This is an optimization exercise on Yosys and OpenROAD, whose aim is small area, a short achievable clock period and few clock cycles per item, not a production implementation.
Only simulation tests tie the RTL to the original design; equivalence was not proved.
Some runs may be left out. An edit can pass the tests and still lose a function that they never use.

## flow/design.v

```verilog
module CONFIG (
	input clk,
	input rst_n,
	input [7:0] data_in,
	input config_data_enable,
	input config_enable,
	output reg [7:0] h_0, h_1, h_2, h_3, h_4, h_5, h_6, h_7, h_8, h_9, h_10, h_11, h_12, h_13, h_14, h_15,
	output reg [3:0] tap_num		
);
always @ (posedge clk)
    begin
        if(!rst_n)
        	begin 
        		h_0 <= 8'b0100_0000;
        		h_1 <= 8'b0100_0000;
        		h_2 <= 8'b0100_0000;
        		h_3 <= 8'b0100_0000;
        		h_4 <= 8'b0100_0000;
        		h_5 <= 8'b0100_0000;
        		h_6 <= 8'b0100_0000;
        		h_7 <= 8'b0100_0000;
        		h_8 <= 8'b0100_0000;
        		h_9 <= 8'b0100_0000;
        		h_10 <= 8'b0100_0000;
        		h_11 <= 8'b0100_0000;
        		h_12 <= 8'b0100_0000;
        		h_13 <= 8'b0100_0000;
        		h_14 <= 8'b0100_0000;
        		h_15 <= 8'b0100_0000;
        		tap_num <= 4'd15; 
        	end
        else
        	begin
        		if (config_enable) 
        		    begin
        		        if (config_data_enable) 
        		            begin
        		                h_0 <= data_in;
								h_1 <=  h_0;
								h_2 <= h_1;
								h_3 <= h_2;
								h_4 <= h_3;
								h_5 <= h_4;
								h_6 <= h_5;
								h_7 <= h_6;
								h_8 <= h_7;
								h_9 <= h_8;
								h_10 <=h_9;
								h_11 <=h_10;
								h_12 <=h_11;
								h_13 <=h_12;
								h_14 <=h_13;
								h_15 <= h_14;
								tap_num <=h_15[3:0];
        		            end
        		        else 
        		            begin
        		                h_0 <=  h_0;
								h_1 <= h_1;
								h_2 <= h_2;
								h_3 <= h_3;
								h_4 <= h_4;
								h_5 <= h_5;
								h_6 <= h_6;
								h_7 <= h_7;
								h_8 <= h_8;
								h_9 <= h_9;
								h_10 <=h_10;
								h_11 <=h_11;
								h_12 <=h_12;
								h_13 <=h_13;
								h_14 <=h_14;
								h_15 <=h_15;
								tap_num <= tap_num;
        		            end
        		    end
        		else 
        		    begin
        		         h_0 <= h_0;
						 h_1 <= h_1;
						 h_2 <= h_2;
						 h_3 <= h_3;
						 h_4 <= h_4;
						 h_5 <= h_5;
						 h_6 <= h_6;
						 h_7 <= h_7;
						 h_8 <= h_8;
						 h_9 <= h_9;
						 h_10 <=h_10;
						 h_11 <=h_11;
						 h_12 <=h_12;
						 h_13 <=h_13;
						 h_14 <=h_14;
						 h_15 <=h_15;
						 tap_num <= tap_num;
        		    end
        	end
    end
endmodule
module FIR_control (
	input clk,
	input rst_n,
	input [0:0] enable,
	input [3:0] tap_num, 
	input [0:0] mac_done, 
	input [0:0] configuration, 
	output reg done, 
	output reg load_enable,
	output reg add_enable,
    output reg expand_enable,
    output reg judge_enable, 
	output reg mac_1_enable, 
	output reg mac_2_enable, 
	output reg mac_3_enable, 
	output reg mac_4_enable, 
	output reg config_enable		
);
reg [7:0] state, next_state;
localparam 
IDLE = 8'b00000001,
LOAD = 8'b00000010,
CALCU = 8'b00000100,
EXPAND = 8'b00001000,
ADD = 8'b00010000,
JUDGE = 8'b00100000,
DONE = 8'b01000000,
CONFIG = 8'b10000000;
always @ (*)
     begin
     	next_state = state;
        case (state)
            IDLE:
                begin
                	if (configuration == 1'b0) 
                	    begin
                    		if (enable) 
                    		    begin
                    		        next_state = LOAD;
                    		    end
                    		else 
                    		    begin
                    		        next_state = IDLE;
                    		    end
			    end
                    else
                    	begin
                    		next_state = CONFIG;
                    	end
                end
            LOAD:
                begin
                	if (configuration == 1'b0) 
                	    begin
                	        next_state = CALCU;
                	    end
                	else 
                	    begin
                	        next_state =  CONFIG;
                	    end
                end
            CALCU:
                begin
                    if(configuration == 1'b0)
                    	if (mac_done) 
                    	    begin
                    	        next_state = EXPAND;
                    	    end
                    	else 
                    	    begin
                    	        next_state = state;
                    	    end
                    else 
                        begin
                            next_state = CONFIG;
                        end
                end
            EXPAND:
            	begin
            		if (configuration == 1'b0) 
            		    begin
            		        next_state = ADD;
            		    end
            		else 
            		    begin
            		        next_state = CONFIG;
            		    end
            	end
            ADD:
                begin
                    if (configuration == 1'b0) 
                        begin
                            next_state = JUDGE;
                        end
                    else 
                        begin
                            next_state = CONFIG;
                        end
                end
            JUDGE:
                begin
                    if (configuration == 1'b0) 
                        begin
                            next_state = DONE;
                        end
                    else 
                        begin
                            next_state = CONFIG;
                        end
                end
            DONE:
                begin
                    if (configuration == 1'b0) 
                        begin
                            next_state =  IDLE;
                        end
                    else 
                        begin
                            next_state = CONFIG;
                        end
                end
            CONFIG:
                begin
                    if (configuration == 1'b0) 
                        begin
                            next_state = IDLE;
                        end
                    else 
                        begin
                            next_state = state;
                        end
                end
        endcase
     end
always @ (posedge clk)
	begin
		if (!rst_n) 
		    begin
		      	state <= IDLE;		  
		    end
		else 
		    begin
		        state <= next_state;
		    end
	end
always @ (*) 
     begin
          case (state)
               IDLE:
               	    begin
                    	mac_1_enable = 1'b0;
                    	mac_2_enable = 1'b0;
                    	mac_3_enable = 1'b0;
                    	mac_4_enable = 1'b0;
                    	load_enable = 1'b0;
                    	add_enable = 1'b0;
                    	done = 1'b0;
                    	config_enable = 1'b0;
                        expand_enable = 1'b0;
                        judge_enable = 1'b0;
                    end
               LOAD:
               		begin
                     	mac_1_enable = 1'b0;
                    	mac_2_enable = 1'b0;
                    	mac_3_enable = 1'b0;
                    	mac_4_enable = 1'b0;
                    	load_enable = 1'b1;
                    	add_enable = 1'b0;
                    	done = 1'b0;
                    	config_enable = 1'b0;  
                        expand_enable = 1'b0;
                        judge_enable = 1'b0;            			
               		end
               CALCU:
                    begin
                    	load_enable = 1'b0;
                    	add_enable = 1'b0;
                    	done = 1'b0;
                    	config_enable = 1'b0;
                        expand_enable = 1'b0;
                        judge_enable =1'b0;
                    	if (tap_num ==4'd15 | tap_num == 4'd14 | tap_num == 4'd13 | tap_num == 4'd12) 
                    	    begin
                    			mac_1_enable = 1'b1;
                    			mac_2_enable = 1'b1;
                    			mac_3_enable = 1'b1;
                    			mac_4_enable = 1'b1;                    	        
                    	    end
                    	else if(tap_num ==4'd11 | tap_num == 4'd10 | tap_num == 4'd9 | tap_num == 4'd8) 
                    		begin
                    			mac_1_enable = 1'b1;
                    			mac_2_enable = 1'b1;
                    			mac_3_enable = 1'b1;
                    			mac_4_enable = 1'b0;
                    		end
                    	else if (tap_num ==4'd4 | tap_num == 4'd7 | tap_num == 4'd6 | tap_num == 4'd5) 
                    		begin
                        		mac_1_enable = 1'b1;
                    			mac_2_enable = 1'b1;
                    			mac_3_enable = 1'b0;
                    			mac_4_enable = 1'b0;
                    		end
                    	else if(tap_num ==4'd0 | tap_num == 4'd1 | tap_num == 4'd2 | tap_num == 4'd3) 
                    	    begin
                    			mac_1_enable = 1'b1;
                    			mac_2_enable = 1'b0;
                    			mac_3_enable = 1'b0;
                    			mac_4_enable = 1'b0;
                    	    end
                        else 
                            begin
                                mac_1_enable = 1'b0;
                                mac_2_enable = 1'b0;
                                mac_3_enable = 1'b0;
                                mac_4_enable = 1'b0;                               
                            end
                    end
               EXPAND:
                    begin
                        mac_1_enable = 1'b0;
                        mac_2_enable = 1'b0;
                        mac_3_enable = 1'b0;
                        mac_4_enable = 1'b0;
                        load_enable = 1'b0;
                        add_enable = 1'b0;
                        done = 1'b0;
                        config_enable = 1'b0;  
                        expand_enable = 1'b1;
                        judge_enable = 1'b0;                     
                    end
               ADD:
                    begin
                      	mac_1_enable = 1'b0;
                    	mac_2_enable = 1'b0;
                    	mac_3_enable = 1'b0;
                    	mac_4_enable = 1'b0;
                    	load_enable = 1'b0;
                    	add_enable = 1'b1;
                    	done = 1'b0;
                    	config_enable = 1'b0;
                        expand_enable = 1'b0;
                        judge_enable = 1'b0;                  
                    end
               JUDGE:
                    begin
                        mac_1_enable = 1'b0;
                        mac_2_enable = 1'b0;
                        mac_3_enable = 1'b0;
                        mac_4_enable = 1'b0;
                        load_enable = 1'b0;
                        add_enable = 1'b0;
                        done = 1'b0;
                        config_enable = 1'b0;
                        expand_enable = 1'b0;
                        judge_enable = 1'b1;                         
                    end
               DONE:
                    begin
                     	mac_1_enable = 1'b0;
                    	mac_2_enable = 1'b0;
                    	mac_3_enable = 1'b0;
                    	mac_4_enable = 1'b0;
                    	load_enable = 1'b0;
                    	add_enable = 1'b0;
                    	done = 1'b1;
                    	config_enable = 1'b0; 
                        expand_enable = 1'b0;
                        judge_enable = 1'b0;                  
                    end
               CONFIG:
               		begin
                    	mac_1_enable = 1'b0;
                    	mac_2_enable = 1'b0;
                    	mac_3_enable = 1'b0;
                    	mac_4_enable = 1'b0;
                    	load_enable = 1'b0;
                    	add_enable = 1'b0;
                    	done = 1'b0;
                    	config_enable = 1'b1; 
                        expand_enable = 1'b0;
                        judge_enable =1'b0;              		            		
               		end
               default:
                    begin
                        mac_1_enable = 1'b0;
                        mac_2_enable = 1'b0;
                        mac_3_enable = 1'b0;
                        mac_4_enable = 1'b0;
                        load_enable = 1'b0;
                        add_enable = 1'b0;
                        done = 1'b0;
                        config_enable = 1'b0;
                        expand_enable = 1'b0;
                        judge_enable = 1'b0;
                    end
          endcase
     end
endmodule
module MAC (
	input clk,
	input rst_n,
	input [0:0] mac_enable, 
	input [7:0] h_0,
	input [7:0] h_1,
	input [7:0] h_2,
	input [7:0] h_3,
	input [7:0] data_0,
	input [7:0] data_1,
	input [7:0] data_2,
	input [7:0] data_3,
	output reg[10:0] data_out, 
	output reg [0:0] mac_done 
);
reg [2:0] cnt;
reg [7:0] op_1;
reg [7:0] op_2;
reg [10:0] ac_sum_old;
wire [10:0] ac_sum_new;
always @ (posedge clk)
    begin
        if(!rst_n)
        	begin
        		cnt <= 3'd0;
        	end
        else if(mac_enable)
        	begin
        		if (cnt == 3'd4) 
        		    begin
        		        cnt <= 0;
        		    end
        		else 
        		    begin
        		        cnt <= cnt +1'b1;
        		    end
        	end
        else 
            begin
                cnt <= 0;
            end
    end
always @ (posedge clk)
    begin
        if(!rst_n)
        	begin
        		op_1 <= 0;
        		op_2 <= 0;
        		ac_sum_old <= 0;
        		mac_done <= 0;
        	end
        else if(cnt == 3'd0 && mac_enable)
        	begin
        		op_1 <= h_0;
        		op_2 <= data_0;
        		ac_sum_old <= 0;
        		mac_done <= 1'b0;
        	end
        else if (cnt == 3'd1 && mac_enable) 
            begin
                op_1 <= h_1;
                op_2 <= data_1;
                ac_sum_old <= ac_sum_new;
                mac_done <= 1'b0;
            end
        else if(cnt == 3'd2 && mac_enable)
            begin
                op_1 <= h_2;
                op_2 <= data_2;
                ac_sum_old <= ac_sum_new;
                mac_done <= 1'b0;
            end
        else if(cnt == 3'd3 && mac_enable)
        	begin
        		op_1 <= h_3;
        		op_2 <= data_3;
        		ac_sum_old <= ac_sum_new;
        		mac_done <= 1'b0;
        	end
        else  if(cnt == 3'd4 && mac_enable)
            begin
                mac_done <= 1'b1;
                data_out <= ac_sum_new;
            end
        else  
            begin
                mac_done <= 1'b0; 
                data_out <= 0;
            end
    end
mac_operate mac_operate_inst(
	.op_1(op_1),
	.op_2(op_2),
	.ac_sum_old(ac_sum_old),
	.ac_sum_new(ac_sum_new)
	);
endmodule
module mac_operate(
	input [7:0] op_1,
	input [7:0] op_2,
	input [10:0] ac_sum_old,
	output wire[10:0] ac_sum_new
	);
    wire [7:0] op_1_ori; 
    wire [7:0] op_2_ori; 
    wire [15:0] mul_temp;
    wire [7:0] mul_cut;
    wire [10:0] mul; 
    wire flag;
    assign op_1_ori = (op_1[7] == 1) ? (~op_1 + 8'd1) : (op_1); 
    assign op_2_ori = (op_2[7] == 1) ? (~op_2 + 8'd1) : (op_2); 
    assign flag = op_1[7] ^ op_2[7];
    assign mul_temp = op_1_ori * op_2_ori;
    assign mul_cut = mul_temp[14:7]; 
    assign mul = (flag == 1'b1) ? (11'd0 - {3'b000,mul_cut}) : ({3'b000,mul_cut}); 
	assign ac_sum_new = ac_sum_old + mul;
endmodule
module FIR (
	input clk,
	input rst_n,
	input [7:0] data_in,
	input enable,
	input configuration, 
	input config_data_enable, 
	output reg [7:0] data_out,
	output reg [1:0] overflow_flag, 
	output [0:0] done
);
wire [3:0] tap_num; 
wire [7:0] h_0, h_1, h_2, h_3, h_4, h_5, h_6, h_7, h_8, h_9, h_10, h_11, h_12, h_13, h_14, h_15; 
reg [7:0] data_0, data_1, data_2, data_3, data_4, data_5, data_6, data_7, data_8, data_9, data_10, data_11, data_12, data_13, data_14, data_15; 
wire[10:0] sum_1, sum_2, sum_3, sum_4; 
reg [12:0] sum_1_1, sum_2_2, sum_3_3, sum_4_4; 
reg [12:0] sum; 
wire mac_1_enable, mac_2_enable, mac_3_enable, mac_4_enable;
wire mac_1_done, mac_2_done, mac_3_done, mac_4_done;
wire mac_done;
assign mac_done = mac_1_done || mac_2_done || mac_3_done || mac_4_done; 
wire load_enable;
wire add_enable;
wire config_enable;
wire expand_enable;
wire judge_enable;
FIR_control FIR_control_inst(
	.clk(clk),
	.rst_n(rst_n),
	.enable(enable),
	.tap_num(tap_num), 
	.mac_done(mac_done), 
	.configuration(configuration), 
	.done(done), 
	.load_enable(load_enable),
	.add_enable(add_enable),
	.mac_1_enable(mac_1_enable), 
	.mac_2_enable(mac_2_enable), 
	.mac_3_enable(mac_3_enable), 
	.mac_4_enable(mac_4_enable), 
	.config_enable(config_enable),
	.expand_enable(expand_enable),
	.judge_enable(judge_enable)		
);
always @ (posedge clk)
    begin
        if(!rst_n)
        	begin
        		data_0 <= 0;
        		data_1 <= 0;
        		data_2 <= 0;
        		data_3 <= 0;
        		data_4 <= 0;
        		data_5 <= 0;
        		data_6 <= 0;
        		data_7 <= 0;
        		data_8 <= 0;
        		data_9 <= 0;
        		data_10 <= 0;
        		data_11 <= 0;
        		data_12 <= 0;
        		data_13 <= 0;
        		data_14<= 0;
        		data_15<= 0;
        	end
        else
        	begin
        		if (load_enable) 
        		    begin
        				data_0  <= data_in;
        				data_1  <= data_0;
        				data_2  <= data_1;
        				data_3  <= data_2;
        				data_4  <= data_3; 
        				data_5  <= data_4; 
        				data_6  <= data_5; 
        				data_7  <= data_6; 
        				data_8  <= data_7; 
        				data_9  <= data_8; 
        				data_10 <= data_9; 
        				data_11 <= data_10;
        				data_12 <= data_11;
        				data_13 <= data_12;
        				data_14 <= data_13;
        				data_15 <= data_14;      		        
        		    end
        		else 
        		    begin
						data_0  <= data_0; 
						data_1  <= data_1; 
						data_2  <= data_2; 
						data_3  <= data_3; 
						data_4  <= data_4; 
						data_5  <= data_5; 
						data_6  <= data_6; 
						data_7  <= data_7; 
						data_8  <= data_8; 
						data_9  <= data_9; 
						data_10 <= data_10;
						data_11 <= data_11;
						data_12 <= data_12;
						data_13 <= data_13;
						data_14 <= data_14;
						data_15 <= data_15;       		        
        		    end
        	end
    end
MAC MAC_inst_1(
	.clk(clk),
	.rst_n(rst_n),
	.mac_enable(mac_1_enable), 
	.h_0(h_0),
	.h_1(h_1),
	.h_2(h_2),
	.h_3(h_3),
	.data_0(data_0),
	.data_1(data_1),
	.data_2(data_2),
	.data_3(data_3),
	.data_out(sum_1), 
	.mac_done(mac_1_done) 
);
MAC MAC_inst_2(
	.clk(clk),
	.rst_n(rst_n),
	.mac_enable(mac_2_enable), 
	.h_0(h_4),
	.h_1(h_5),
	.h_2(h_6),
	.h_3(h_7),
	.data_0(data_4),
	.data_1(data_5),
	.data_2(data_6),
	.data_3(data_7),
	.data_out(sum_2), 
	.mac_done(mac_2_done) 
);
MAC MAC_inst_3(
	.clk(clk),
	.rst_n(rst_n),
	.mac_enable(mac_3_enable), 
	.h_0(h_8),
	.h_1(h_9),
	.h_2(h_10),
	.h_3(h_11),
	.data_0(data_8),
	.data_1(data_9),
	.data_2(data_10),
	.data_3(data_11),
	.data_out(sum_3), 
	.mac_done(mac_3_done) 
);
MAC MAC_inst_4(
	.clk(clk),
	.rst_n(rst_n),
	.mac_enable(mac_4_enable), 
	.h_0(h_12),
	.h_1(h_13),
	.h_2(h_14),
	.h_3(h_15),
	.data_0(data_12),
	.data_1(data_13),
	.data_2(data_14),
	.data_3(data_15),
	.data_out(sum_4), 
	.mac_done(mac_4_done) 
);
always @ (posedge clk)
    begin
        if(!rst_n)
        	begin
        		sum_1_1 <= 0;
        		sum_2_2 <= 0;
        		sum_3_3 <= 0;
        		sum_4_4 <= 0;
        	end
        else 
        	begin
        		if (expand_enable) 
        		    begin
        		    	sum_1_1 <= (sum_1[10]==1) ? ({1'b1,1'b1,sum_1}) : ({1'b0,1'b0,sum_1});
        		    	sum_2_2 <= (sum_2[10]==1) ? ({1'b1,1'b1,sum_2}) : ({1'b0,1'b0,sum_2});
        		    	sum_3_3 <= (sum_3[10]==1) ? ({1'b1,1'b1,sum_3}) : ({1'b0,1'b0,sum_3});
        		    	sum_4_4 <= (sum_4[10]==1) ? ({1'b1,1'b1,sum_4}) : ({1'b0,1'b0,sum_4});
        		    end
        		else 
        		    begin
       		            sum_1_1 <= sum_1_1;
						sum_2_2 <= sum_2_2;
						sum_3_3 <= sum_3_3;
       		            sum_4_4 <= sum_4_4;
        		    end
        	end
    end
always @ (posedge clk)
    begin
        if(!rst_n)
        	begin
        		sum <= 0;
        	end
        else
        	begin
        		if (add_enable) 
        		    begin
        		         sum <= sum_1_1 + sum_2_2 + sum_3_3 + sum_4_4;
        		    end
        		else 
        		    begin
        		        sum <= sum;
        		    end
        	end
    end
always @ (posedge clk)
   begin
        if(!rst_n)
        	begin
        		data_out <= 0;
        		overflow_flag <= 0;
        	end
        else
        	begin
        		if (judge_enable) 
        		    begin
        		        if (sum[12] == 1) 
        		            begin
        		                if (sum[11]==0||sum[10]==0||sum[9]==0||sum[8]==0||sum[7]==0) 
        		                    begin
        		                        data_out <= 8'b1000_0000; 
        		                        overflow_flag <= 2'b10;
        		                    end
        		                else 
        		                    begin
        		                        data_out <= sum[7:0];
        		                        overflow_flag <= 2'b00;
        		                    end
        		            end
        		        else 
        		            begin
        		                if (sum[11]==1||sum[10]==1||sum[9]==1||sum[8]==1||sum[7]==1) 
        		                    begin
        		                        data_out <= 8'b0111_1111; 
        		                        overflow_flag <= 2'b01;
        		                    end
        		                else 
        		                    begin
        		                        data_out <= sum[7:0];
        		                        overflow_flag <= 2'b00;
        		                    end
        		            end
        		    end
        		else 
        		    begin
        		        overflow_flag <= overflow_flag;
        		        data_out <= data_out;
        		    end
        	end
    end
CONFIG CONFIG_inst(
	.clk(clk),
	.rst_n(rst_n),
	.data_in(data_in),
	.config_data_enable(config_data_enable),
	.config_enable(config_enable),
	.h_0(h_0), 
	.h_1(h_1), 
	.h_2(h_2), 
	.h_3(h_3), 
	.h_4(h_4), 
	.h_5(h_5), 
	.h_6(h_6), 
	.h_7(h_7), 
	.h_8(h_8), 
	.h_9(h_9), 
	.h_10(h_10), 
	.h_11(h_11), 
	.h_12(h_12), 
	.h_13(h_13), 
	.h_14(h_14), 
	.h_15(h_15),
	.tap_num(tap_num)		
);
endmodule
```

## flow/run.sh

```bash
#!/bin/bash
# synth_recipe.tcl (not shown) runs the flow's synth.tcl, then flattens the netlist and writes it again
# the make line also repeats each setting of config.mk as NAME=value (left out here)
make -C /OpenROAD-flow-scripts/flow DESIGN_CONFIG=/design/flow/config.mk WORK_HOME=/design/flow/orfs CLKGATE_MAP_FILE= SYNTH_SCRIPT=/design/flow/synth_recipe.tcl finish
```

## flow/config.mk

```make
export PLATFORM = sky130hd
export DESIGN_NAME = FIR
export DESIGN_NICKNAME = FIR
export VERILOG_FILES = /design/flow/design.v
export SDC_FILE = /design/flow/constraint.sdc
export NUM_CORES = 4
export LEC_CHECK = 0
export CAP_MARGIN = 20
export CORE_MARGIN = 2
export CORE_UTILIZATION = 40
export SLEW_MARGIN = 20
```

## flow/constraint.sdc

```tcl
create_clock -name core_clock -period 10.0 [get_ports {clk}]
set_input_delay 2.0000 -clock core_clock [delete_from_list [all_inputs] [get_ports {clk}]]
set_output_delay 2.0000 -clock core_clock [all_outputs]
set_load 0.01 [all_outputs]
```

Fig. 1: run 1, met3 routing
Scale: 2 px per µm.
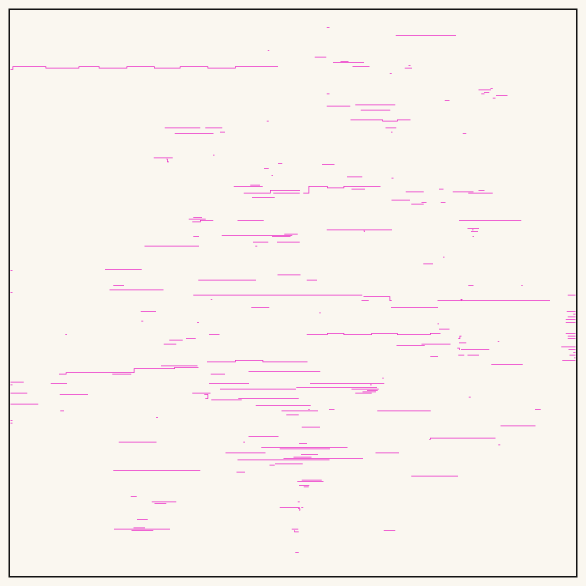
128 nets have wire on it. The layer carries 2370 µm of wire. The wires run mostly horizontal. The longest straight run is 84.2 µm. The layer holds 3.3% of the routed length.
met3 Use GR: 2.27%
aggregate routed wire length: 72200 µm

Fig. 2: run 1, logic cells by family
Scale: 1.5 px per µm.
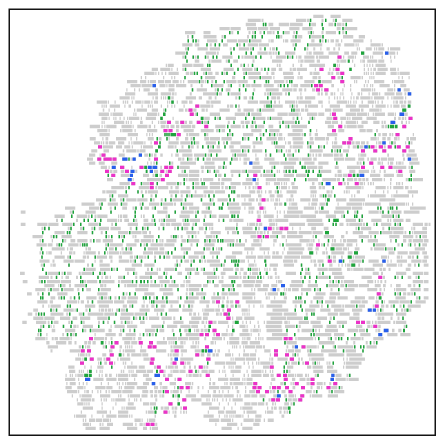
Key: blue = AND-OR and OR-AND gates [cells 41, most used a21o_1, where all over the die]; magenta = XOR/XNOR gates [cells 165, most used xnor2_1, where all over the die]; green = NAND gates [cells 827, most used nand2_1, where all over the die]
multi-input gate share of total cell area: 55.5%
most frequent standard cell in the layout excluding fill and tap cells: sky130_fd_sc_hd__nand2_1
number of standard cells in the final layout excluding fillers: 4810

Fig. 3: run 1, clock distribution
Scale: 1.5 px per µm.
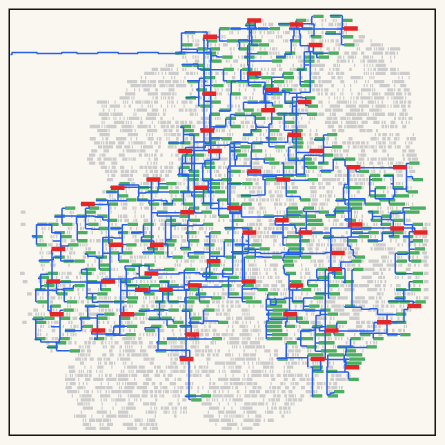
Key: blue = clock wires [length 6590 µm]; red = clock drivers [count 56]; green = flip-flops [count 501]
There are 57 routed clock nets.
Worst Skew: 55.7 ps
source-to-sink clock delay at the later pin of the worst-skew pair: 630 ps

==> results.json, run 1 <==
{
  "status": "no timing/DRC/antenna violations",
  "worstHoldPathCells": 2,
  "path_max_fanout": 8,
  "viasPerCell": 5.11,
  "globalRoute.busiestLayer": "met2",
  "layout.filler_cells": 7759,
  "ctsRootBufferMaster": "sky130_fd_sc_hd__clkbuf_16",
  "grtUsageTotal_pct": 17.9,
  "initialDrtViolationCount": 1723,
  "use_met1_pct": 24.9,
  "floorplan.initialDensity_pct": 40.3,
  "route.detailed.drc": 0,
  "crit_path_launch_type": "flip-flop",
  "synth-edff-count": 44,
  "flow.area_growth_from_synthesis_pct": 9.65,
  "avgSynthCellArea_um2": 8.18,
  "dp_cells": 4705,
  "tritoncts_num_sinks": 501,
  "crit-reg2reg-capture": "MAC_inst_4.data_out[10]",
  "multiInputGateArea_mm2": 0.0189,
  "floorplan.io_pins": 24,
  "ff_latch_area_mm2": 0.0105,
  "topRoutingLayerUsed": "met4",
  "worstPathRequired_ps": 10370,
  "hold_ws_ps": 447,
  "area_share_nonclk_buffers_pct": 1.31
}
Testbench counts for the RTL of run 1, summed over its fixed seeds: cycles 57,600, items 4,800.
Fig. 4: run 1, critical path on the layout
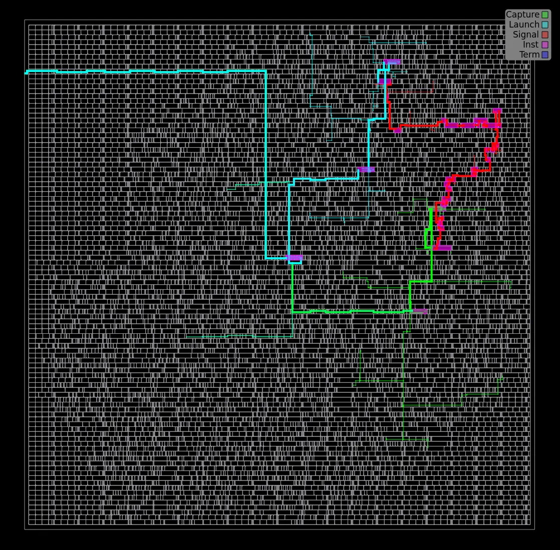

--- run 2 (changed files replaced; the others as in run 1) ---
==> flow/design.v <==
module CONFIG (
	input clk,
	input rst_n,
	input [7:0] data_in,
	input config_data_enable,
	input config_enable,
	output reg [7:0] h_0, h_1, h_2, h_3, h_4, h_5, h_6, h_7, h_8, h_9, h_10, h_11, h_12, h_13, h_14, h_15,
	output reg [3:0] tap_num
);
always @ (posedge clk) begin
	if (!rst_n) begin
		h_0 <= 8'h40; h_1 <= 8'h40; h_2 <= 8'h40; h_3 <= 8'h40;
		h_4 <= 8'h40; h_5 <= 8'h40; h_6 <= 8'h40; h_7 <= 8'h40;
		h_8 <= 8'h40; h_9 <= 8'h40; h_10 <= 8'h40; h_11 <= 8'h40;
		h_12 <= 8'h40; h_13 <= 8'h40; h_14 <= 8'h40; h_15 <= 8'h40;
		tap_num <= 4'd15;
	end else if (config_enable && config_data_enable) begin
		h_0 <= data_in; h_1 <= h_0; h_2 <= h_1; h_3 <= h_2;
		h_4 <= h_3; h_5 <= h_4; h_6 <= h_5; h_7 <= h_6;
		h_8 <= h_7; h_9 <= h_8; h_10 <= h_9; h_11 <= h_10;
		h_12 <= h_11; h_13 <= h_12; h_14 <= h_13; h_15 <= h_14;
		tap_num <= h_15[3:0];
	end
end
endmodule
module FIR_control (
	input clk,
	input rst_n,
	input enable,
	input configuration,
	input config_data_enable,
	output reg done,
	output config_enable
);
reg cfg_q; 
always @ (posedge clk) begin
	if (!rst_n) begin
		done <= 1'b0;
		cfg_q <= 1'b0;
	end else begin
		done <= enable;
		cfg_q <= configuration;
	end
end
assign config_enable = cfg_q & configuration & rst_n;
endmodule
module MAC (
	input [7:0] a,
	input [7:0] b,
	output [8:0] p
);
wire signed [7:0] sa = a;
wire signed [7:0] sb = b;
wire signed [15:0] prod = sa * sb;
assign p = prod[15:7] + {8'd0, prod[15] & (|prod[6:0])};
endmodule
module MAC4 (
	input [7:0] h_0, h_1, h_2, h_3,
	input [7:0] d_0, d_1, d_2, d_3,
	output [10:0] s
);
wire [8:0] p0, p1, p2, p3;
MAC m0 (.a(h_0), .b(d_0), .p(p0));
MAC m1 (.a(h_1), .b(d_1), .p(p1));
MAC m2 (.a(h_2), .b(d_2), .p(p2));
MAC m3 (.a(h_3), .b(d_3), .p(p3));
assign s = {{2{p0[8]}}, p0} + {{2{p1[8]}}, p1} + {{2{p2[8]}}, p2} + {{2{p3[8]}}, p3};
endmodule
module FIR (
	input clk,
	input rst_n,
	input [7:0] data_in,
	input enable,
	input configuration, 
	input config_data_enable,
	output [7:0] data_out,
	output [1:0] overflow_flag, 
	output [0:0] done
);
wire [3:0] tap_num;
wire [7:0] h_0, h_1, h_2, h_3, h_4, h_5, h_6, h_7, h_8, h_9, h_10, h_11, h_12, h_13, h_14, h_15;
wire config_enable;
reg [7:0] x_1, x_2, x_3, x_4, x_5, x_6, x_7, x_8, x_9, x_10, x_11, x_12, x_13, x_14, x_15;
FIR_control FIR_control_inst (
	.clk(clk),
	.rst_n(rst_n),
	.enable(enable),
	.configuration(configuration),
	.config_data_enable(config_data_enable),
	.done(done),
	.config_enable(config_enable)
);
CONFIG CONFIG_inst (
	.clk(clk),
	.rst_n(rst_n),
	.data_in(data_in),
	.config_data_enable(config_data_enable),
	.config_enable(config_enable),
	.h_0(h_0), .h_1(h_1), .h_2(h_2), .h_3(h_3),
	.h_4(h_4), .h_5(h_5), .h_6(h_6), .h_7(h_7),
	.h_8(h_8), .h_9(h_9), .h_10(h_10), .h_11(h_11),
	.h_12(h_12), .h_13(h_13), .h_14(h_14), .h_15(h_15),
	.tap_num(tap_num)
);
always @ (posedge clk) begin
	if (!rst_n) begin
		x_1 <= 0; x_2 <= 0; x_3 <= 0; x_4 <= 0; x_5 <= 0;
		x_6 <= 0; x_7 <= 0; x_8 <= 0; x_9 <= 0; x_10 <= 0;
		x_11 <= 0; x_12 <= 0; x_13 <= 0; x_14 <= 0; x_15 <= 0;
	end else if (enable) begin
		x_1 <= data_in; x_2 <= x_1; x_3 <= x_2; x_4 <= x_3; x_5 <= x_4;
		x_6 <= x_5; x_7 <= x_6; x_8 <= x_7; x_9 <= x_8; x_10 <= x_9;
		x_11 <= x_10; x_12 <= x_11; x_13 <= x_12; x_14 <= x_13; x_15 <= x_14;
	end
end
wire [10:0] g_0, g_1, g_2, g_3;
MAC4 group_0 (.h_0(8'd0), .h_1(h_1), .h_2(h_2), .h_3(h_3),
	.d_0(8'd0), .d_1(x_1), .d_2(x_2), .d_3(x_3), .s(g_0));
MAC4 group_1 (.h_0(h_4), .h_1(h_5), .h_2(h_6), .h_3(h_7),
	.d_0(x_4), .d_1(x_5), .d_2(x_6), .d_3(x_7), .s(g_1));
MAC4 group_2 (.h_0(h_8), .h_1(h_9), .h_2(h_10), .h_3(h_11),
	.d_0(x_8), .d_1(x_9), .d_2(x_10), .d_3(x_11), .s(g_2));
MAC4 group_3 (.h_0(h_12), .h_1(h_13), .h_2(h_14), .h_3(h_15),
	.d_0(x_12), .d_1(x_13), .d_2(x_14), .d_3(x_15), .s(g_3));
reg [10:0] gs_0, gs_1, gs_2, gs_3;
always @ (posedge clk) begin
	if (!rst_n) begin
		gs_0 <= 0; gs_1 <= 0; gs_2 <= 0; gs_3 <= 0;
	end else begin
		gs_0 <= g_0;
		gs_1 <= (tap_num[3:2] != 2'd0) ? g_1 : 11'd0;
		gs_2 <= tap_num[3] ? g_2 : 11'd0;
		gs_3 <= (tap_num[3:2] == 2'd3) ? g_3 : 11'd0;
	end
end
wire [12:0] s_rest = {{2{gs_0[10]}}, gs_0} + {{2{gs_1[10]}}, gs_1} + {{2{gs_2[10]}}, gs_2} + {{2{gs_3[10]}}, gs_3};
wire [8:0] p_0;
MAC tap_0 (.a(h_0), .b(data_in), .p(p_0));
reg [12:0] rest;
reg [8:0] prod_0;
always @ (posedge clk) begin
	if (!rst_n) begin
		rest <= 0;
		prod_0 <= 0;
	end else if (enable) begin
		rest <= s_rest;
		prod_0 <= p_0;
	end
end
wire [12:0] sum = rest + {{4{prod_0[8]}}, prod_0};
wire pos_ovf = !sum[12] && (sum[11:7] != 5'b00000);
wire neg_ovf = sum[12] && (sum[11:7] != 5'b11111);
assign data_out = pos_ovf ? 8'h7f : (neg_ovf ? 8'h80 : sum[7:0]);
assign overflow_flag = {neg_ovf, pos_ovf};
endmodule
Fig. 5: run 2, critical path on the layout
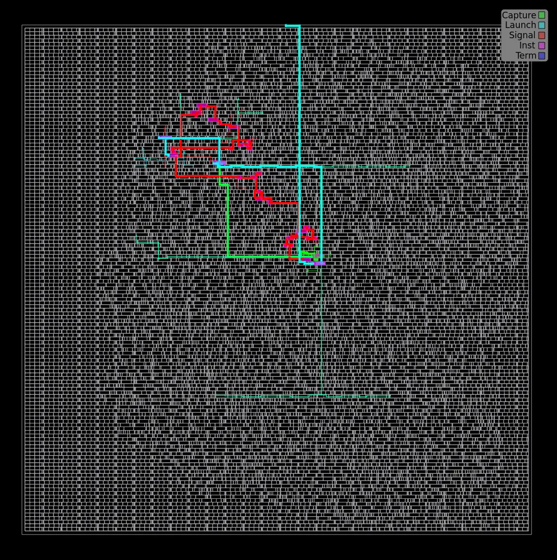
worst-case setup margin in the final layout: 1600 ps
number of standard cells in the final layout excluding fillers: 8431
final-layout setup total negative slack: 0 ps
final period demand of the worst path: 8400 ps
post-layout utilization of the core: 42.3%

Fig. 6: run 2, met3 routing
Scale: 1.5 px per µm.
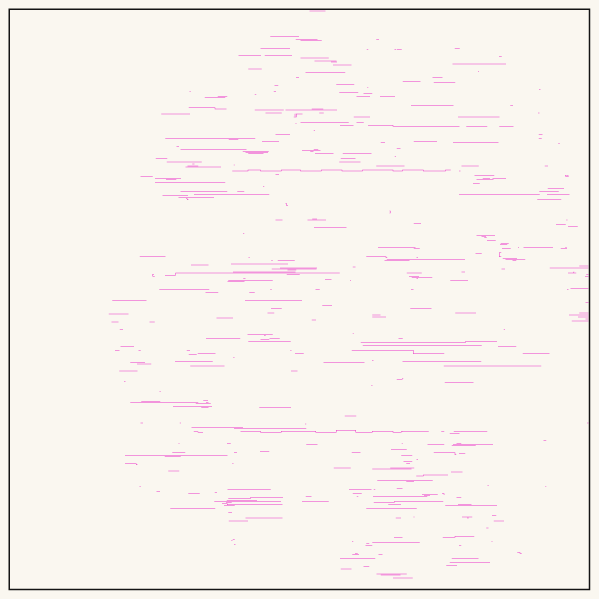
routed via count: 42400
aggregate routed wire length: 136000 µm

==> results.json, run 2 <==
{
  "layout.cells.most_common": "sky130_fd_sc_hd__inv_1",
  "flow.area_growth_from_synthesis_pct": 5.27,
  "viasPerCell": 5.03,
  "whs_endpoint": "prod_0[3]",
  "topRoutingLayerUsed": "met5",
  "initialDrtViolationCount": 2101,
  "grtUsageTotal_pct": 18.9,
  "multiInputGateArea_mm2": 0.0462,
  "globalRoute.busiestLayer": "met2",
  "worst_clock_skew_ps": 22.8,
  "core_area_mm2": 0.145,
  "worstPathRequired_ps": 10520,
  "worstHoldPathCells": 2,
  "synth-warning-count": 3,
  "antenna_cells": 0,
  "yosys.area_share.xor_xnor_pct": 6.37,
  "route.detailed.drc": 0,
  "crit-reg2reg-capture": "gs_2[9]",
  "ctsRootBufferMaster": "sky130_fd_sc_hd__clkbuf_16",
  "path_max_fanout": 10,
  "grt_pass1_vias": 44200,
  "startpoint": "x_9[3]",
  "setup_viol": 0,
  "hold_ws_ps": 493,
  "tritoncts_num_sinks": 318,
  "rsz0062_at_grt": "no",
  "num-clock-buffers": 54,
  "num_rows": 140,
  "floorplan.initialDensity_pct": 40.2,
  "area_share_nonclk_buffers_pct": 0.483,
  "dp_cells": 8354,
  "largest_family_of_logic_cells_by_synthesized_area": "adder cells",
  "avgSynthCellArea_um2": 8.71,
  "worst_skew_pair.late_latency_ps": 630,
  "floorplan.io_pins": 24,
  "multi_input_area_share_pct": 75.2,
  "layout.filler_cells": 14300,
  "synth-edff-count": 0,
  "synth_adder_area_share_pct": 45.1,
  "status": "no timing/DRC/antenna violations",
  "use_met1_pct": 25.2,
  "sequential_share_of_cell_area_pct": 10.4,
  "final_design_area_no_fill_mm2": 0.0614,
  "met3_usage_pct": 1.58,
  "ff_latch_area_mm2": 0.00637,
  "crit_path_launch_type": "flip-flop",
  "slew_viol_final": 0,
  "timing.final.hold_violations": 0,
  "num_tap_cells": 1917
}
Testbench counts for the RTL of run 2, summed over its fixed seeds: cycles 9,600, items 4,800.
Fig. 7: run 2, cell classes on the final placement
Scale: 1 px per µm. Fill, decap, tap and diode cells in gray.
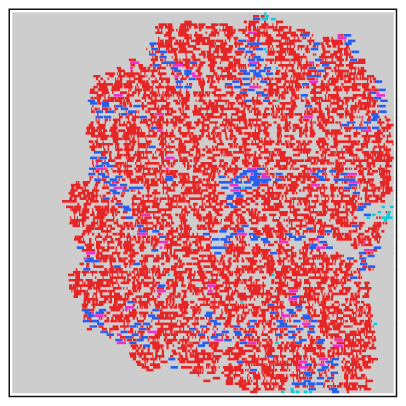

## Run 3: large edit since run 2, in outline
flow/design.v: 155 -> 950 lines; modules unchanged: 1
  FIR_control: edited, 21 -> 106 lines
  MAC_group: new, 545 lines
  MAC_tap0: new, 148 lines
  FIR: edited, 87 -> 126 lines
  removed: MAC, MAC4
==> module MAC_tap0 as of run 3 <==
module MAC_tap0 (
	input [7:0] h,
	input [7:0] x,
	input [12:0] qin_s, qin_c,
	output [19:0] qs, qc
);
wire t_one0 = h[0] ^ 1'b0;
wire t_two0 = (h[1] & ~h[0] & ~1'b0) | (~h[1] & h[0] & 1'b0);
wire t_r0_0 = ((t_one0 & x[0]) | (t_two0 & 1'b0)) ^ h[1];
wire t_r0_1 = ((t_one0 & x[1]) | (t_two0 & x[0])) ^ h[1];
wire t_r0_2 = ((t_one0 & x[2]) | (t_two0 & x[1])) ^ h[1];
wire t_r0_3 = ((t_one0 & x[3]) | (t_two0 & x[2])) ^ h[1];
wire t_r0_4 = ((t_one0 & x[4]) | (t_two0 & x[3])) ^ h[1];
wire t_r0_5 = ((t_one0 & x[5]) | (t_two0 & x[4])) ^ h[1];
wire t_r0_6 = ((t_one0 & x[6]) | (t_two0 & x[5])) ^ h[1];
wire t_r0_7 = ((t_one0 & x[7]) | (t_two0 & x[6])) ^ h[1];
wire t_r0_8 = ~(((t_one0 | t_two0) & x[7]) ^ h[1]);
wire t_one1 = h[2] ^ h[1];
wire t_two1 = (h[3] & ~h[2] & ~h[1]) | (~h[3] & h[2] & h[1]);
wire t_r1_0 = ((t_one1 & x[0]) | (t_two1 & 1'b0)) ^ h[3];
wire t_r1_1 = ((t_one1 & x[1]) | (t_two1 & x[0])) ^ h[3];
wire t_r1_2 = ((t_one1 & x[2]) | (t_two1 & x[1])) ^ h[3];
wire t_r1_3 = ((t_one1 & x[3]) | (t_two1 & x[2])) ^ h[3];
wire t_r1_4 = ((t_one1 & x[4]) | (t_two1 & x[3])) ^ h[3];
wire t_r1_5 = ((t_one1 & x[5]) | (t_two1 & x[4])) ^ h[3];
wire t_r1_6 = ((t_one1 & x[6]) | (t_two1 & x[5])) ^ h[3];
wire t_r1_7 = ((t_one1 & x[7]) | (t_two1 & x[6])) ^ h[3];
wire t_r1_8 = ~(((t_one1 | t_two1) & x[7]) ^ h[3]);
wire t_one2 = h[4] ^ h[3];
wire t_two2 = (h[5] & ~h[4] & ~h[3]) | (~h[5] & h[4] & h[3]);
wire t_r2_0 = ((t_one2 & x[0]) | (t_two2 & 1'b0)) ^ h[5];
wire t_r2_1 = ((t_one2 & x[1]) | (t_two2 & x[0])) ^ h[5];
wire t_r2_2 = ((t_one2 & x[2]) | (t_two2 & x[1])) ^ h[5];
wire t_r2_3 = ((t_one2 & x[3]) | (t_two2 & x[2])) ^ h[5];
wire t_r2_4 = ((t_one2 & x[4]) | (t_two2 & x[3])) ^ h[5];
wire t_r2_5 = ((t_one2 & x[5]) | (t_two2 & x[4])) ^ h[5];
wire t_r2_6 = ((t_one2 & x[6]) | (t_two2 & x[5])) ^ h[5];
wire t_r2_7 = ((t_one2 & x[7]) | (t_two2 & x[6])) ^ h[5];
wire t_r2_8 = ~(((t_one2 | t_two2) & x[7]) ^ h[5]);
wire t_one3 = h[6] ^ h[5];
wire t_two3 = (h[7] & ~h[6] & ~h[5]) | (~h[7] & h[6] & h[5]);
wire t_r3_0 = ((t_one3 & x[0]) | (t_two3 & 1'b0)) ^ h[7];
wire t_r3_1 = ((t_one3 & x[1]) | (t_two3 & x[0])) ^ h[7];
wire t_r3_2 = ((t_one3 & x[2]) | (t_two3 & x[1])) ^ h[7];
wire t_r3_3 = ((t_one3 & x[3]) | (t_two3 & x[2])) ^ h[7];
wire t_r3_4 = ((t_one3 & x[4]) | (t_two3 & x[3])) ^ h[7];
wire t_r3_5 = ((t_one3 & x[5]) | (t_two3 & x[4])) ^ h[7];
wire t_r3_6 = ((t_one3 & x[6]) | (t_two3 & x[5])) ^ h[7];
wire t_r3_7 = ((t_one3 & x[7]) | (t_two3 & x[6])) ^ h[7];
wire t_r3_8 = ~(((t_one3 | t_two3) & x[7]) ^ h[7]);
wire t_bias = h[7] ^ x[7];
wire t2_s1 = h[1] ^ t_bias;
wire t2_c1 = h[1] & t_bias;
wire t2_s2 = t_bias ^ t_r0_1;
wire t2_c2 = t_bias & t_r0_1;
wire t2_s3 = h[3] ^ t_bias ^ t_r0_2;
wire t2_c3 = (h[3] & t_bias) | (h[3] & t_r0_2) | (t_bias & t_r0_2);
wire t2_s4 = t_r1_0 ^ t2_c2;
wire t2_c4 = t_r1_0 & t2_c2;
wire t2_s5 = t_bias ^ t_r0_3 ^ t_r1_1;
wire t2_c5 = (t_bias & t_r0_3) | (t_bias & t_r1_1) | (t_r0_3 & t_r1_1);
wire t2_s6 = t2_c3 ^ t2_c4;
wire t2_c6 = t2_c3 & t2_c4;
wire t2_s7 = h[5] ^ t_bias ^ t_r0_4;
wire t2_c7 = (h[5] & t_bias) | (h[5] & t_r0_4) | (t_bias & t_r0_4);
wire t2_s8 = t_r1_2 ^ t_r2_0 ^ t2_c5;
wire t2_c8 = (t_r1_2 & t_r2_0) | (t_r1_2 & t2_c5) | (t_r2_0 & t2_c5);
wire t2_s9 = t2_s7 ^ t2_c6;
wire t2_c9 = t2_s7 & t2_c6;
wire t2_s10 = t_bias ^ t_r0_5 ^ t_r1_3;
wire t2_c10 = (t_bias & t_r0_5) | (t_bias & t_r1_3) | (t_r0_5 & t_r1_3);
wire t2_s11 = t_r2_1 ^ t2_c7 ^ t2_s10;
wire t2_c11 = (t_r2_1 & t2_c7) | (t_r2_1 & t2_s10) | (t2_c7 & t2_s10);
wire t2_s12 = t2_c8 ^ t2_c9;
wire t2_c12 = t2_c8 & t2_c9;
wire t2_s13 = h[7] ^ t_bias ^ t_r0_6;
wire t2_c13 = (h[7] & t_bias) | (h[7] & t_r0_6) | (t_bias & t_r0_6);
wire t2_s14 = t_r1_4 ^ t_r2_2 ^ t_r3_0;
wire t2_c14 = (t_r1_4 & t_r2_2) | (t_r1_4 & t_r3_0) | (t_r2_2 & t_r3_0);
wire t2_s15 = t2_c10 ^ t2_s13 ^ t2_s14;
wire t2_c15 = (t2_c10 & t2_s13) | (t2_c10 & t2_s14) | (t2_s13 & t2_s14);
wire t2_s16 = t2_c11 ^ t2_s15;
wire t2_c16 = t2_c11 & t2_s15;
wire t2_s17 = qin_s[0] ^ qin_c[0] ^ t_r0_7;
wire t2_c17 = (qin_s[0] & qin_c[0]) | (qin_s[0] & t_r0_7) | (qin_c[0] & t_r0_7);
wire t2_s18 = t_r1_5 ^ t_r2_3 ^ t_r3_1;
wire t2_c18 = (t_r1_5 & t_r2_3) | (t_r1_5 & t_r3_1) | (t_r2_3 & t_r3_1);
wire t2_s19 = t2_c13 ^ t2_c14 ^ t2_s17;
wire t2_c19 = (t2_c13 & t2_c14) | (t2_c13 & t2_s17) | (t2_c14 & t2_s17);
wire t2_s20 = t2_s18 ^ t2_c15 ^ t2_s19;
wire t2_c20 = (t2_s18 & t2_c15) | (t2_s18 & t2_s19) | (t2_c15 & t2_s19);
wire t2_s21 = qin_s[1] ^ qin_c[1] ^ t_r0_8;
wire t2_c21 = (qin_s[1] & qin_c[1]) | (qin_s[1] & t_r0_8) | (qin_c[1] & t_r0_8);
wire t2_s22 = t_r1_6 ^ t_r2_4 ^ t_r3_2;
wire t2_c22 = (t_r1_6 & t_r2_4) | (t_r1_6 & t_r3_2) | (t_r2_4 & t_r3_2);
wire t2_s23 = t2_c17 ^ t2_c18 ^ t2_s21;
wire t2_c23 = (t2_c17 & t2_c18) | (t2_c17 & t2_s21) | (t2_c18 & t2_s21);
wire t2_s24 = t2_s22 ^ t2_c19 ^ t2_s23;
wire t2_c24 = (t2_s22 & t2_c19) | (t2_s22 & t2_s23) | (t2_c19 & t2_s23);
wire t2_s25 = qin_s[2] ^ qin_c[2] ^ t_r1_7;
wire t2_c25 = (qin_s[2] & qin_c[2]) | (qin_s[2] & t_r1_7) | (qin_c[2] & t_r1_7);
wire t2_s26 = t_r2_5 ^ t_r3_3 ^ t2_c21;
wire t2_c26 = (t_r2_5 & t_r3_3) | (t_r2_5 & t2_c21) | (t_r3_3 & t2_c21);
wire t2_s27 = t2_c22 ^ t2_s25 ^ t2_c23;
wire t2_c27 = (t2_c22 & t2_s25) | (t2_c22 & t2_c23) | (t2_s25 & t2_c23);
wire t2_s28 = t2_s26 ^ t2_c24;
wire t2_c28 = t2_s26 & t2_c24;
wire t2_s29 = qin_s[3] ^ qin_c[3] ^ t_r1_8;
wire t2_c29 = (qin_s[3] & qin_c[3]) | (qin_s[3] & t_r1_8) | (qin_c[3] & t_r1_8);
wire t2_s30 = t_r2_6 ^ t_r3_4 ^ t2_c25;
wire t2_c30 = (t_r2_6 & t_r3_4) | (t_r2_6 & t2_c25) | (t_r3_4 & t2_c25);
wire t2_s31 = t2_s29 ^ t2_c26 ^ t2_s30;
wire t2_c31 = (t2_s29 & t2_c26) | (t2_s29 & t2_s30) | (t2_c26 & t2_s30);
wire t2_s32 = t2_c27 ^ t2_s31;
wire t2_c32 = t2_c27 & t2_s31;
wire t2_s33 = qin_s[4] ^ qin_c[4] ^ t_r2_7;
wire t2_c33 = (qin_s[4] & qin_c[4]) | (qin_s[4] & t_r2_7) | (qin_c[4] & t_r2_7);
wire t2_s34 = t_r3_5 ^ t2_c29 ^ t2_s33;
wire t2_c34 = (t_r3_5 & t2_c29) | (t_r3_5 & t2_s33) | (t2_c29 & t2_s33);
wire t2_s35 = t2_c30 ^ t2_s34 ^ t2_c31;
wire t2_c35 = (t2_c30 & t2_s34) | (t2_c30 & t2_c31) | (t2_s34 & t2_c31);
wire t2_s36 = qin_s[5] ^ qin_c[5] ^ t_r2_8;
wire t2_c36 = (qin_s[5] & qin_c[5]) | (qin_s[5] & t_r2_8) | (qin_c[5] & t_r2_8);
wire t2_s37 = t_r3_6 ^ t2_c33 ^ t2_s36;
wire t2_c37 = (t_r3_6 & t2_c33) | (t_r3_6 & t2_s36) | (t2_c33 & t2_s36);
wire t2_s38 = t2_c34 ^ t2_s37;
wire t2_c38 = t2_c34 & t2_s37;
wire t2_s39 = qin_s[6] ^ qin_c[6] ^ t_r3_7;
wire t2_c39 = (qin_s[6] & qin_c[6]) | (qin_s[6] & t_r3_7) | (qin_c[6] & t_r3_7);
wire t2_s40 = t2_c36 ^ t2_s39 ^ t2_c37;
wire t2_c40 = (t2_c36 & t2_s39) | (t2_c36 & t2_c37) | (t2_s39 & t2_c37);
wire t2_s41 = qin_s[7] ^ qin_c[7] ^ t_r3_8;
wire t2_c41 = (qin_s[7] & qin_c[7]) | (qin_s[7] & t_r3_8) | (qin_c[7] & t_r3_8);
wire t2_s42 = t2_c39 ^ t2_s41;
wire t2_c42 = t2_c39 & t2_s41;
wire t2_s43 = qin_s[8] ^ qin_c[8] ^ t2_c41;
wire t2_c43 = (qin_s[8] & qin_c[8]) | (qin_s[8] & t2_c41) | (qin_c[8] & t2_c41);
wire t2_s44 = qin_s[9] ^ qin_c[9];
wire t2_c44 = qin_s[9] & qin_c[9];
wire t2_s45 = qin_s[10] ^ qin_c[10];
wire t2_c45 = qin_s[10] & qin_c[10];
wire t2_s46 = qin_s[11] ^ qin_c[11];
wire t2_c46 = qin_s[11] & qin_c[11];
wire t2_s47 = qin_s[12] ^ qin_c[12];
wire t2_c47 = qin_s[12] & qin_c[12];
assign qs = {t2_c46, t2_c45, t2_c44, t2_c43, t2_c42, t2_c40, t2_c38, t2_c35, t2_c32, t2_c28, t2_s27, t2_c20, t2_c16, t2_c12, t2_s11, t2_s8, t2_s5, t2_s3, t2_c1, t_r0_0};
assign qc = {t2_s47, t2_s46, t2_s45, t2_s44, t2_s43, t2_s42, t2_s40, t2_s38, t2_s35, t2_s32, t2_s28, t2_s24, t2_s20, t2_s16, t2_s12, t2_s9, t2_s6, t2_s4, t2_s2, t2_s1};
endmodule
==> module FIR_control as of run 3 <==
module FIR_control (
	input clk,
	input rst_n,
	input enable,
	input configuration,
	input [3:0] tap_num,
	output reg done,
	output config_enable,
	output reg sel_a, sel_bo, sel_be, sel_co, sel_ce, sel_do, sel_de,
	output reg fresh,
	output n_sel_a, n_sel_b, n_sel_c, n_sel_d, 
	output p_load,
	output v_e, 
	output q_load, 
	output q2_load
);
reg cfg_q; 
reg busy;
reg recomp;
reg ve;
reg dirty;
reg [1:0] k;
wire [1:0] g = tap_num[3:2];
wire g0 = (g == 2'd0);
wire m_a = done | cfg_q;
wire m_e = !m_a && !busy && !recomp; 
assign p_load = m_a || busy || recomp || ((enable || ve) && m_e && !g0);
assign v_e = (enable && !busy && !recomp && !ve && !(dirty && !g0)) || ve;
assign q_load = (v_e && !g[1]) || (busy && k == g - 2'd1);
assign q2_load = v_e && g[1];
assign config_enable = cfg_q & configuration & rst_n;
reg n_busy, n_recomp, n_ve, n_dirty;
reg [1:0] n_k;
always @ (*) begin
	n_busy = busy;
	n_recomp = recomp;
	n_ve = 1'b0;
	n_k = k;
	n_dirty = dirty;
	if (cfg_q) n_dirty = 1'b1;
	else if (v_e) n_dirty = 1'b0;
	if (v_e) begin
		n_busy = g[1];
		n_k = 2'd1;
	end else if (busy) begin
		if (k == g - 2'd1) n_busy = 1'b0;
		n_k = k + 2'd1;
	end else if (recomp) begin
		if (k == g) begin
			n_recomp = 1'b0;
			n_ve = 1'b1;
		end
		n_k = k + 2'd1;
	end else if (enable && dirty && !g0) begin
		if (g == 2'd1) n_ve = 1'b1;
		else begin
			n_recomp = 1'b1;
			n_k = 2'd2;
		end
	end
end
wire n_m_a = q_load | configuration;
wire n_m_e = !n_m_a && !n_busy && !n_recomp;
wire n_rec_e = n_m_e && n_dirty && !n_ve && !g0;
wire [1:0] n_gk = g - n_k;
wire n_sel_bo = (n_busy && n_gk == 2'd1) || (n_recomp && n_k == 2'd1) || n_rec_e;
wire n_sel_co = (n_busy && n_gk == 2'd2) || (n_recomp && n_k == 2'd2);
wire n_sel_do = n_recomp && n_k == 2'd3;
wire n_sel_be = n_m_e && !n_rec_e && g == 2'd1;
wire n_sel_ce = n_m_e && !n_rec_e && g == 2'd2;
wire n_sel_de = n_m_e && !n_rec_e && g == 2'd3;
assign n_sel_a = n_m_a;
assign n_sel_b = n_sel_bo | n_sel_be;
assign n_sel_c = n_sel_co | n_sel_ce;
assign n_sel_d = n_sel_do | n_sel_de;
always @ (posedge clk) begin
	if (!rst_n) begin
		done <= 1'b0;
		cfg_q <= 1'b0;
		busy <= 1'b0;
		recomp <= 1'b0;
		ve <= 1'b0;
		dirty <= 1'b0;
		k <= 2'd0;
		sel_a <= 1'b0; sel_bo <= 1'b0; sel_be <= 1'b0; sel_co <= 1'b0;
		sel_ce <= 1'b0; sel_do <= 1'b0; sel_de <= 1'b1; 
		fresh <= 1'b1;
	end else begin
		done <= q_load;
		cfg_q <= configuration;
		busy <= n_busy;
		recomp <= n_recomp;
		ve <= n_ve;
		dirty <= n_dirty;
		k <= n_k;
		sel_a <= n_m_a;
		sel_bo <= n_sel_bo;
		sel_co <= n_sel_co;
		sel_do <= n_sel_do;
		sel_be <= n_sel_be;
		sel_ce <= n_sel_ce;
		sel_de <= n_sel_de;
		fresh <= configuration || (q_load && g0) || (n_m_e && !n_rec_e);
	end
end
endmodule
--- a/flow/config.mk
+++ b/flow/config.mk
@@ -9,3 +9,4 @@
 export CORE_MARGIN = 2
 export CORE_UTILIZATION = 40
+export SETUP_SLACK_MARGIN = 5
 export SLEW_MARGIN = 20
Fig. 8: run 3, cell classes on the final placement
Scale: 1.5 px per µm. Fill, decap, tap and diode cells in gray.
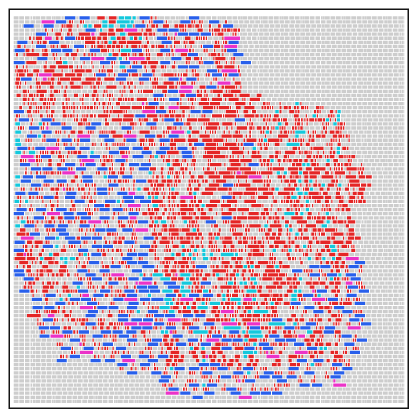
Key: cyan = other buffers and delay cells [cells 209]; magenta = clock drivers and dummy loads [cells 80]; blue = flops [cells 390]; red = combinational and other logic [cells 2878]
sequential share of cell area: 24.7%
Non-Filler Cell Area, Final: 0.0317 mm²

Fig. 9: run 3, met3 routing
Scale: 2 px per µm.
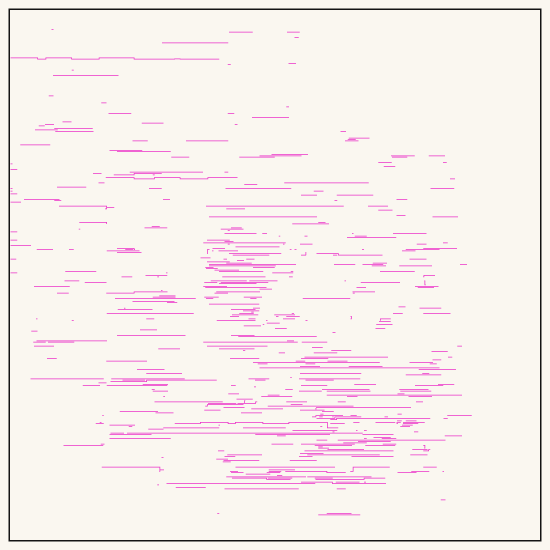
The longest straight run is 118 µm. The layer holds 6.6% of the routed length. The layer carries 5620 µm of wire. The wires run mostly horizontal. 274 nets have wire on it.
routed via count: 25300
met3 Use GR: 3.17%

==> results.json, run 3 <==
{
  "whs_endpoint": "q2_c[3]",
  "post-route-util_pct": 47.1,
  "yosys.area_share.xor_xnor_pct": 2.80,
  "slew_viol_final": 0,
  "crit-reg2reg-capture": "p_c[3]",
  "path_max_fanout": 4,
  "worstPathRequired_ps": 8000,
  "area_share_nonclk_buffers_pct": 6.56,
  "antenna_cells": 0,
  "worst_clock_skew_ps": 18.7,
  "num_rows": 95,
  "startpoint": "q_c[1]",
  "synth-warning-count": 3,
  "floorplan.io_pins": 24,
  "synth_adder_area_share_pct": 17.7,
  "status": "no timing/DRC/antenna violations",
  "timing.final.hold_violations": 0,
  "crit_path_launch_type": "flip-flop",
  "grtUsageTotal_pct": 23.3,
  "synth-edff-count": 0,
  "setup_viol": 0,
  "hold_ws_ps": 452,
  "route.detailed.drc": 0
}
Testbench counts for the RTL of run 3, summed over its fixed seeds: cycles 12,191, items 4,800.
Fig. 10: run 3, logic cells by family
Scale: 2 px per µm.
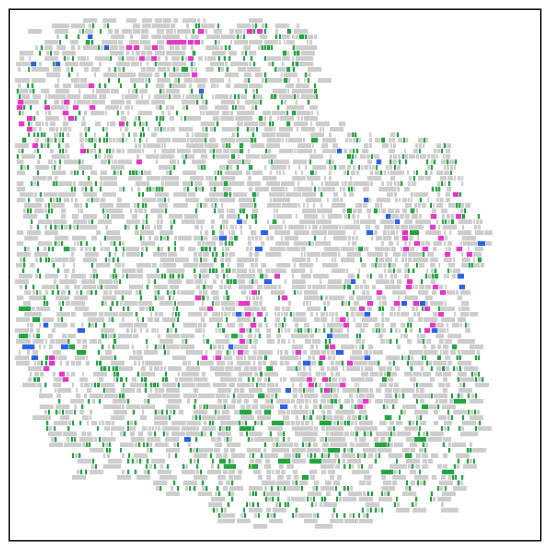

==> run 4: too many edits to list; what changed since run 3 <==
flow/design.v: 950 -> 978 lines; modules unchanged: 1
  FIR_control: edited, 106 -> 97 lines
  MAC_group: edited, 545 -> 515 lines
  MAC_tap0: edited, 148 -> 150 lines
  BOOTH_ENC: new, 14 lines
  FIR: edited, 126 -> 177 lines
==> module BOOTH_ENC as of run 4 <==
module BOOTH_ENC (
	input [7:0] a,
	output [3:0] one, two, neg
);
wire [8:0] aa = {a, 1'b0};
genvar i;
generate
	for (i = 0; i < 4; i = i + 1) begin : digit
		assign one[i] = aa[2*i+1] ^ aa[2*i];
		assign two[i] = (aa[2*i+2] & ~aa[2*i+1] & ~aa[2*i]) | (~aa[2*i+2] & aa[2*i+1] & aa[2*i]);
		assign neg[i] = aa[2*i+2];
	end
endgenerate
endmodule
==> module MAC_tap0 as of run 4 <==
module MAC_tap0 (
	input [7:0] h,
	input [7:0] x,
	input [12:0] qin_s, qin_c,
	output [12:0] qs, qc,
	output qcin
);
wire t_one0 = h[0] ^ 1'b0;
wire t_two0 = (h[1] & ~h[0] & ~1'b0) | (~h[1] & h[0] & 1'b0);
wire t_r0_0 = ((t_one0 & x[0]) | (t_two0 & 1'b0)) ^ h[1];
wire t_r0_1 = ((t_one0 & x[1]) | (t_two0 & x[0])) ^ h[1];
wire t_r0_2 = ((t_one0 & x[2]) | (t_two0 & x[1])) ^ h[1];
wire t_r0_3 = ((t_one0 & x[3]) | (t_two0 & x[2])) ^ h[1];
wire t_r0_4 = ((t_one0 & x[4]) | (t_two0 & x[3])) ^ h[1];
wire t_r0_5 = ((t_one0 & x[5]) | (t_two0 & x[4])) ^ h[1];
wire t_r0_6 = ((t_one0 & x[6]) | (t_two0 & x[5])) ^ h[1];
wire t_r0_7 = ((t_one0 & x[7]) | (t_two0 & x[6])) ^ h[1];
wire t_r0_8 = ~(((t_one0 | t_two0) & x[7]) ^ h[1]);
wire t_one1 = h[2] ^ h[1];
wire t_two1 = (h[3] & ~h[2] & ~h[1]) | (~h[3] & h[2] & h[1]);
wire t_r1_0 = ((t_one1 & x[0]) | (t_two1 & 1'b0)) ^ h[3];
wire t_r1_1 = ((t_one1 & x[1]) | (t_two1 & x[0])) ^ h[3];
wire t_r1_2 = ((t_one1 & x[2]) | (t_two1 & x[1])) ^ h[3];
wire t_r1_3 = ((t_one1 & x[3]) | (t_two1 & x[2])) ^ h[3];
wire t_r1_4 = ((t_one1 & x[4]) | (t_two1 & x[3])) ^ h[3];
wire t_r1_5 = ((t_one1 & x[5]) | (t_two1 & x[4])) ^ h[3];
wire t_r1_6 = ((t_one1 & x[6]) | (t_two1 & x[5])) ^ h[3];
wire t_r1_7 = ((t_one1 & x[7]) | (t_two1 & x[6])) ^ h[3];
wire t_r1_8 = ~(((t_one1 | t_two1) & x[7]) ^ h[3]);
wire t_one2 = h[4] ^ h[3];
wire t_two2 = (h[5] & ~h[4] & ~h[3]) | (~h[5] & h[4] & h[3]);
wire t_r2_0 = ((t_one2 & x[0]) | (t_two2 & 1'b0)) ^ h[5];
wire t_r2_1 = ((t_one2 & x[1]) | (t_two2 & x[0])) ^ h[5];
wire t_r2_2 = ((t_one2 & x[2]) | (t_two2 & x[1])) ^ h[5];
wire t_r2_3 = ((t_one2 & x[3]) | (t_two2 & x[2])) ^ h[5];
wire t_r2_4 = ((t_one2 & x[4]) | (t_two2 & x[3])) ^ h[5];
wire t_r2_5 = ((t_one2 & x[5]) | (t_two2 & x[4])) ^ h[5];
wire t_r2_6 = ((t_one2 & x[6]) | (t_two2 & x[5])) ^ h[5];
wire t_r2_7 = ((t_one2 & x[7]) | (t_two2 & x[6])) ^ h[5];
wire t_r2_8 = ~(((t_one2 | t_two2) & x[7]) ^ h[5]);
wire t_one3 = h[6] ^ h[5];
wire t_two3 = (h[7] & ~h[6] & ~h[5]) | (~h[7] & h[6] & h[5]);
wire t_r3_0 = ((t_one3 & x[0]) | (t_two3 & 1'b0)) ^ h[7];
wire t_r3_1 = ((t_one3 & x[1]) | (t_two3 & x[0])) ^ h[7];
wire t_r3_2 = ((t_one3 & x[2]) | (t_two3 & x[1])) ^ h[7];
wire t_r3_3 = ((t_one3 & x[3]) | (t_two3 & x[2])) ^ h[7];
wire t_r3_4 = ((t_one3 & x[4]) | (t_two3 & x[3])) ^ h[7];
wire t_r3_5 = ((t_one3 & x[5]) | (t_two3 & x[4])) ^ h[7];
wire t_r3_6 = ((t_one3 & x[6]) | (t_two3 & x[5])) ^ h[7];
wire t_r3_7 = ((t_one3 & x[7]) | (t_two3 & x[6])) ^ h[7];
wire t_r3_8 = ~(((t_one3 | t_two3) & x[7]) ^ h[7]);
wire t_bias = h[7] ^ x[7];
wire t2l_s1 = h[1] ^ t_bias;
wire t2l_c1 = h[1] & t_bias;
wire t2l_s2 = t_bias ^ t_r0_1;
wire t2l_c2 = t_bias & t_r0_1;
wire t2l_s3 = h[3] ^ t_bias ^ t_r0_2;
wire t2l_c3 = (h[3] & t_bias) | (h[3] & t_r0_2) | (t_bias & t_r0_2);
wire t2l_s4 = t_r1_0 ^ t2l_c2;
wire t2l_c4 = t_r1_0 & t2l_c2;
wire t2l_s5 = t_bias ^ t_r0_3 ^ t_r1_1;
wire t2l_c5 = (t_bias & t_r0_3) | (t_bias & t_r1_1) | (t_r0_3 & t_r1_1);
wire t2l_s6 = t2l_c3 ^ t2l_c4;
wire t2l_c6 = t2l_c3 & t2l_c4;
wire t2l_s7 = h[5] ^ t_bias ^ t_r0_4;
wire t2l_c7 = (h[5] & t_bias) | (h[5] & t_r0_4) | (t_bias & t_r0_4);
wire t2l_s8 = t_r1_2 ^ t_r2_0 ^ t2l_c5;
wire t2l_c8 = (t_r1_2 & t_r2_0) | (t_r1_2 & t2l_c5) | (t_r2_0 & t2l_c5);
wire t2l_s9 = t2l_s7 ^ t2l_c6;
wire t2l_c9 = t2l_s7 & t2l_c6;
wire t2l_s10 = t_bias ^ t_r0_5 ^ t_r1_3;
wire t2l_c10 = (t_bias & t_r0_5) | (t_bias & t_r1_3) | (t_r0_5 & t_r1_3);
wire t2l_s11 = t_r2_1 ^ t2l_c7 ^ t2l_s10;
wire t2l_c11 = (t_r2_1 & t2l_c7) | (t_r2_1 & t2l_s10) | (t2l_c7 & t2l_s10);
wire t2l_s12 = t2l_c8 ^ t2l_c9;
wire t2l_c12 = t2l_c8 & t2l_c9;
wire t2l_s13 = h[7] ^ t_bias ^ t_r0_6;
wire t2l_c13 = (h[7] & t_bias) | (h[7] & t_r0_6) | (t_bias & t_r0_6);
wire t2l_s14 = t_r1_4 ^ t_r2_2 ^ t_r3_0;
wire t2l_c14 = (t_r1_4 & t_r2_2) | (t_r1_4 & t_r3_0) | (t_r2_2 & t_r3_0);
wire t2l_s15 = t2l_c10 ^ t2l_s13 ^ t2l_s14;
wire t2l_c15 = (t2l_c10 & t2l_s13) | (t2l_c10 & t2l_s14) | (t2l_s13 & t2l_s14);
wire t2l_s16 = t2l_c11 ^ t2l_s15;
wire t2l_c16 = t2l_c11 & t2l_s15;
wire t2_s1 = qin_s[0] ^ qin_c[0] ^ t_r0_7;
wire t2_c1 = (qin_s[0] & qin_c[0]) | (qin_s[0] & t_r0_7) | (qin_c[0] & t_r0_7);
wire t2_s2 = t_r1_5 ^ t_r2_3 ^ t_r3_1;
wire t2_c2 = (t_r1_5 & t_r2_3) | (t_r1_5 & t_r3_1) | (t_r2_3 & t_r3_1);
wire t2_s3 = t2l_c13 ^ t2l_c14 ^ t2_s1;
wire t2_c3 = (t2l_c13 & t2l_c14) | (t2l_c13 & t2_s1) | (t2l_c14 & t2_s1);
wire t2_s4 = t2_s2 ^ t2l_c15 ^ t2_s3;
wire t2_c4 = (t2_s2 & t2l_c15) | (t2_s2 & t2_s3) | (t2l_c15 & t2_s3);
wire t2_s5 = qin_s[1] ^ qin_c[1] ^ t_r0_8;
wire t2_c5 = (qin_s[1] & qin_c[1]) | (qin_s[1] & t_r0_8) | (qin_c[1] & t_r0_8);
wire t2_s6 = t_r1_6 ^ t_r2_4 ^ t_r3_2;
wire t2_c6 = (t_r1_6 & t_r2_4) | (t_r1_6 & t_r3_2) | (t_r2_4 & t_r3_2);
wire t2_s7 = t2_c1 ^ t2_c2 ^ t2_s5;
wire t2_c7 = (t2_c1 & t2_c2) | (t2_c1 & t2_s5) | (t2_c2 & t2_s5);
wire t2_s8 = t2_s6 ^ t2_c3 ^ t2_s7;
wire t2_c8 = (t2_s6 & t2_c3) | (t2_s6 & t2_s7) | (t2_c3 & t2_s7);
wire t2_s9 = qin_s[2] ^ qin_c[2] ^ t_r1_7;
wire t2_c9 = (qin_s[2] & qin_c[2]) | (qin_s[2] & t_r1_7) | (qin_c[2] & t_r1_7);
wire t2_s10 = t_r2_5 ^ t_r3_3 ^ t2_c5;
wire t2_c10 = (t_r2_5 & t_r3_3) | (t_r2_5 & t2_c5) | (t_r3_3 & t2_c5);
wire t2_s11 = t2_c6 ^ t2_s9 ^ t2_c7;
wire t2_c11 = (t2_c6 & t2_s9) | (t2_c6 & t2_c7) | (t2_s9 & t2_c7);
wire t2_s12 = t2_s10 ^ t2_c8;
wire t2_c12 = t2_s10 & t2_c8;
wire t2_s13 = qin_s[3] ^ qin_c[3] ^ t_r1_8;
wire t2_c13 = (qin_s[3] & qin_c[3]) | (qin_s[3] & t_r1_8) | (qin_c[3] & t_r1_8);
wire t2_s14 = t_r2_6 ^ t_r3_4 ^ t2_c9;
wire t2_c14 = (t_r2_6 & t_r3_4) | (t_r2_6 & t2_c9) | (t_r3_4 & t2_c9);
wire t2_s15 = t2_s13 ^ t2_c10 ^ t2_s14;
wire t2_c15 = (t2_s13 & t2_c10) | (t2_s13 & t2_s14) | (t2_c10 & t2_s14);
wire t2_s16 = t2_c11 ^ t2_s15;
wire t2_c16 = t2_c11 & t2_s15;
wire t2_s17 = qin_s[4] ^ qin_c[4] ^ t_r2_7;
wire t2_c17 = (qin_s[4] & qin_c[4]) | (qin_s[4] & t_r2_7) | (qin_c[4] & t_r2_7);
wire t2_s18 = t_r3_5 ^ t2_c13 ^ t2_s17;
wire t2_c18 = (t_r3_5 & t2_c13) | (t_r3_5 & t2_s17) | (t2_c13 & t2_s17);
wire t2_s19 = t2_c14 ^ t2_s18 ^ t2_c15;
wire t2_c19 = (t2_c14 & t2_s18) | (t2_c14 & t2_c15) | (t2_s18 & t2_c15);
wire t2_s20 = qin_s[5] ^ qin_c[5] ^ t_r2_8;
wire t2_c20 = (qin_s[5] & qin_c[5]) | (qin_s[5] & t_r2_8) | (qin_c[5] & t_r2_8);
wire t2_s21 = t_r3_6 ^ t2_c17 ^ t2_s20;
wire t2_c21 = (t_r3_6 & t2_c17) | (t_r3_6 & t2_s20) | (t2_c17 & t2_s20);
wire t2_s22 = t2_c18 ^ t2_s21;
wire t2_c22 = t2_c18 & t2_s21;
wire t2_s23 = qin_s[6] ^ qin_c[6] ^ t_r3_7;
wire t2_c23 = (qin_s[6] & qin_c[6]) | (qin_s[6] & t_r3_7) | (qin_c[6] & t_r3_7);
wire t2_s24 = t2_c20 ^ t2_s23 ^ t2_c21;
wire t2_c24 = (t2_c20 & t2_s23) | (t2_c20 & t2_c21) | (t2_s23 & t2_c21);
wire t2_s25 = qin_s[7] ^ qin_c[7] ^ t_r3_8;
wire t2_c25 = (qin_s[7] & qin_c[7]) | (qin_s[7] & t_r3_8) | (qin_c[7] & t_r3_8);
wire t2_s26 = t2_c23 ^ t2_s25;
wire t2_c26 = t2_c23 & t2_s25;
wire t2_s27 = qin_s[8] ^ qin_c[8] ^ t2_c25;
wire t2_c27 = (qin_s[8] & qin_c[8]) | (qin_s[8] & t2_c25) | (qin_c[8] & t2_c25);
wire t2_s28 = qin_s[9] ^ qin_c[9];
wire t2_c28 = qin_s[9] & qin_c[9];
wire t2_s29 = qin_s[10] ^ qin_c[10];
wire t2_c29 = qin_s[10] & qin_c[10];
wire t2_s30 = qin_s[11] ^ qin_c[11];
wire t2_c30 = qin_s[11] & qin_c[11];
wire t2_s31 = qin_s[12] ^ qin_c[12];
wire t2_c31 = qin_s[12] & qin_c[12];
assign qcin = ((t2l_c12 & t2l_s16) | ((t2l_c12 | t2l_s16) & ((t2l_s11 & t2l_s12) | ((t2l_s11 | t2l_s12) & ((t2l_s8 & t2l_s9) | ((t2l_s8 | t2l_s9) & ((t2l_s5 & t2l_s6) | ((t2l_s5 | t2l_s6) & ((t2l_s3 & t2l_s4) | ((t2l_s3 | t2l_s4) & ((t2l_c1 & t2l_s2) | ((t2l_c1 | t2l_s2) & ((t_r0_0 & t2l_s1) | ((t_r0_0 | t2l_s1) & 1'b0))))))))))))));
assign qs = {t2_c30, t2_c29, t2_c28, t2_c27, t2_c26, t2_c24, t2_c22, t2_c19, t2_c16, t2_c12, t2_s11, t2_c4, t2l_c16};
assign qc = {t2_s31, t2_s30, t2_s29, t2_s28, t2_s27, t2_s26, t2_s24, t2_s22, t2_s19, t2_s16, t2_s12, t2_s8, t2_s4};
endmodule
==> module FIR_control as of run 4 <==
module FIR_control (
	input clk,
	input rst_n,
	input enable,
	input configuration,
	input [3:0] tap_num,
	output reg done,
	output config_enable,
	output reg fresh,
	output n_sel_a, n_sel_b, n_sel_c, n_sel_d, 
	output n_sel_be, n_sel_ce, n_sel_de, 
	output p_load,
	output v_e, 
	output q_load, 
	output q2_load
);
reg cfg_q; 
reg busy;
reg recomp;
reg ve;
reg dirty;
reg [1:0] k;
wire [1:0] g = tap_num[3:2];
wire g0 = (g == 2'd0);
wire m_a = done | cfg_q;
wire m_e = !m_a && !busy && !recomp; 
assign p_load = m_a || busy || recomp || ((enable || ve) && m_e && !g0);
assign v_e = (enable && !busy && !recomp && !ve && !(dirty && !g0)) || ve;
assign q_load = (v_e && !g[1]) || (busy && k == g - 2'd1);
assign q2_load = v_e && g[1];
assign config_enable = cfg_q & configuration & rst_n;
reg n_busy, n_recomp, n_ve, n_dirty;
reg [1:0] n_k;
always @ (*) begin
	n_busy = busy;
	n_recomp = recomp;
	n_ve = 1'b0;
	n_k = k;
	n_dirty = dirty;
	if (cfg_q) n_dirty = 1'b1;
	else if (v_e) n_dirty = 1'b0;
	if (v_e) begin
		n_busy = g[1];
		n_k = 2'd1;
	end else if (busy) begin
		if (k == g - 2'd1) n_busy = 1'b0;
		n_k = k + 2'd1;
	end else if (recomp) begin
		if (k == g) begin
			n_recomp = 1'b0;
			n_ve = 1'b1;
		end
		n_k = k + 2'd1;
	end else if (enable && dirty && !g0) begin
		if (g == 2'd1) n_ve = 1'b1;
		else begin
			n_recomp = 1'b1;
			n_k = 2'd2;
		end
	end
end
wire n_m_a = q_load | configuration;
wire n_m_e = !n_m_a && !n_busy && !n_recomp;
wire n_rec_e = n_m_e && n_dirty && !n_ve && !g0;
wire [1:0] n_gk = g - n_k;
wire n_sel_bo = (n_busy && n_gk == 2'd1) || (n_recomp && n_k == 2'd1) || n_rec_e;
wire n_sel_co = (n_busy && n_gk == 2'd2) || (n_recomp && n_k == 2'd2);
wire n_sel_do = n_recomp && n_k == 2'd3;
assign n_sel_be = n_m_e && !n_rec_e && g == 2'd1;
assign n_sel_ce = n_m_e && !n_rec_e && g == 2'd2;
assign n_sel_de = n_m_e && !n_rec_e && g == 2'd3;
assign n_sel_a = n_m_a;
assign n_sel_b = n_sel_bo | n_sel_be;
assign n_sel_c = n_sel_co | n_sel_ce;
assign n_sel_d = n_sel_do | n_sel_de;
always @ (posedge clk) begin
	if (!rst_n) begin
		done <= 1'b0;
		cfg_q <= 1'b0;
		busy <= 1'b0;
		recomp <= 1'b0;
		ve <= 1'b0;
		dirty <= 1'b0;
		k <= 2'd0;
		fresh <= 1'b1;
	end else begin
		done <= q_load;
		cfg_q <= configuration;
		busy <= n_busy;
		recomp <= n_recomp;
		ve <= n_ve;
		dirty <= n_dirty;
		k <= n_k;
		fresh <= configuration || (q_load && g0) || (n_m_e && !n_rec_e);
	end
end
endmodule
Fig. 11: run 4, logic cells by family
Scale: 2 px per µm.
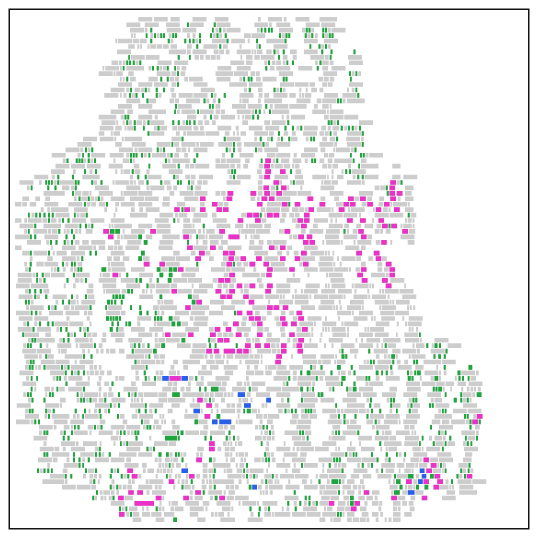
number of standard cells in the final layout excluding fillers: 3903
multi-input gate share of total cell area: 56.5%

Fig. 12: run 4, met3 routing
Scale: 2 px per µm.
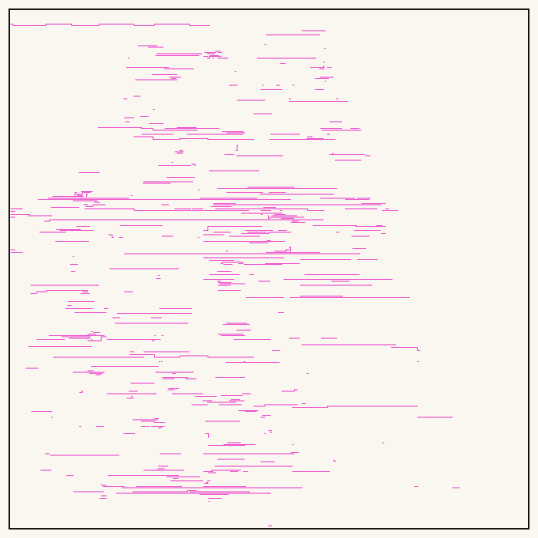
aggregate routed wire length: 72400 µm
met3 Use GR: 3.75%
routed via count: 21700

==> results.json, run 4 <==
{
  "status": "no timing/DRC/antenna violations",
  "sequential_share_of_cell_area_pct": 29.5,
  "grtUsageTotal_pct": 21.1,
  "timing.final.ws_setup_ps": 4950,
  "ff_latch_area_mm2": 0.00837,
  "yosys.area_share.xor_xnor_pct": 6.77,
  "num-clock-buffers": 67,
  "worstPathRequired_ps": 8000,
  "synth-edff-count": 0,
  "use_met1_pct": 29.0,
  "worst_clock_skew_ps": 15.5,
  "final_design_area_no_fill_mm2": 0.0284,
  "initialDrtViolationCount": 1868,
  "synth-warning-count": 3,
  "timing.final.hold_violations": 0,
  "period_minus_slack_ps": 5050,
  "viasPerCell": 5.56,
  "path_max_fanout": 8,
  "layout.filler_cells": 6273,
  "avgSynthCellArea_um2": 8.19,
  "crit-reg2reg-capture": "p_c[3]",
  "slew_viol_final": 0,
  "startpoint": "q_cin",
  "layout.cells.most_common": "sky130_fd_sc_hd__nand2_1",
  "num_rows": 93,
  "route.detailed.drc": 0,
  "flow.area_growth_from_synthesis_pct": 9.35,
  "synth_adder_area_share_pct": 16.9,
  "whs_endpoint": "q_s[0]",
  "crit_path_launch_type": "flip-flop",
  "tritoncts_num_sinks": 418,
  "worst_skew_pair.late_latency_ps": 580,
  "worstHoldPathCells": 2,
  "topRoutingLayerUsed": "met4",
  "num_tap_cells": 855
}
Testbench counts for the RTL of run 4, summed over its fixed seeds: cycles 12,191, items 4,800.
Fig. 13: run 4, cell classes on the final placement
Scale: 1.5 px per µm. Fill, decap, tap and diode cells in gray.
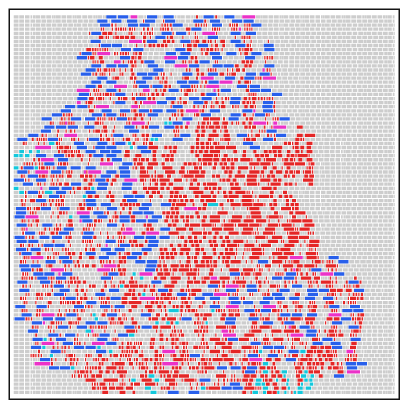

--- run 5 (diff from run 4) ---
--- a/flow/design.v
+++ b/flow/design.v
@@ -49,13 +49,69 @@
 wire g0 = (g == 2'd0);
 wire m_a = done | cfg_q;
 wire m_e = !m_a && !busy && !recomp; 
+wire start = !busy && !recomp && !ve; 
 assign p_load = m_a || busy || recomp || ((enable || ve) && m_e && !g0);
-assign v_e = (enable && !busy && !recomp && !ve && !(dirty && !g0)) || ve;
+assign v_e = (enable && start && !(dirty && !g0)) || ve;
 assign q_load = (v_e && !g[1]) || (busy && k == g - 2'd1);
 assign q2_load = v_e && g[1];
 assign config_enable = cfg_q & configuration & rst_n;
-reg n_busy, n_recomp, n_ve, n_dirty;
-reg [1:0] n_k;
+wire e_busy, e_recomp, e_ve, e_dirty, e_a, e_bo, e_be, e_co, e_ce, e_do, e_de, e_fresh;
+wire [1:0] e_k;
+wire i_busy, i_recomp, i_ve, i_dirty, i_a, i_bo, i_be, i_co, i_ce, i_do, i_de, i_fresh;
+wire [1:0] i_k;
+FIR_next next_e (.en(1'b1), .cfg_q(cfg_q), .done(done), .busy(busy), .recomp(recomp), .ve(ve),
+	.dirty(dirty), .k(k), .g(g),
+	.n_busy(e_busy), .n_recomp(e_recomp), .n_ve(e_ve), .n_dirty(e_dirty), .n_k(e_k),
+	.s_a(e_a), .s_bo(e_bo), .s_be(e_be), .s_co(e_co), .s_ce(e_ce), .s_do(e_do), .s_de(e_de), .s_fresh(e_fresh));
+FIR_next next_i (.en(1'b0), .cfg_q(cfg_q), .done(done), .busy(busy), .recomp(recomp), .ve(ve),
+	.dirty(dirty), .k(k), .g(g),
+	.n_busy(i_busy), .n_recomp(i_recomp), .n_ve(i_ve), .n_dirty(i_dirty), .n_k(i_k),
+	.s_a(i_a), .s_bo(i_bo), .s_be(i_be), .s_co(i_co), .s_ce(i_ce), .s_do(i_do), .s_de(i_de), .s_fresh(i_fresh));
+wire n_bo = !configuration && (enable ? e_bo : i_bo);
+wire n_co = !configuration && (enable ? e_co : i_co);
+wire n_do = !configuration && (enable ? e_do : i_do);
+assign n_sel_be = !configuration && (enable ? e_be : i_be);
+assign n_sel_ce = !configuration && (enable ? e_ce : i_ce);
+assign n_sel_de = !configuration && (enable ? e_de : i_de);
+assign n_sel_a = configuration || (enable ? e_a : i_a);
+assign n_sel_b = n_bo | n_sel_be;
+assign n_sel_c = n_co | n_sel_ce;
+assign n_sel_d = n_do | n_sel_de;
+always @ (posedge clk) begin
+	if (!rst_n) begin
+		done <= 1'b0;
+		cfg_q <= 1'b0;
+		busy <= 1'b0;
+		recomp <= 1'b0;
+		ve <= 1'b0;
+		dirty <= 1'b0;
+		k <= 2'd0;
+		fresh <= 1'b1;
+	end else begin
+		done <= q_load;
+		cfg_q <= configuration;
+		busy <= enable ? e_busy : i_busy;
+		recomp <= enable ? e_recomp : i_recomp;
+		ve <= enable ? e_ve : i_ve;
+		dirty <= enable ? e_dirty : i_dirty;
+		k <= enable ? e_k : i_k;
+		fresh <= configuration || (enable ? e_fresh : i_fresh);
+	end
+end
+endmodule
+module FIR_next (
+	input en,
+	input cfg_q, done, busy, recomp, ve, dirty,
+	input [1:0] k,
+	input [1:0] g,
+	output reg n_busy, n_recomp, n_ve, n_dirty,
+	output reg [1:0] n_k,
+	output s_a, s_bo, s_be, s_co, s_ce, s_do, s_de, s_fresh
+);
+wire g0 = (g == 2'd0);
+wire start = !busy && !recomp && !ve;
+wire v_e = (en && start && !(dirty && !g0)) || ve;
+wire q_load = (v_e && !g[1]) || (busy && k == g - 2'd1);
 always @ (*) begin
 	n_busy = busy;
 	n_recomp = recomp;
@@ -76,7 +132,7 @@
 			n_ve = 1'b1;
 		end
 		n_k = k + 2'd1;
-	end else if (enable && dirty && !g0) begin
+	end else if (en && dirty && !g0) begin
 		if (g == 2'd1) n_ve = 1'b1;
 		else begin
 			n_recomp = 1'b1;
@@ -84,41 +140,18 @@
 		end
 	end
 end
-wire n_m_a = q_load | configuration;
+wire n_m_a = q_load;
 wire n_m_e = !n_m_a && !n_busy && !n_recomp;
 wire n_rec_e = n_m_e && n_dirty && !n_ve && !g0;
 wire [1:0] n_gk = g - n_k;
-wire n_sel_bo = (n_busy && n_gk == 2'd1) || (n_recomp && n_k == 2'd1) || n_rec_e;
-wire n_sel_co = (n_busy && n_gk == 2'd2) || (n_recomp && n_k == 2'd2);
-wire n_sel_do = n_recomp && n_k == 2'd3;
-assign n_sel_be = n_m_e && !n_rec_e && g == 2'd1;
-assign n_sel_ce = n_m_e && !n_rec_e && g == 2'd2;
-assign n_sel_de = n_m_e && !n_rec_e && g == 2'd3;
-assign n_sel_a = n_m_a;
-assign n_sel_b = n_sel_bo | n_sel_be;
-assign n_sel_c = n_sel_co | n_sel_ce;
-assign n_sel_d = n_sel_do | n_sel_de;
-always @ (posedge clk) begin
-	if (!rst_n) begin
-		done <= 1'b0;
-		cfg_q <= 1'b0;
-		busy <= 1'b0;
-		recomp <= 1'b0;
-		ve <= 1'b0;
-		dirty <= 1'b0;
-		k <= 2'd0;
-		fresh <= 1'b1;
-	end else begin
-		done <= q_load;
-		cfg_q <= configuration;
-		busy <= n_busy;
-		recomp <= n_recomp;
-		ve <= n_ve;
-		dirty <= n_dirty;
-		k <= n_k;
-		fresh <= configuration || (q_load && g0) || (n_m_e && !n_rec_e);
-	end
-end
+assign s_a = n_m_a;
+assign s_bo = (n_busy && n_gk == 2'd1) || (n_recomp && n_k == 2'd1) || n_rec_e;
+assign s_co = (n_busy && n_gk == 2'd2) || (n_recomp && n_k == 2'd2);
+assign s_do = n_recomp && n_k == 2'd3;
+assign s_be = n_m_e && !n_rec_e && g == 2'd1;
+assign s_ce = n_m_e && !n_rec_e && g == 2'd2;
+assign s_de = n_m_e && !n_rec_e && g == 2'd3;
+assign s_fresh = (q_load && g0) || (n_m_e && !n_rec_e);
 endmodule
 module MAC_group (
 	input [3:0] one0, one1, one2, one3, 
@@ -912,8 +945,7 @@
 	.b0(b0), .b1(b1), .b2(b2), .b3(b3),
 	.pin_s(pin_s), .pin_c(pin_c), .ps(ps), .pc(pc));
 reg [12:0] q2_s, q2_c;
-reg [12:0] q_s, q_c;
-reg q_cin;
+reg [12:0] q_g, q_p;
 wire [12:0] qin_s = tap_num[3] ? q2_s : p_s;
 wire [12:0] qin_c = tap_num[3] ? q2_c : p_c;
 wire [12:0] qs, qc;
@@ -925,9 +957,8 @@
 		p_c <= 0;
 		q2_s <= 0;
 		q2_c <= 0;
-		q_s <= 0;
-		q_c <= 0;
-		q_cin <= 0;
+		q_g <= 0;
+		q_p <= 0;
 	end else begin
 		if (p_load) begin
 			p_s <= ps;
@@ -938,41 +969,36 @@
 			q2_c <= p_c;
 		end
 		if (q_load) begin
-			q_s <= qs;
-			q_c <= qc;
-			q_cin <= qcin;
+			q_g <= {qs[12:1] & qc[12:1], (qs[0] & qc[0]) | ((qs[0] ^ qc[0]) & qcin)};
+			q_p <= {qs[12:1] ^ qc[12:1], qs[0] ^ qc[0] ^ qcin};
 		end
 	end
 end
-wire [12:0] ra = q_s;
-wire [12:0] rb = q_c;
-wire [7:0] pg = ra[7:0] ^ rb[7:0];
-wire [6:0] g0 = {ra[6:1] & rb[6:1], (ra[0] & rb[0]) | (pg[0] & q_cin)};
-wire [6:0] p0 = pg[6:0];
+wire [6:0] g0 = q_g[6:0];
+wire [6:0] p0 = q_p[6:0];
 wire [6:0] g1 = {g0[6:1] | (p0[6:1] & g0[5:0]), g0[0]};
 wire [6:0] p1 = {p0[6:1] & p0[5:0], p0[0]};
 wire [6:0] g2 = {g1[6:2] | (p1[6:2] & g1[4:0]), g1[1:0]};
 wire [6:0] p2 = {p1[6:2] & p1[4:0], p1[1:0]};
 wire [6:0] g3 = {g2[6:4] | (p2[6:4] & g2[2:0]), g2[3:0]};
-wire [7:0] cy = {g3, q_cin}; 
-wire [7:0] r = pg ^ cy;
+wire [7:0] cy = {g3, 1'b0}; 
+wire [7:0] r = q_p[7:0] ^ cy;
 wire c = cy[7];
-wire [5:0] ha = ra[12:7], hb = rb[12:7];
-wire [5:0] hx = ha ^ hb, ho = ha | hb, hn = ha & hb;
+wire [5:0] hx = q_p[12:7], hn = q_g[12:7];
+wire [5:0] ho = hx | hn;
 wire t_is63 = &hx;
 wire t_is0 = !hx[0] && (hx[5:1] == ho[4:0]);
 wire t_is62 = !hx[0] && (hx[1] != ho[0]) && (hx[5:2] == ~hn[4:1]);
 wire ir0 = t_is0 | t_is63; 
 wire ir1 = t_is63 | t_is62; 
-wire [5:0] hg0 = hn, hp0 = hx;
-wire hc5_0 = hg0[4] | (hp0[4] & (hg0[3] | (hp0[3] & (hg0[2] | (hp0[2] & (hg0[1] | (hp0[1] & hg0[0])))))));
-wire hc5_1 = hg0[4] | (hp0[4] & (hg0[3] | (hp0[3] & (hg0[2] | (hp0[2] & (hg0[1] | (hp0[1] & (hg0[0] | hp0[0]))))))));
+wire hc5_0 = hn[4] | (hx[4] & (hn[3] | (hx[3] & (hn[2] | (hx[2] & (hn[1] | (hx[1] & hn[0])))))));
+wire hc5_1 = hn[4] | (hx[4] & (hn[3] | (hx[3] & (hn[2] | (hx[2] & (hn[1] | (hx[1] & (hn[0] | hx[0]))))))));
 wire s0 = hx[5] ^ hc5_0;
 wire s1 = hx[5] ^ hc5_1;
-wire in_range = c ? ir1 : ir0;
-wire r12 = c ? s1 : s0;
-wire pos_ovf = !in_range && !r12;
-wire neg_ovf = !in_range && r12;
-assign data_out = in_range ? r : (r12 ? 8'h80 : 8'h7f);
-assign overflow_flag = {neg_ovf, pos_ovf};
+wire [7:0] x1 = ir1 ? {~q_p[7], r[6:0]} : (s1 ? 8'h80 : 8'h7f); 
+wire [7:0] x0 = ir0 ? {q_p[7], r[6:0]} : (s0 ? 8'h80 : 8'h7f);
+wire [1:0] f1 = ir1 ? 2'b00 : (s1 ? 2'b10 : 2'b01);
+wire [1:0] f0 = ir0 ? 2'b00 : (s0 ? 2'b10 : 2'b01);
+assign data_out = c ? x1 : x0;
+assign overflow_flag = c ? f1 : f0;
 endmodule
--- a/flow/config.mk
+++ b/flow/config.mk
@@ -8,5 +8,6 @@
 export CAP_MARGIN = 20
 export CORE_MARGIN = 2
 export CORE_UTILIZATION = 40
+export CTS_BUF_LIST = sky130_fd_sc_hd__clkbuf_4 sky130_fd_sc_hd__clkbuf_8
 export SETUP_SLACK_MARGIN = 5
 export SLEW_MARGIN = 20
Fig. 14: run 5, cell classes on the final placement
Scale: 1.5 px per µm. Fill, decap, tap and diode cells in gray.
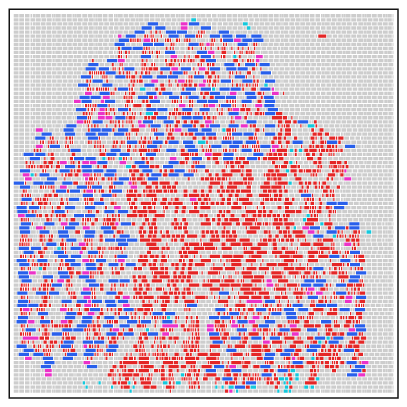
Non-Filler Cell Area, Final: 0.0282 mm²
area of the placeable core: 0.0641 mm²
post-layout utilization of the core: 43.9%
sequential share of cell area: 29.6%

Fig. 15: run 5, critical path on the layout
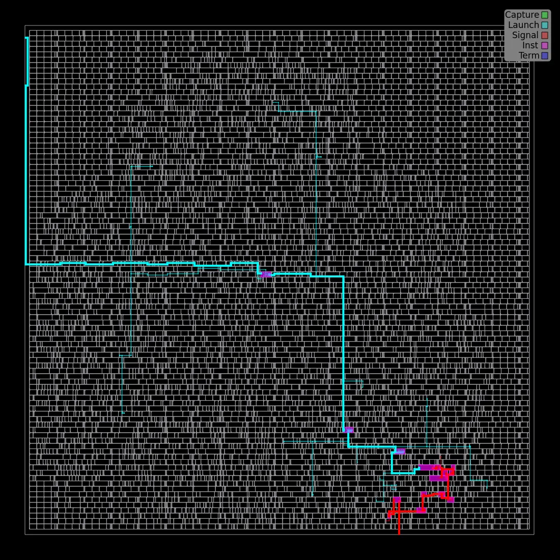
final period demand of the worst path: 4930 ps
number of standard cells in the final layout excluding fillers: 3909
worst-case setup margin in the final layout: 5070 ps

==> results.json, run 5 <==
{
  "status": "no timing/DRC/antenna violations",
  "finalSetupTns_ps": 0,
  "crit-reg2reg-capture": "p_c[3]",
  "crit_path_launch_type": "flip-flop",
  "flow.area_growth_from_synthesis_pct": 8.95,
  "route.detailed.drc": 0,
  "rsz0062_at_grt": "yes",
  "grtUsageTotal_pct": 21.4,
  "timing.rr.start": "one0[1]",
  "use_met1_pct": 28.6,
  "startpoint": "q_g[7]",
  "routed_via_count": 21700,
  "synth-edff-count": 0,
  "synth_adder_area_share_pct": 16.5,
  "post-route-period-util_pct": 49.3,
  "worst_skew_pair.late_latency_ps": 670,
  "antenna_cells": 5,
  "post-place-ws_ps": 3500,
  "largest_family_of_logic_cells_by_synthesized_area": "compound AO/OA/AOI/OAI gates",
  "topRoutingLayerUsed": "met4",
  "area_share_nonclk_buffers_pct": 1.72,
  "ff_latch_area_mm2": 0.00833,
  "floorplan_die_area_mm2": 0.0666,
  "slew_viol_final": 0,
  "tritoncts_num_sinks": 416,
  "multi_input_area_share_pct": 56.9,
  "globalRoute.busiestLayer": "met2",
  "wl_um": 73900,
  "worst_clock_skew_ps": 46.3,
  "hold_ws_ps": 452,
  "initialDrtViolationCount": 1829,
  "yosys.area_share.xor_xnor_pct": 6.85,
  "avgSynthCellArea_um2": 8.22,
  "clk_pin_slew_worst_paths_ps": 60,
  "whs_endpoint": "q2_s[10]",
  "multiInputGateArea_mm2": 0.0160,
  "floorplan.io_pins": 24,
  "drt_pass1_iterations": 6,
  "dp_cells": 3765,
  "worstHoldPathCells": 2,
  "synth-warning-count": 4,
  "worstPathRequired_ps": 8000,
  "grt_pass1_vias": 20400,
  "timing.final.hold_violations": 0,
  "layout.cells.most_common": "sky130_fd_sc_hd__nand2_1",
  "globalRoute.totalOverflow": 0
}
Testbench counts for the RTL of run 5, summed over its fixed seeds: cycles 12,191, items 4,800.

[afterwards: timing with drivers on the ports]
In the flow no input, the clock included, has a driving cell. The finished layouts below were timed again as built, in two steps. Step 1 sets driving cells, clkbuf_16 on the clock port and buf_2 on the other inputs (assumed; they add their load-dependent delay and slew). Step 2 also shifts input and output timing later by t, the mid clock arrival at the registers, as if the neighbouring blocks saw the same clock. a / b / c = ideal ports / drivers / drivers and shift; a / b = the first two.
| run | t, ns | slack for setup (ns) | worst setup path at the end | worst slew at a driven data input, ns |
|---|---|---|---|---|
| run 1 | 0.665 | 1.797 / 1.797 / 1.797 | register to register | 0.05 |
| run 2 | 0.675 | 1.601 / 1.601 / 1.593 | input to register | 0.11 |
| run 3 | 0.652 | 3.813 / 3.754 / 4.406 | register to output | 0.05 |
| run 4 | 0.633 | 4.951 / 4.888 / 4.569 | input to register | 0.06 |
| run 5 | 0.704 | 5.067 / 5.007 / 4.517 | input to register | 0.12 |
After both steps every run listed still meets setup and hold. For run 5, which loses most, drivers alone change the setup slack by -0.060 ns; drivers and shift together by -0.550 ns.
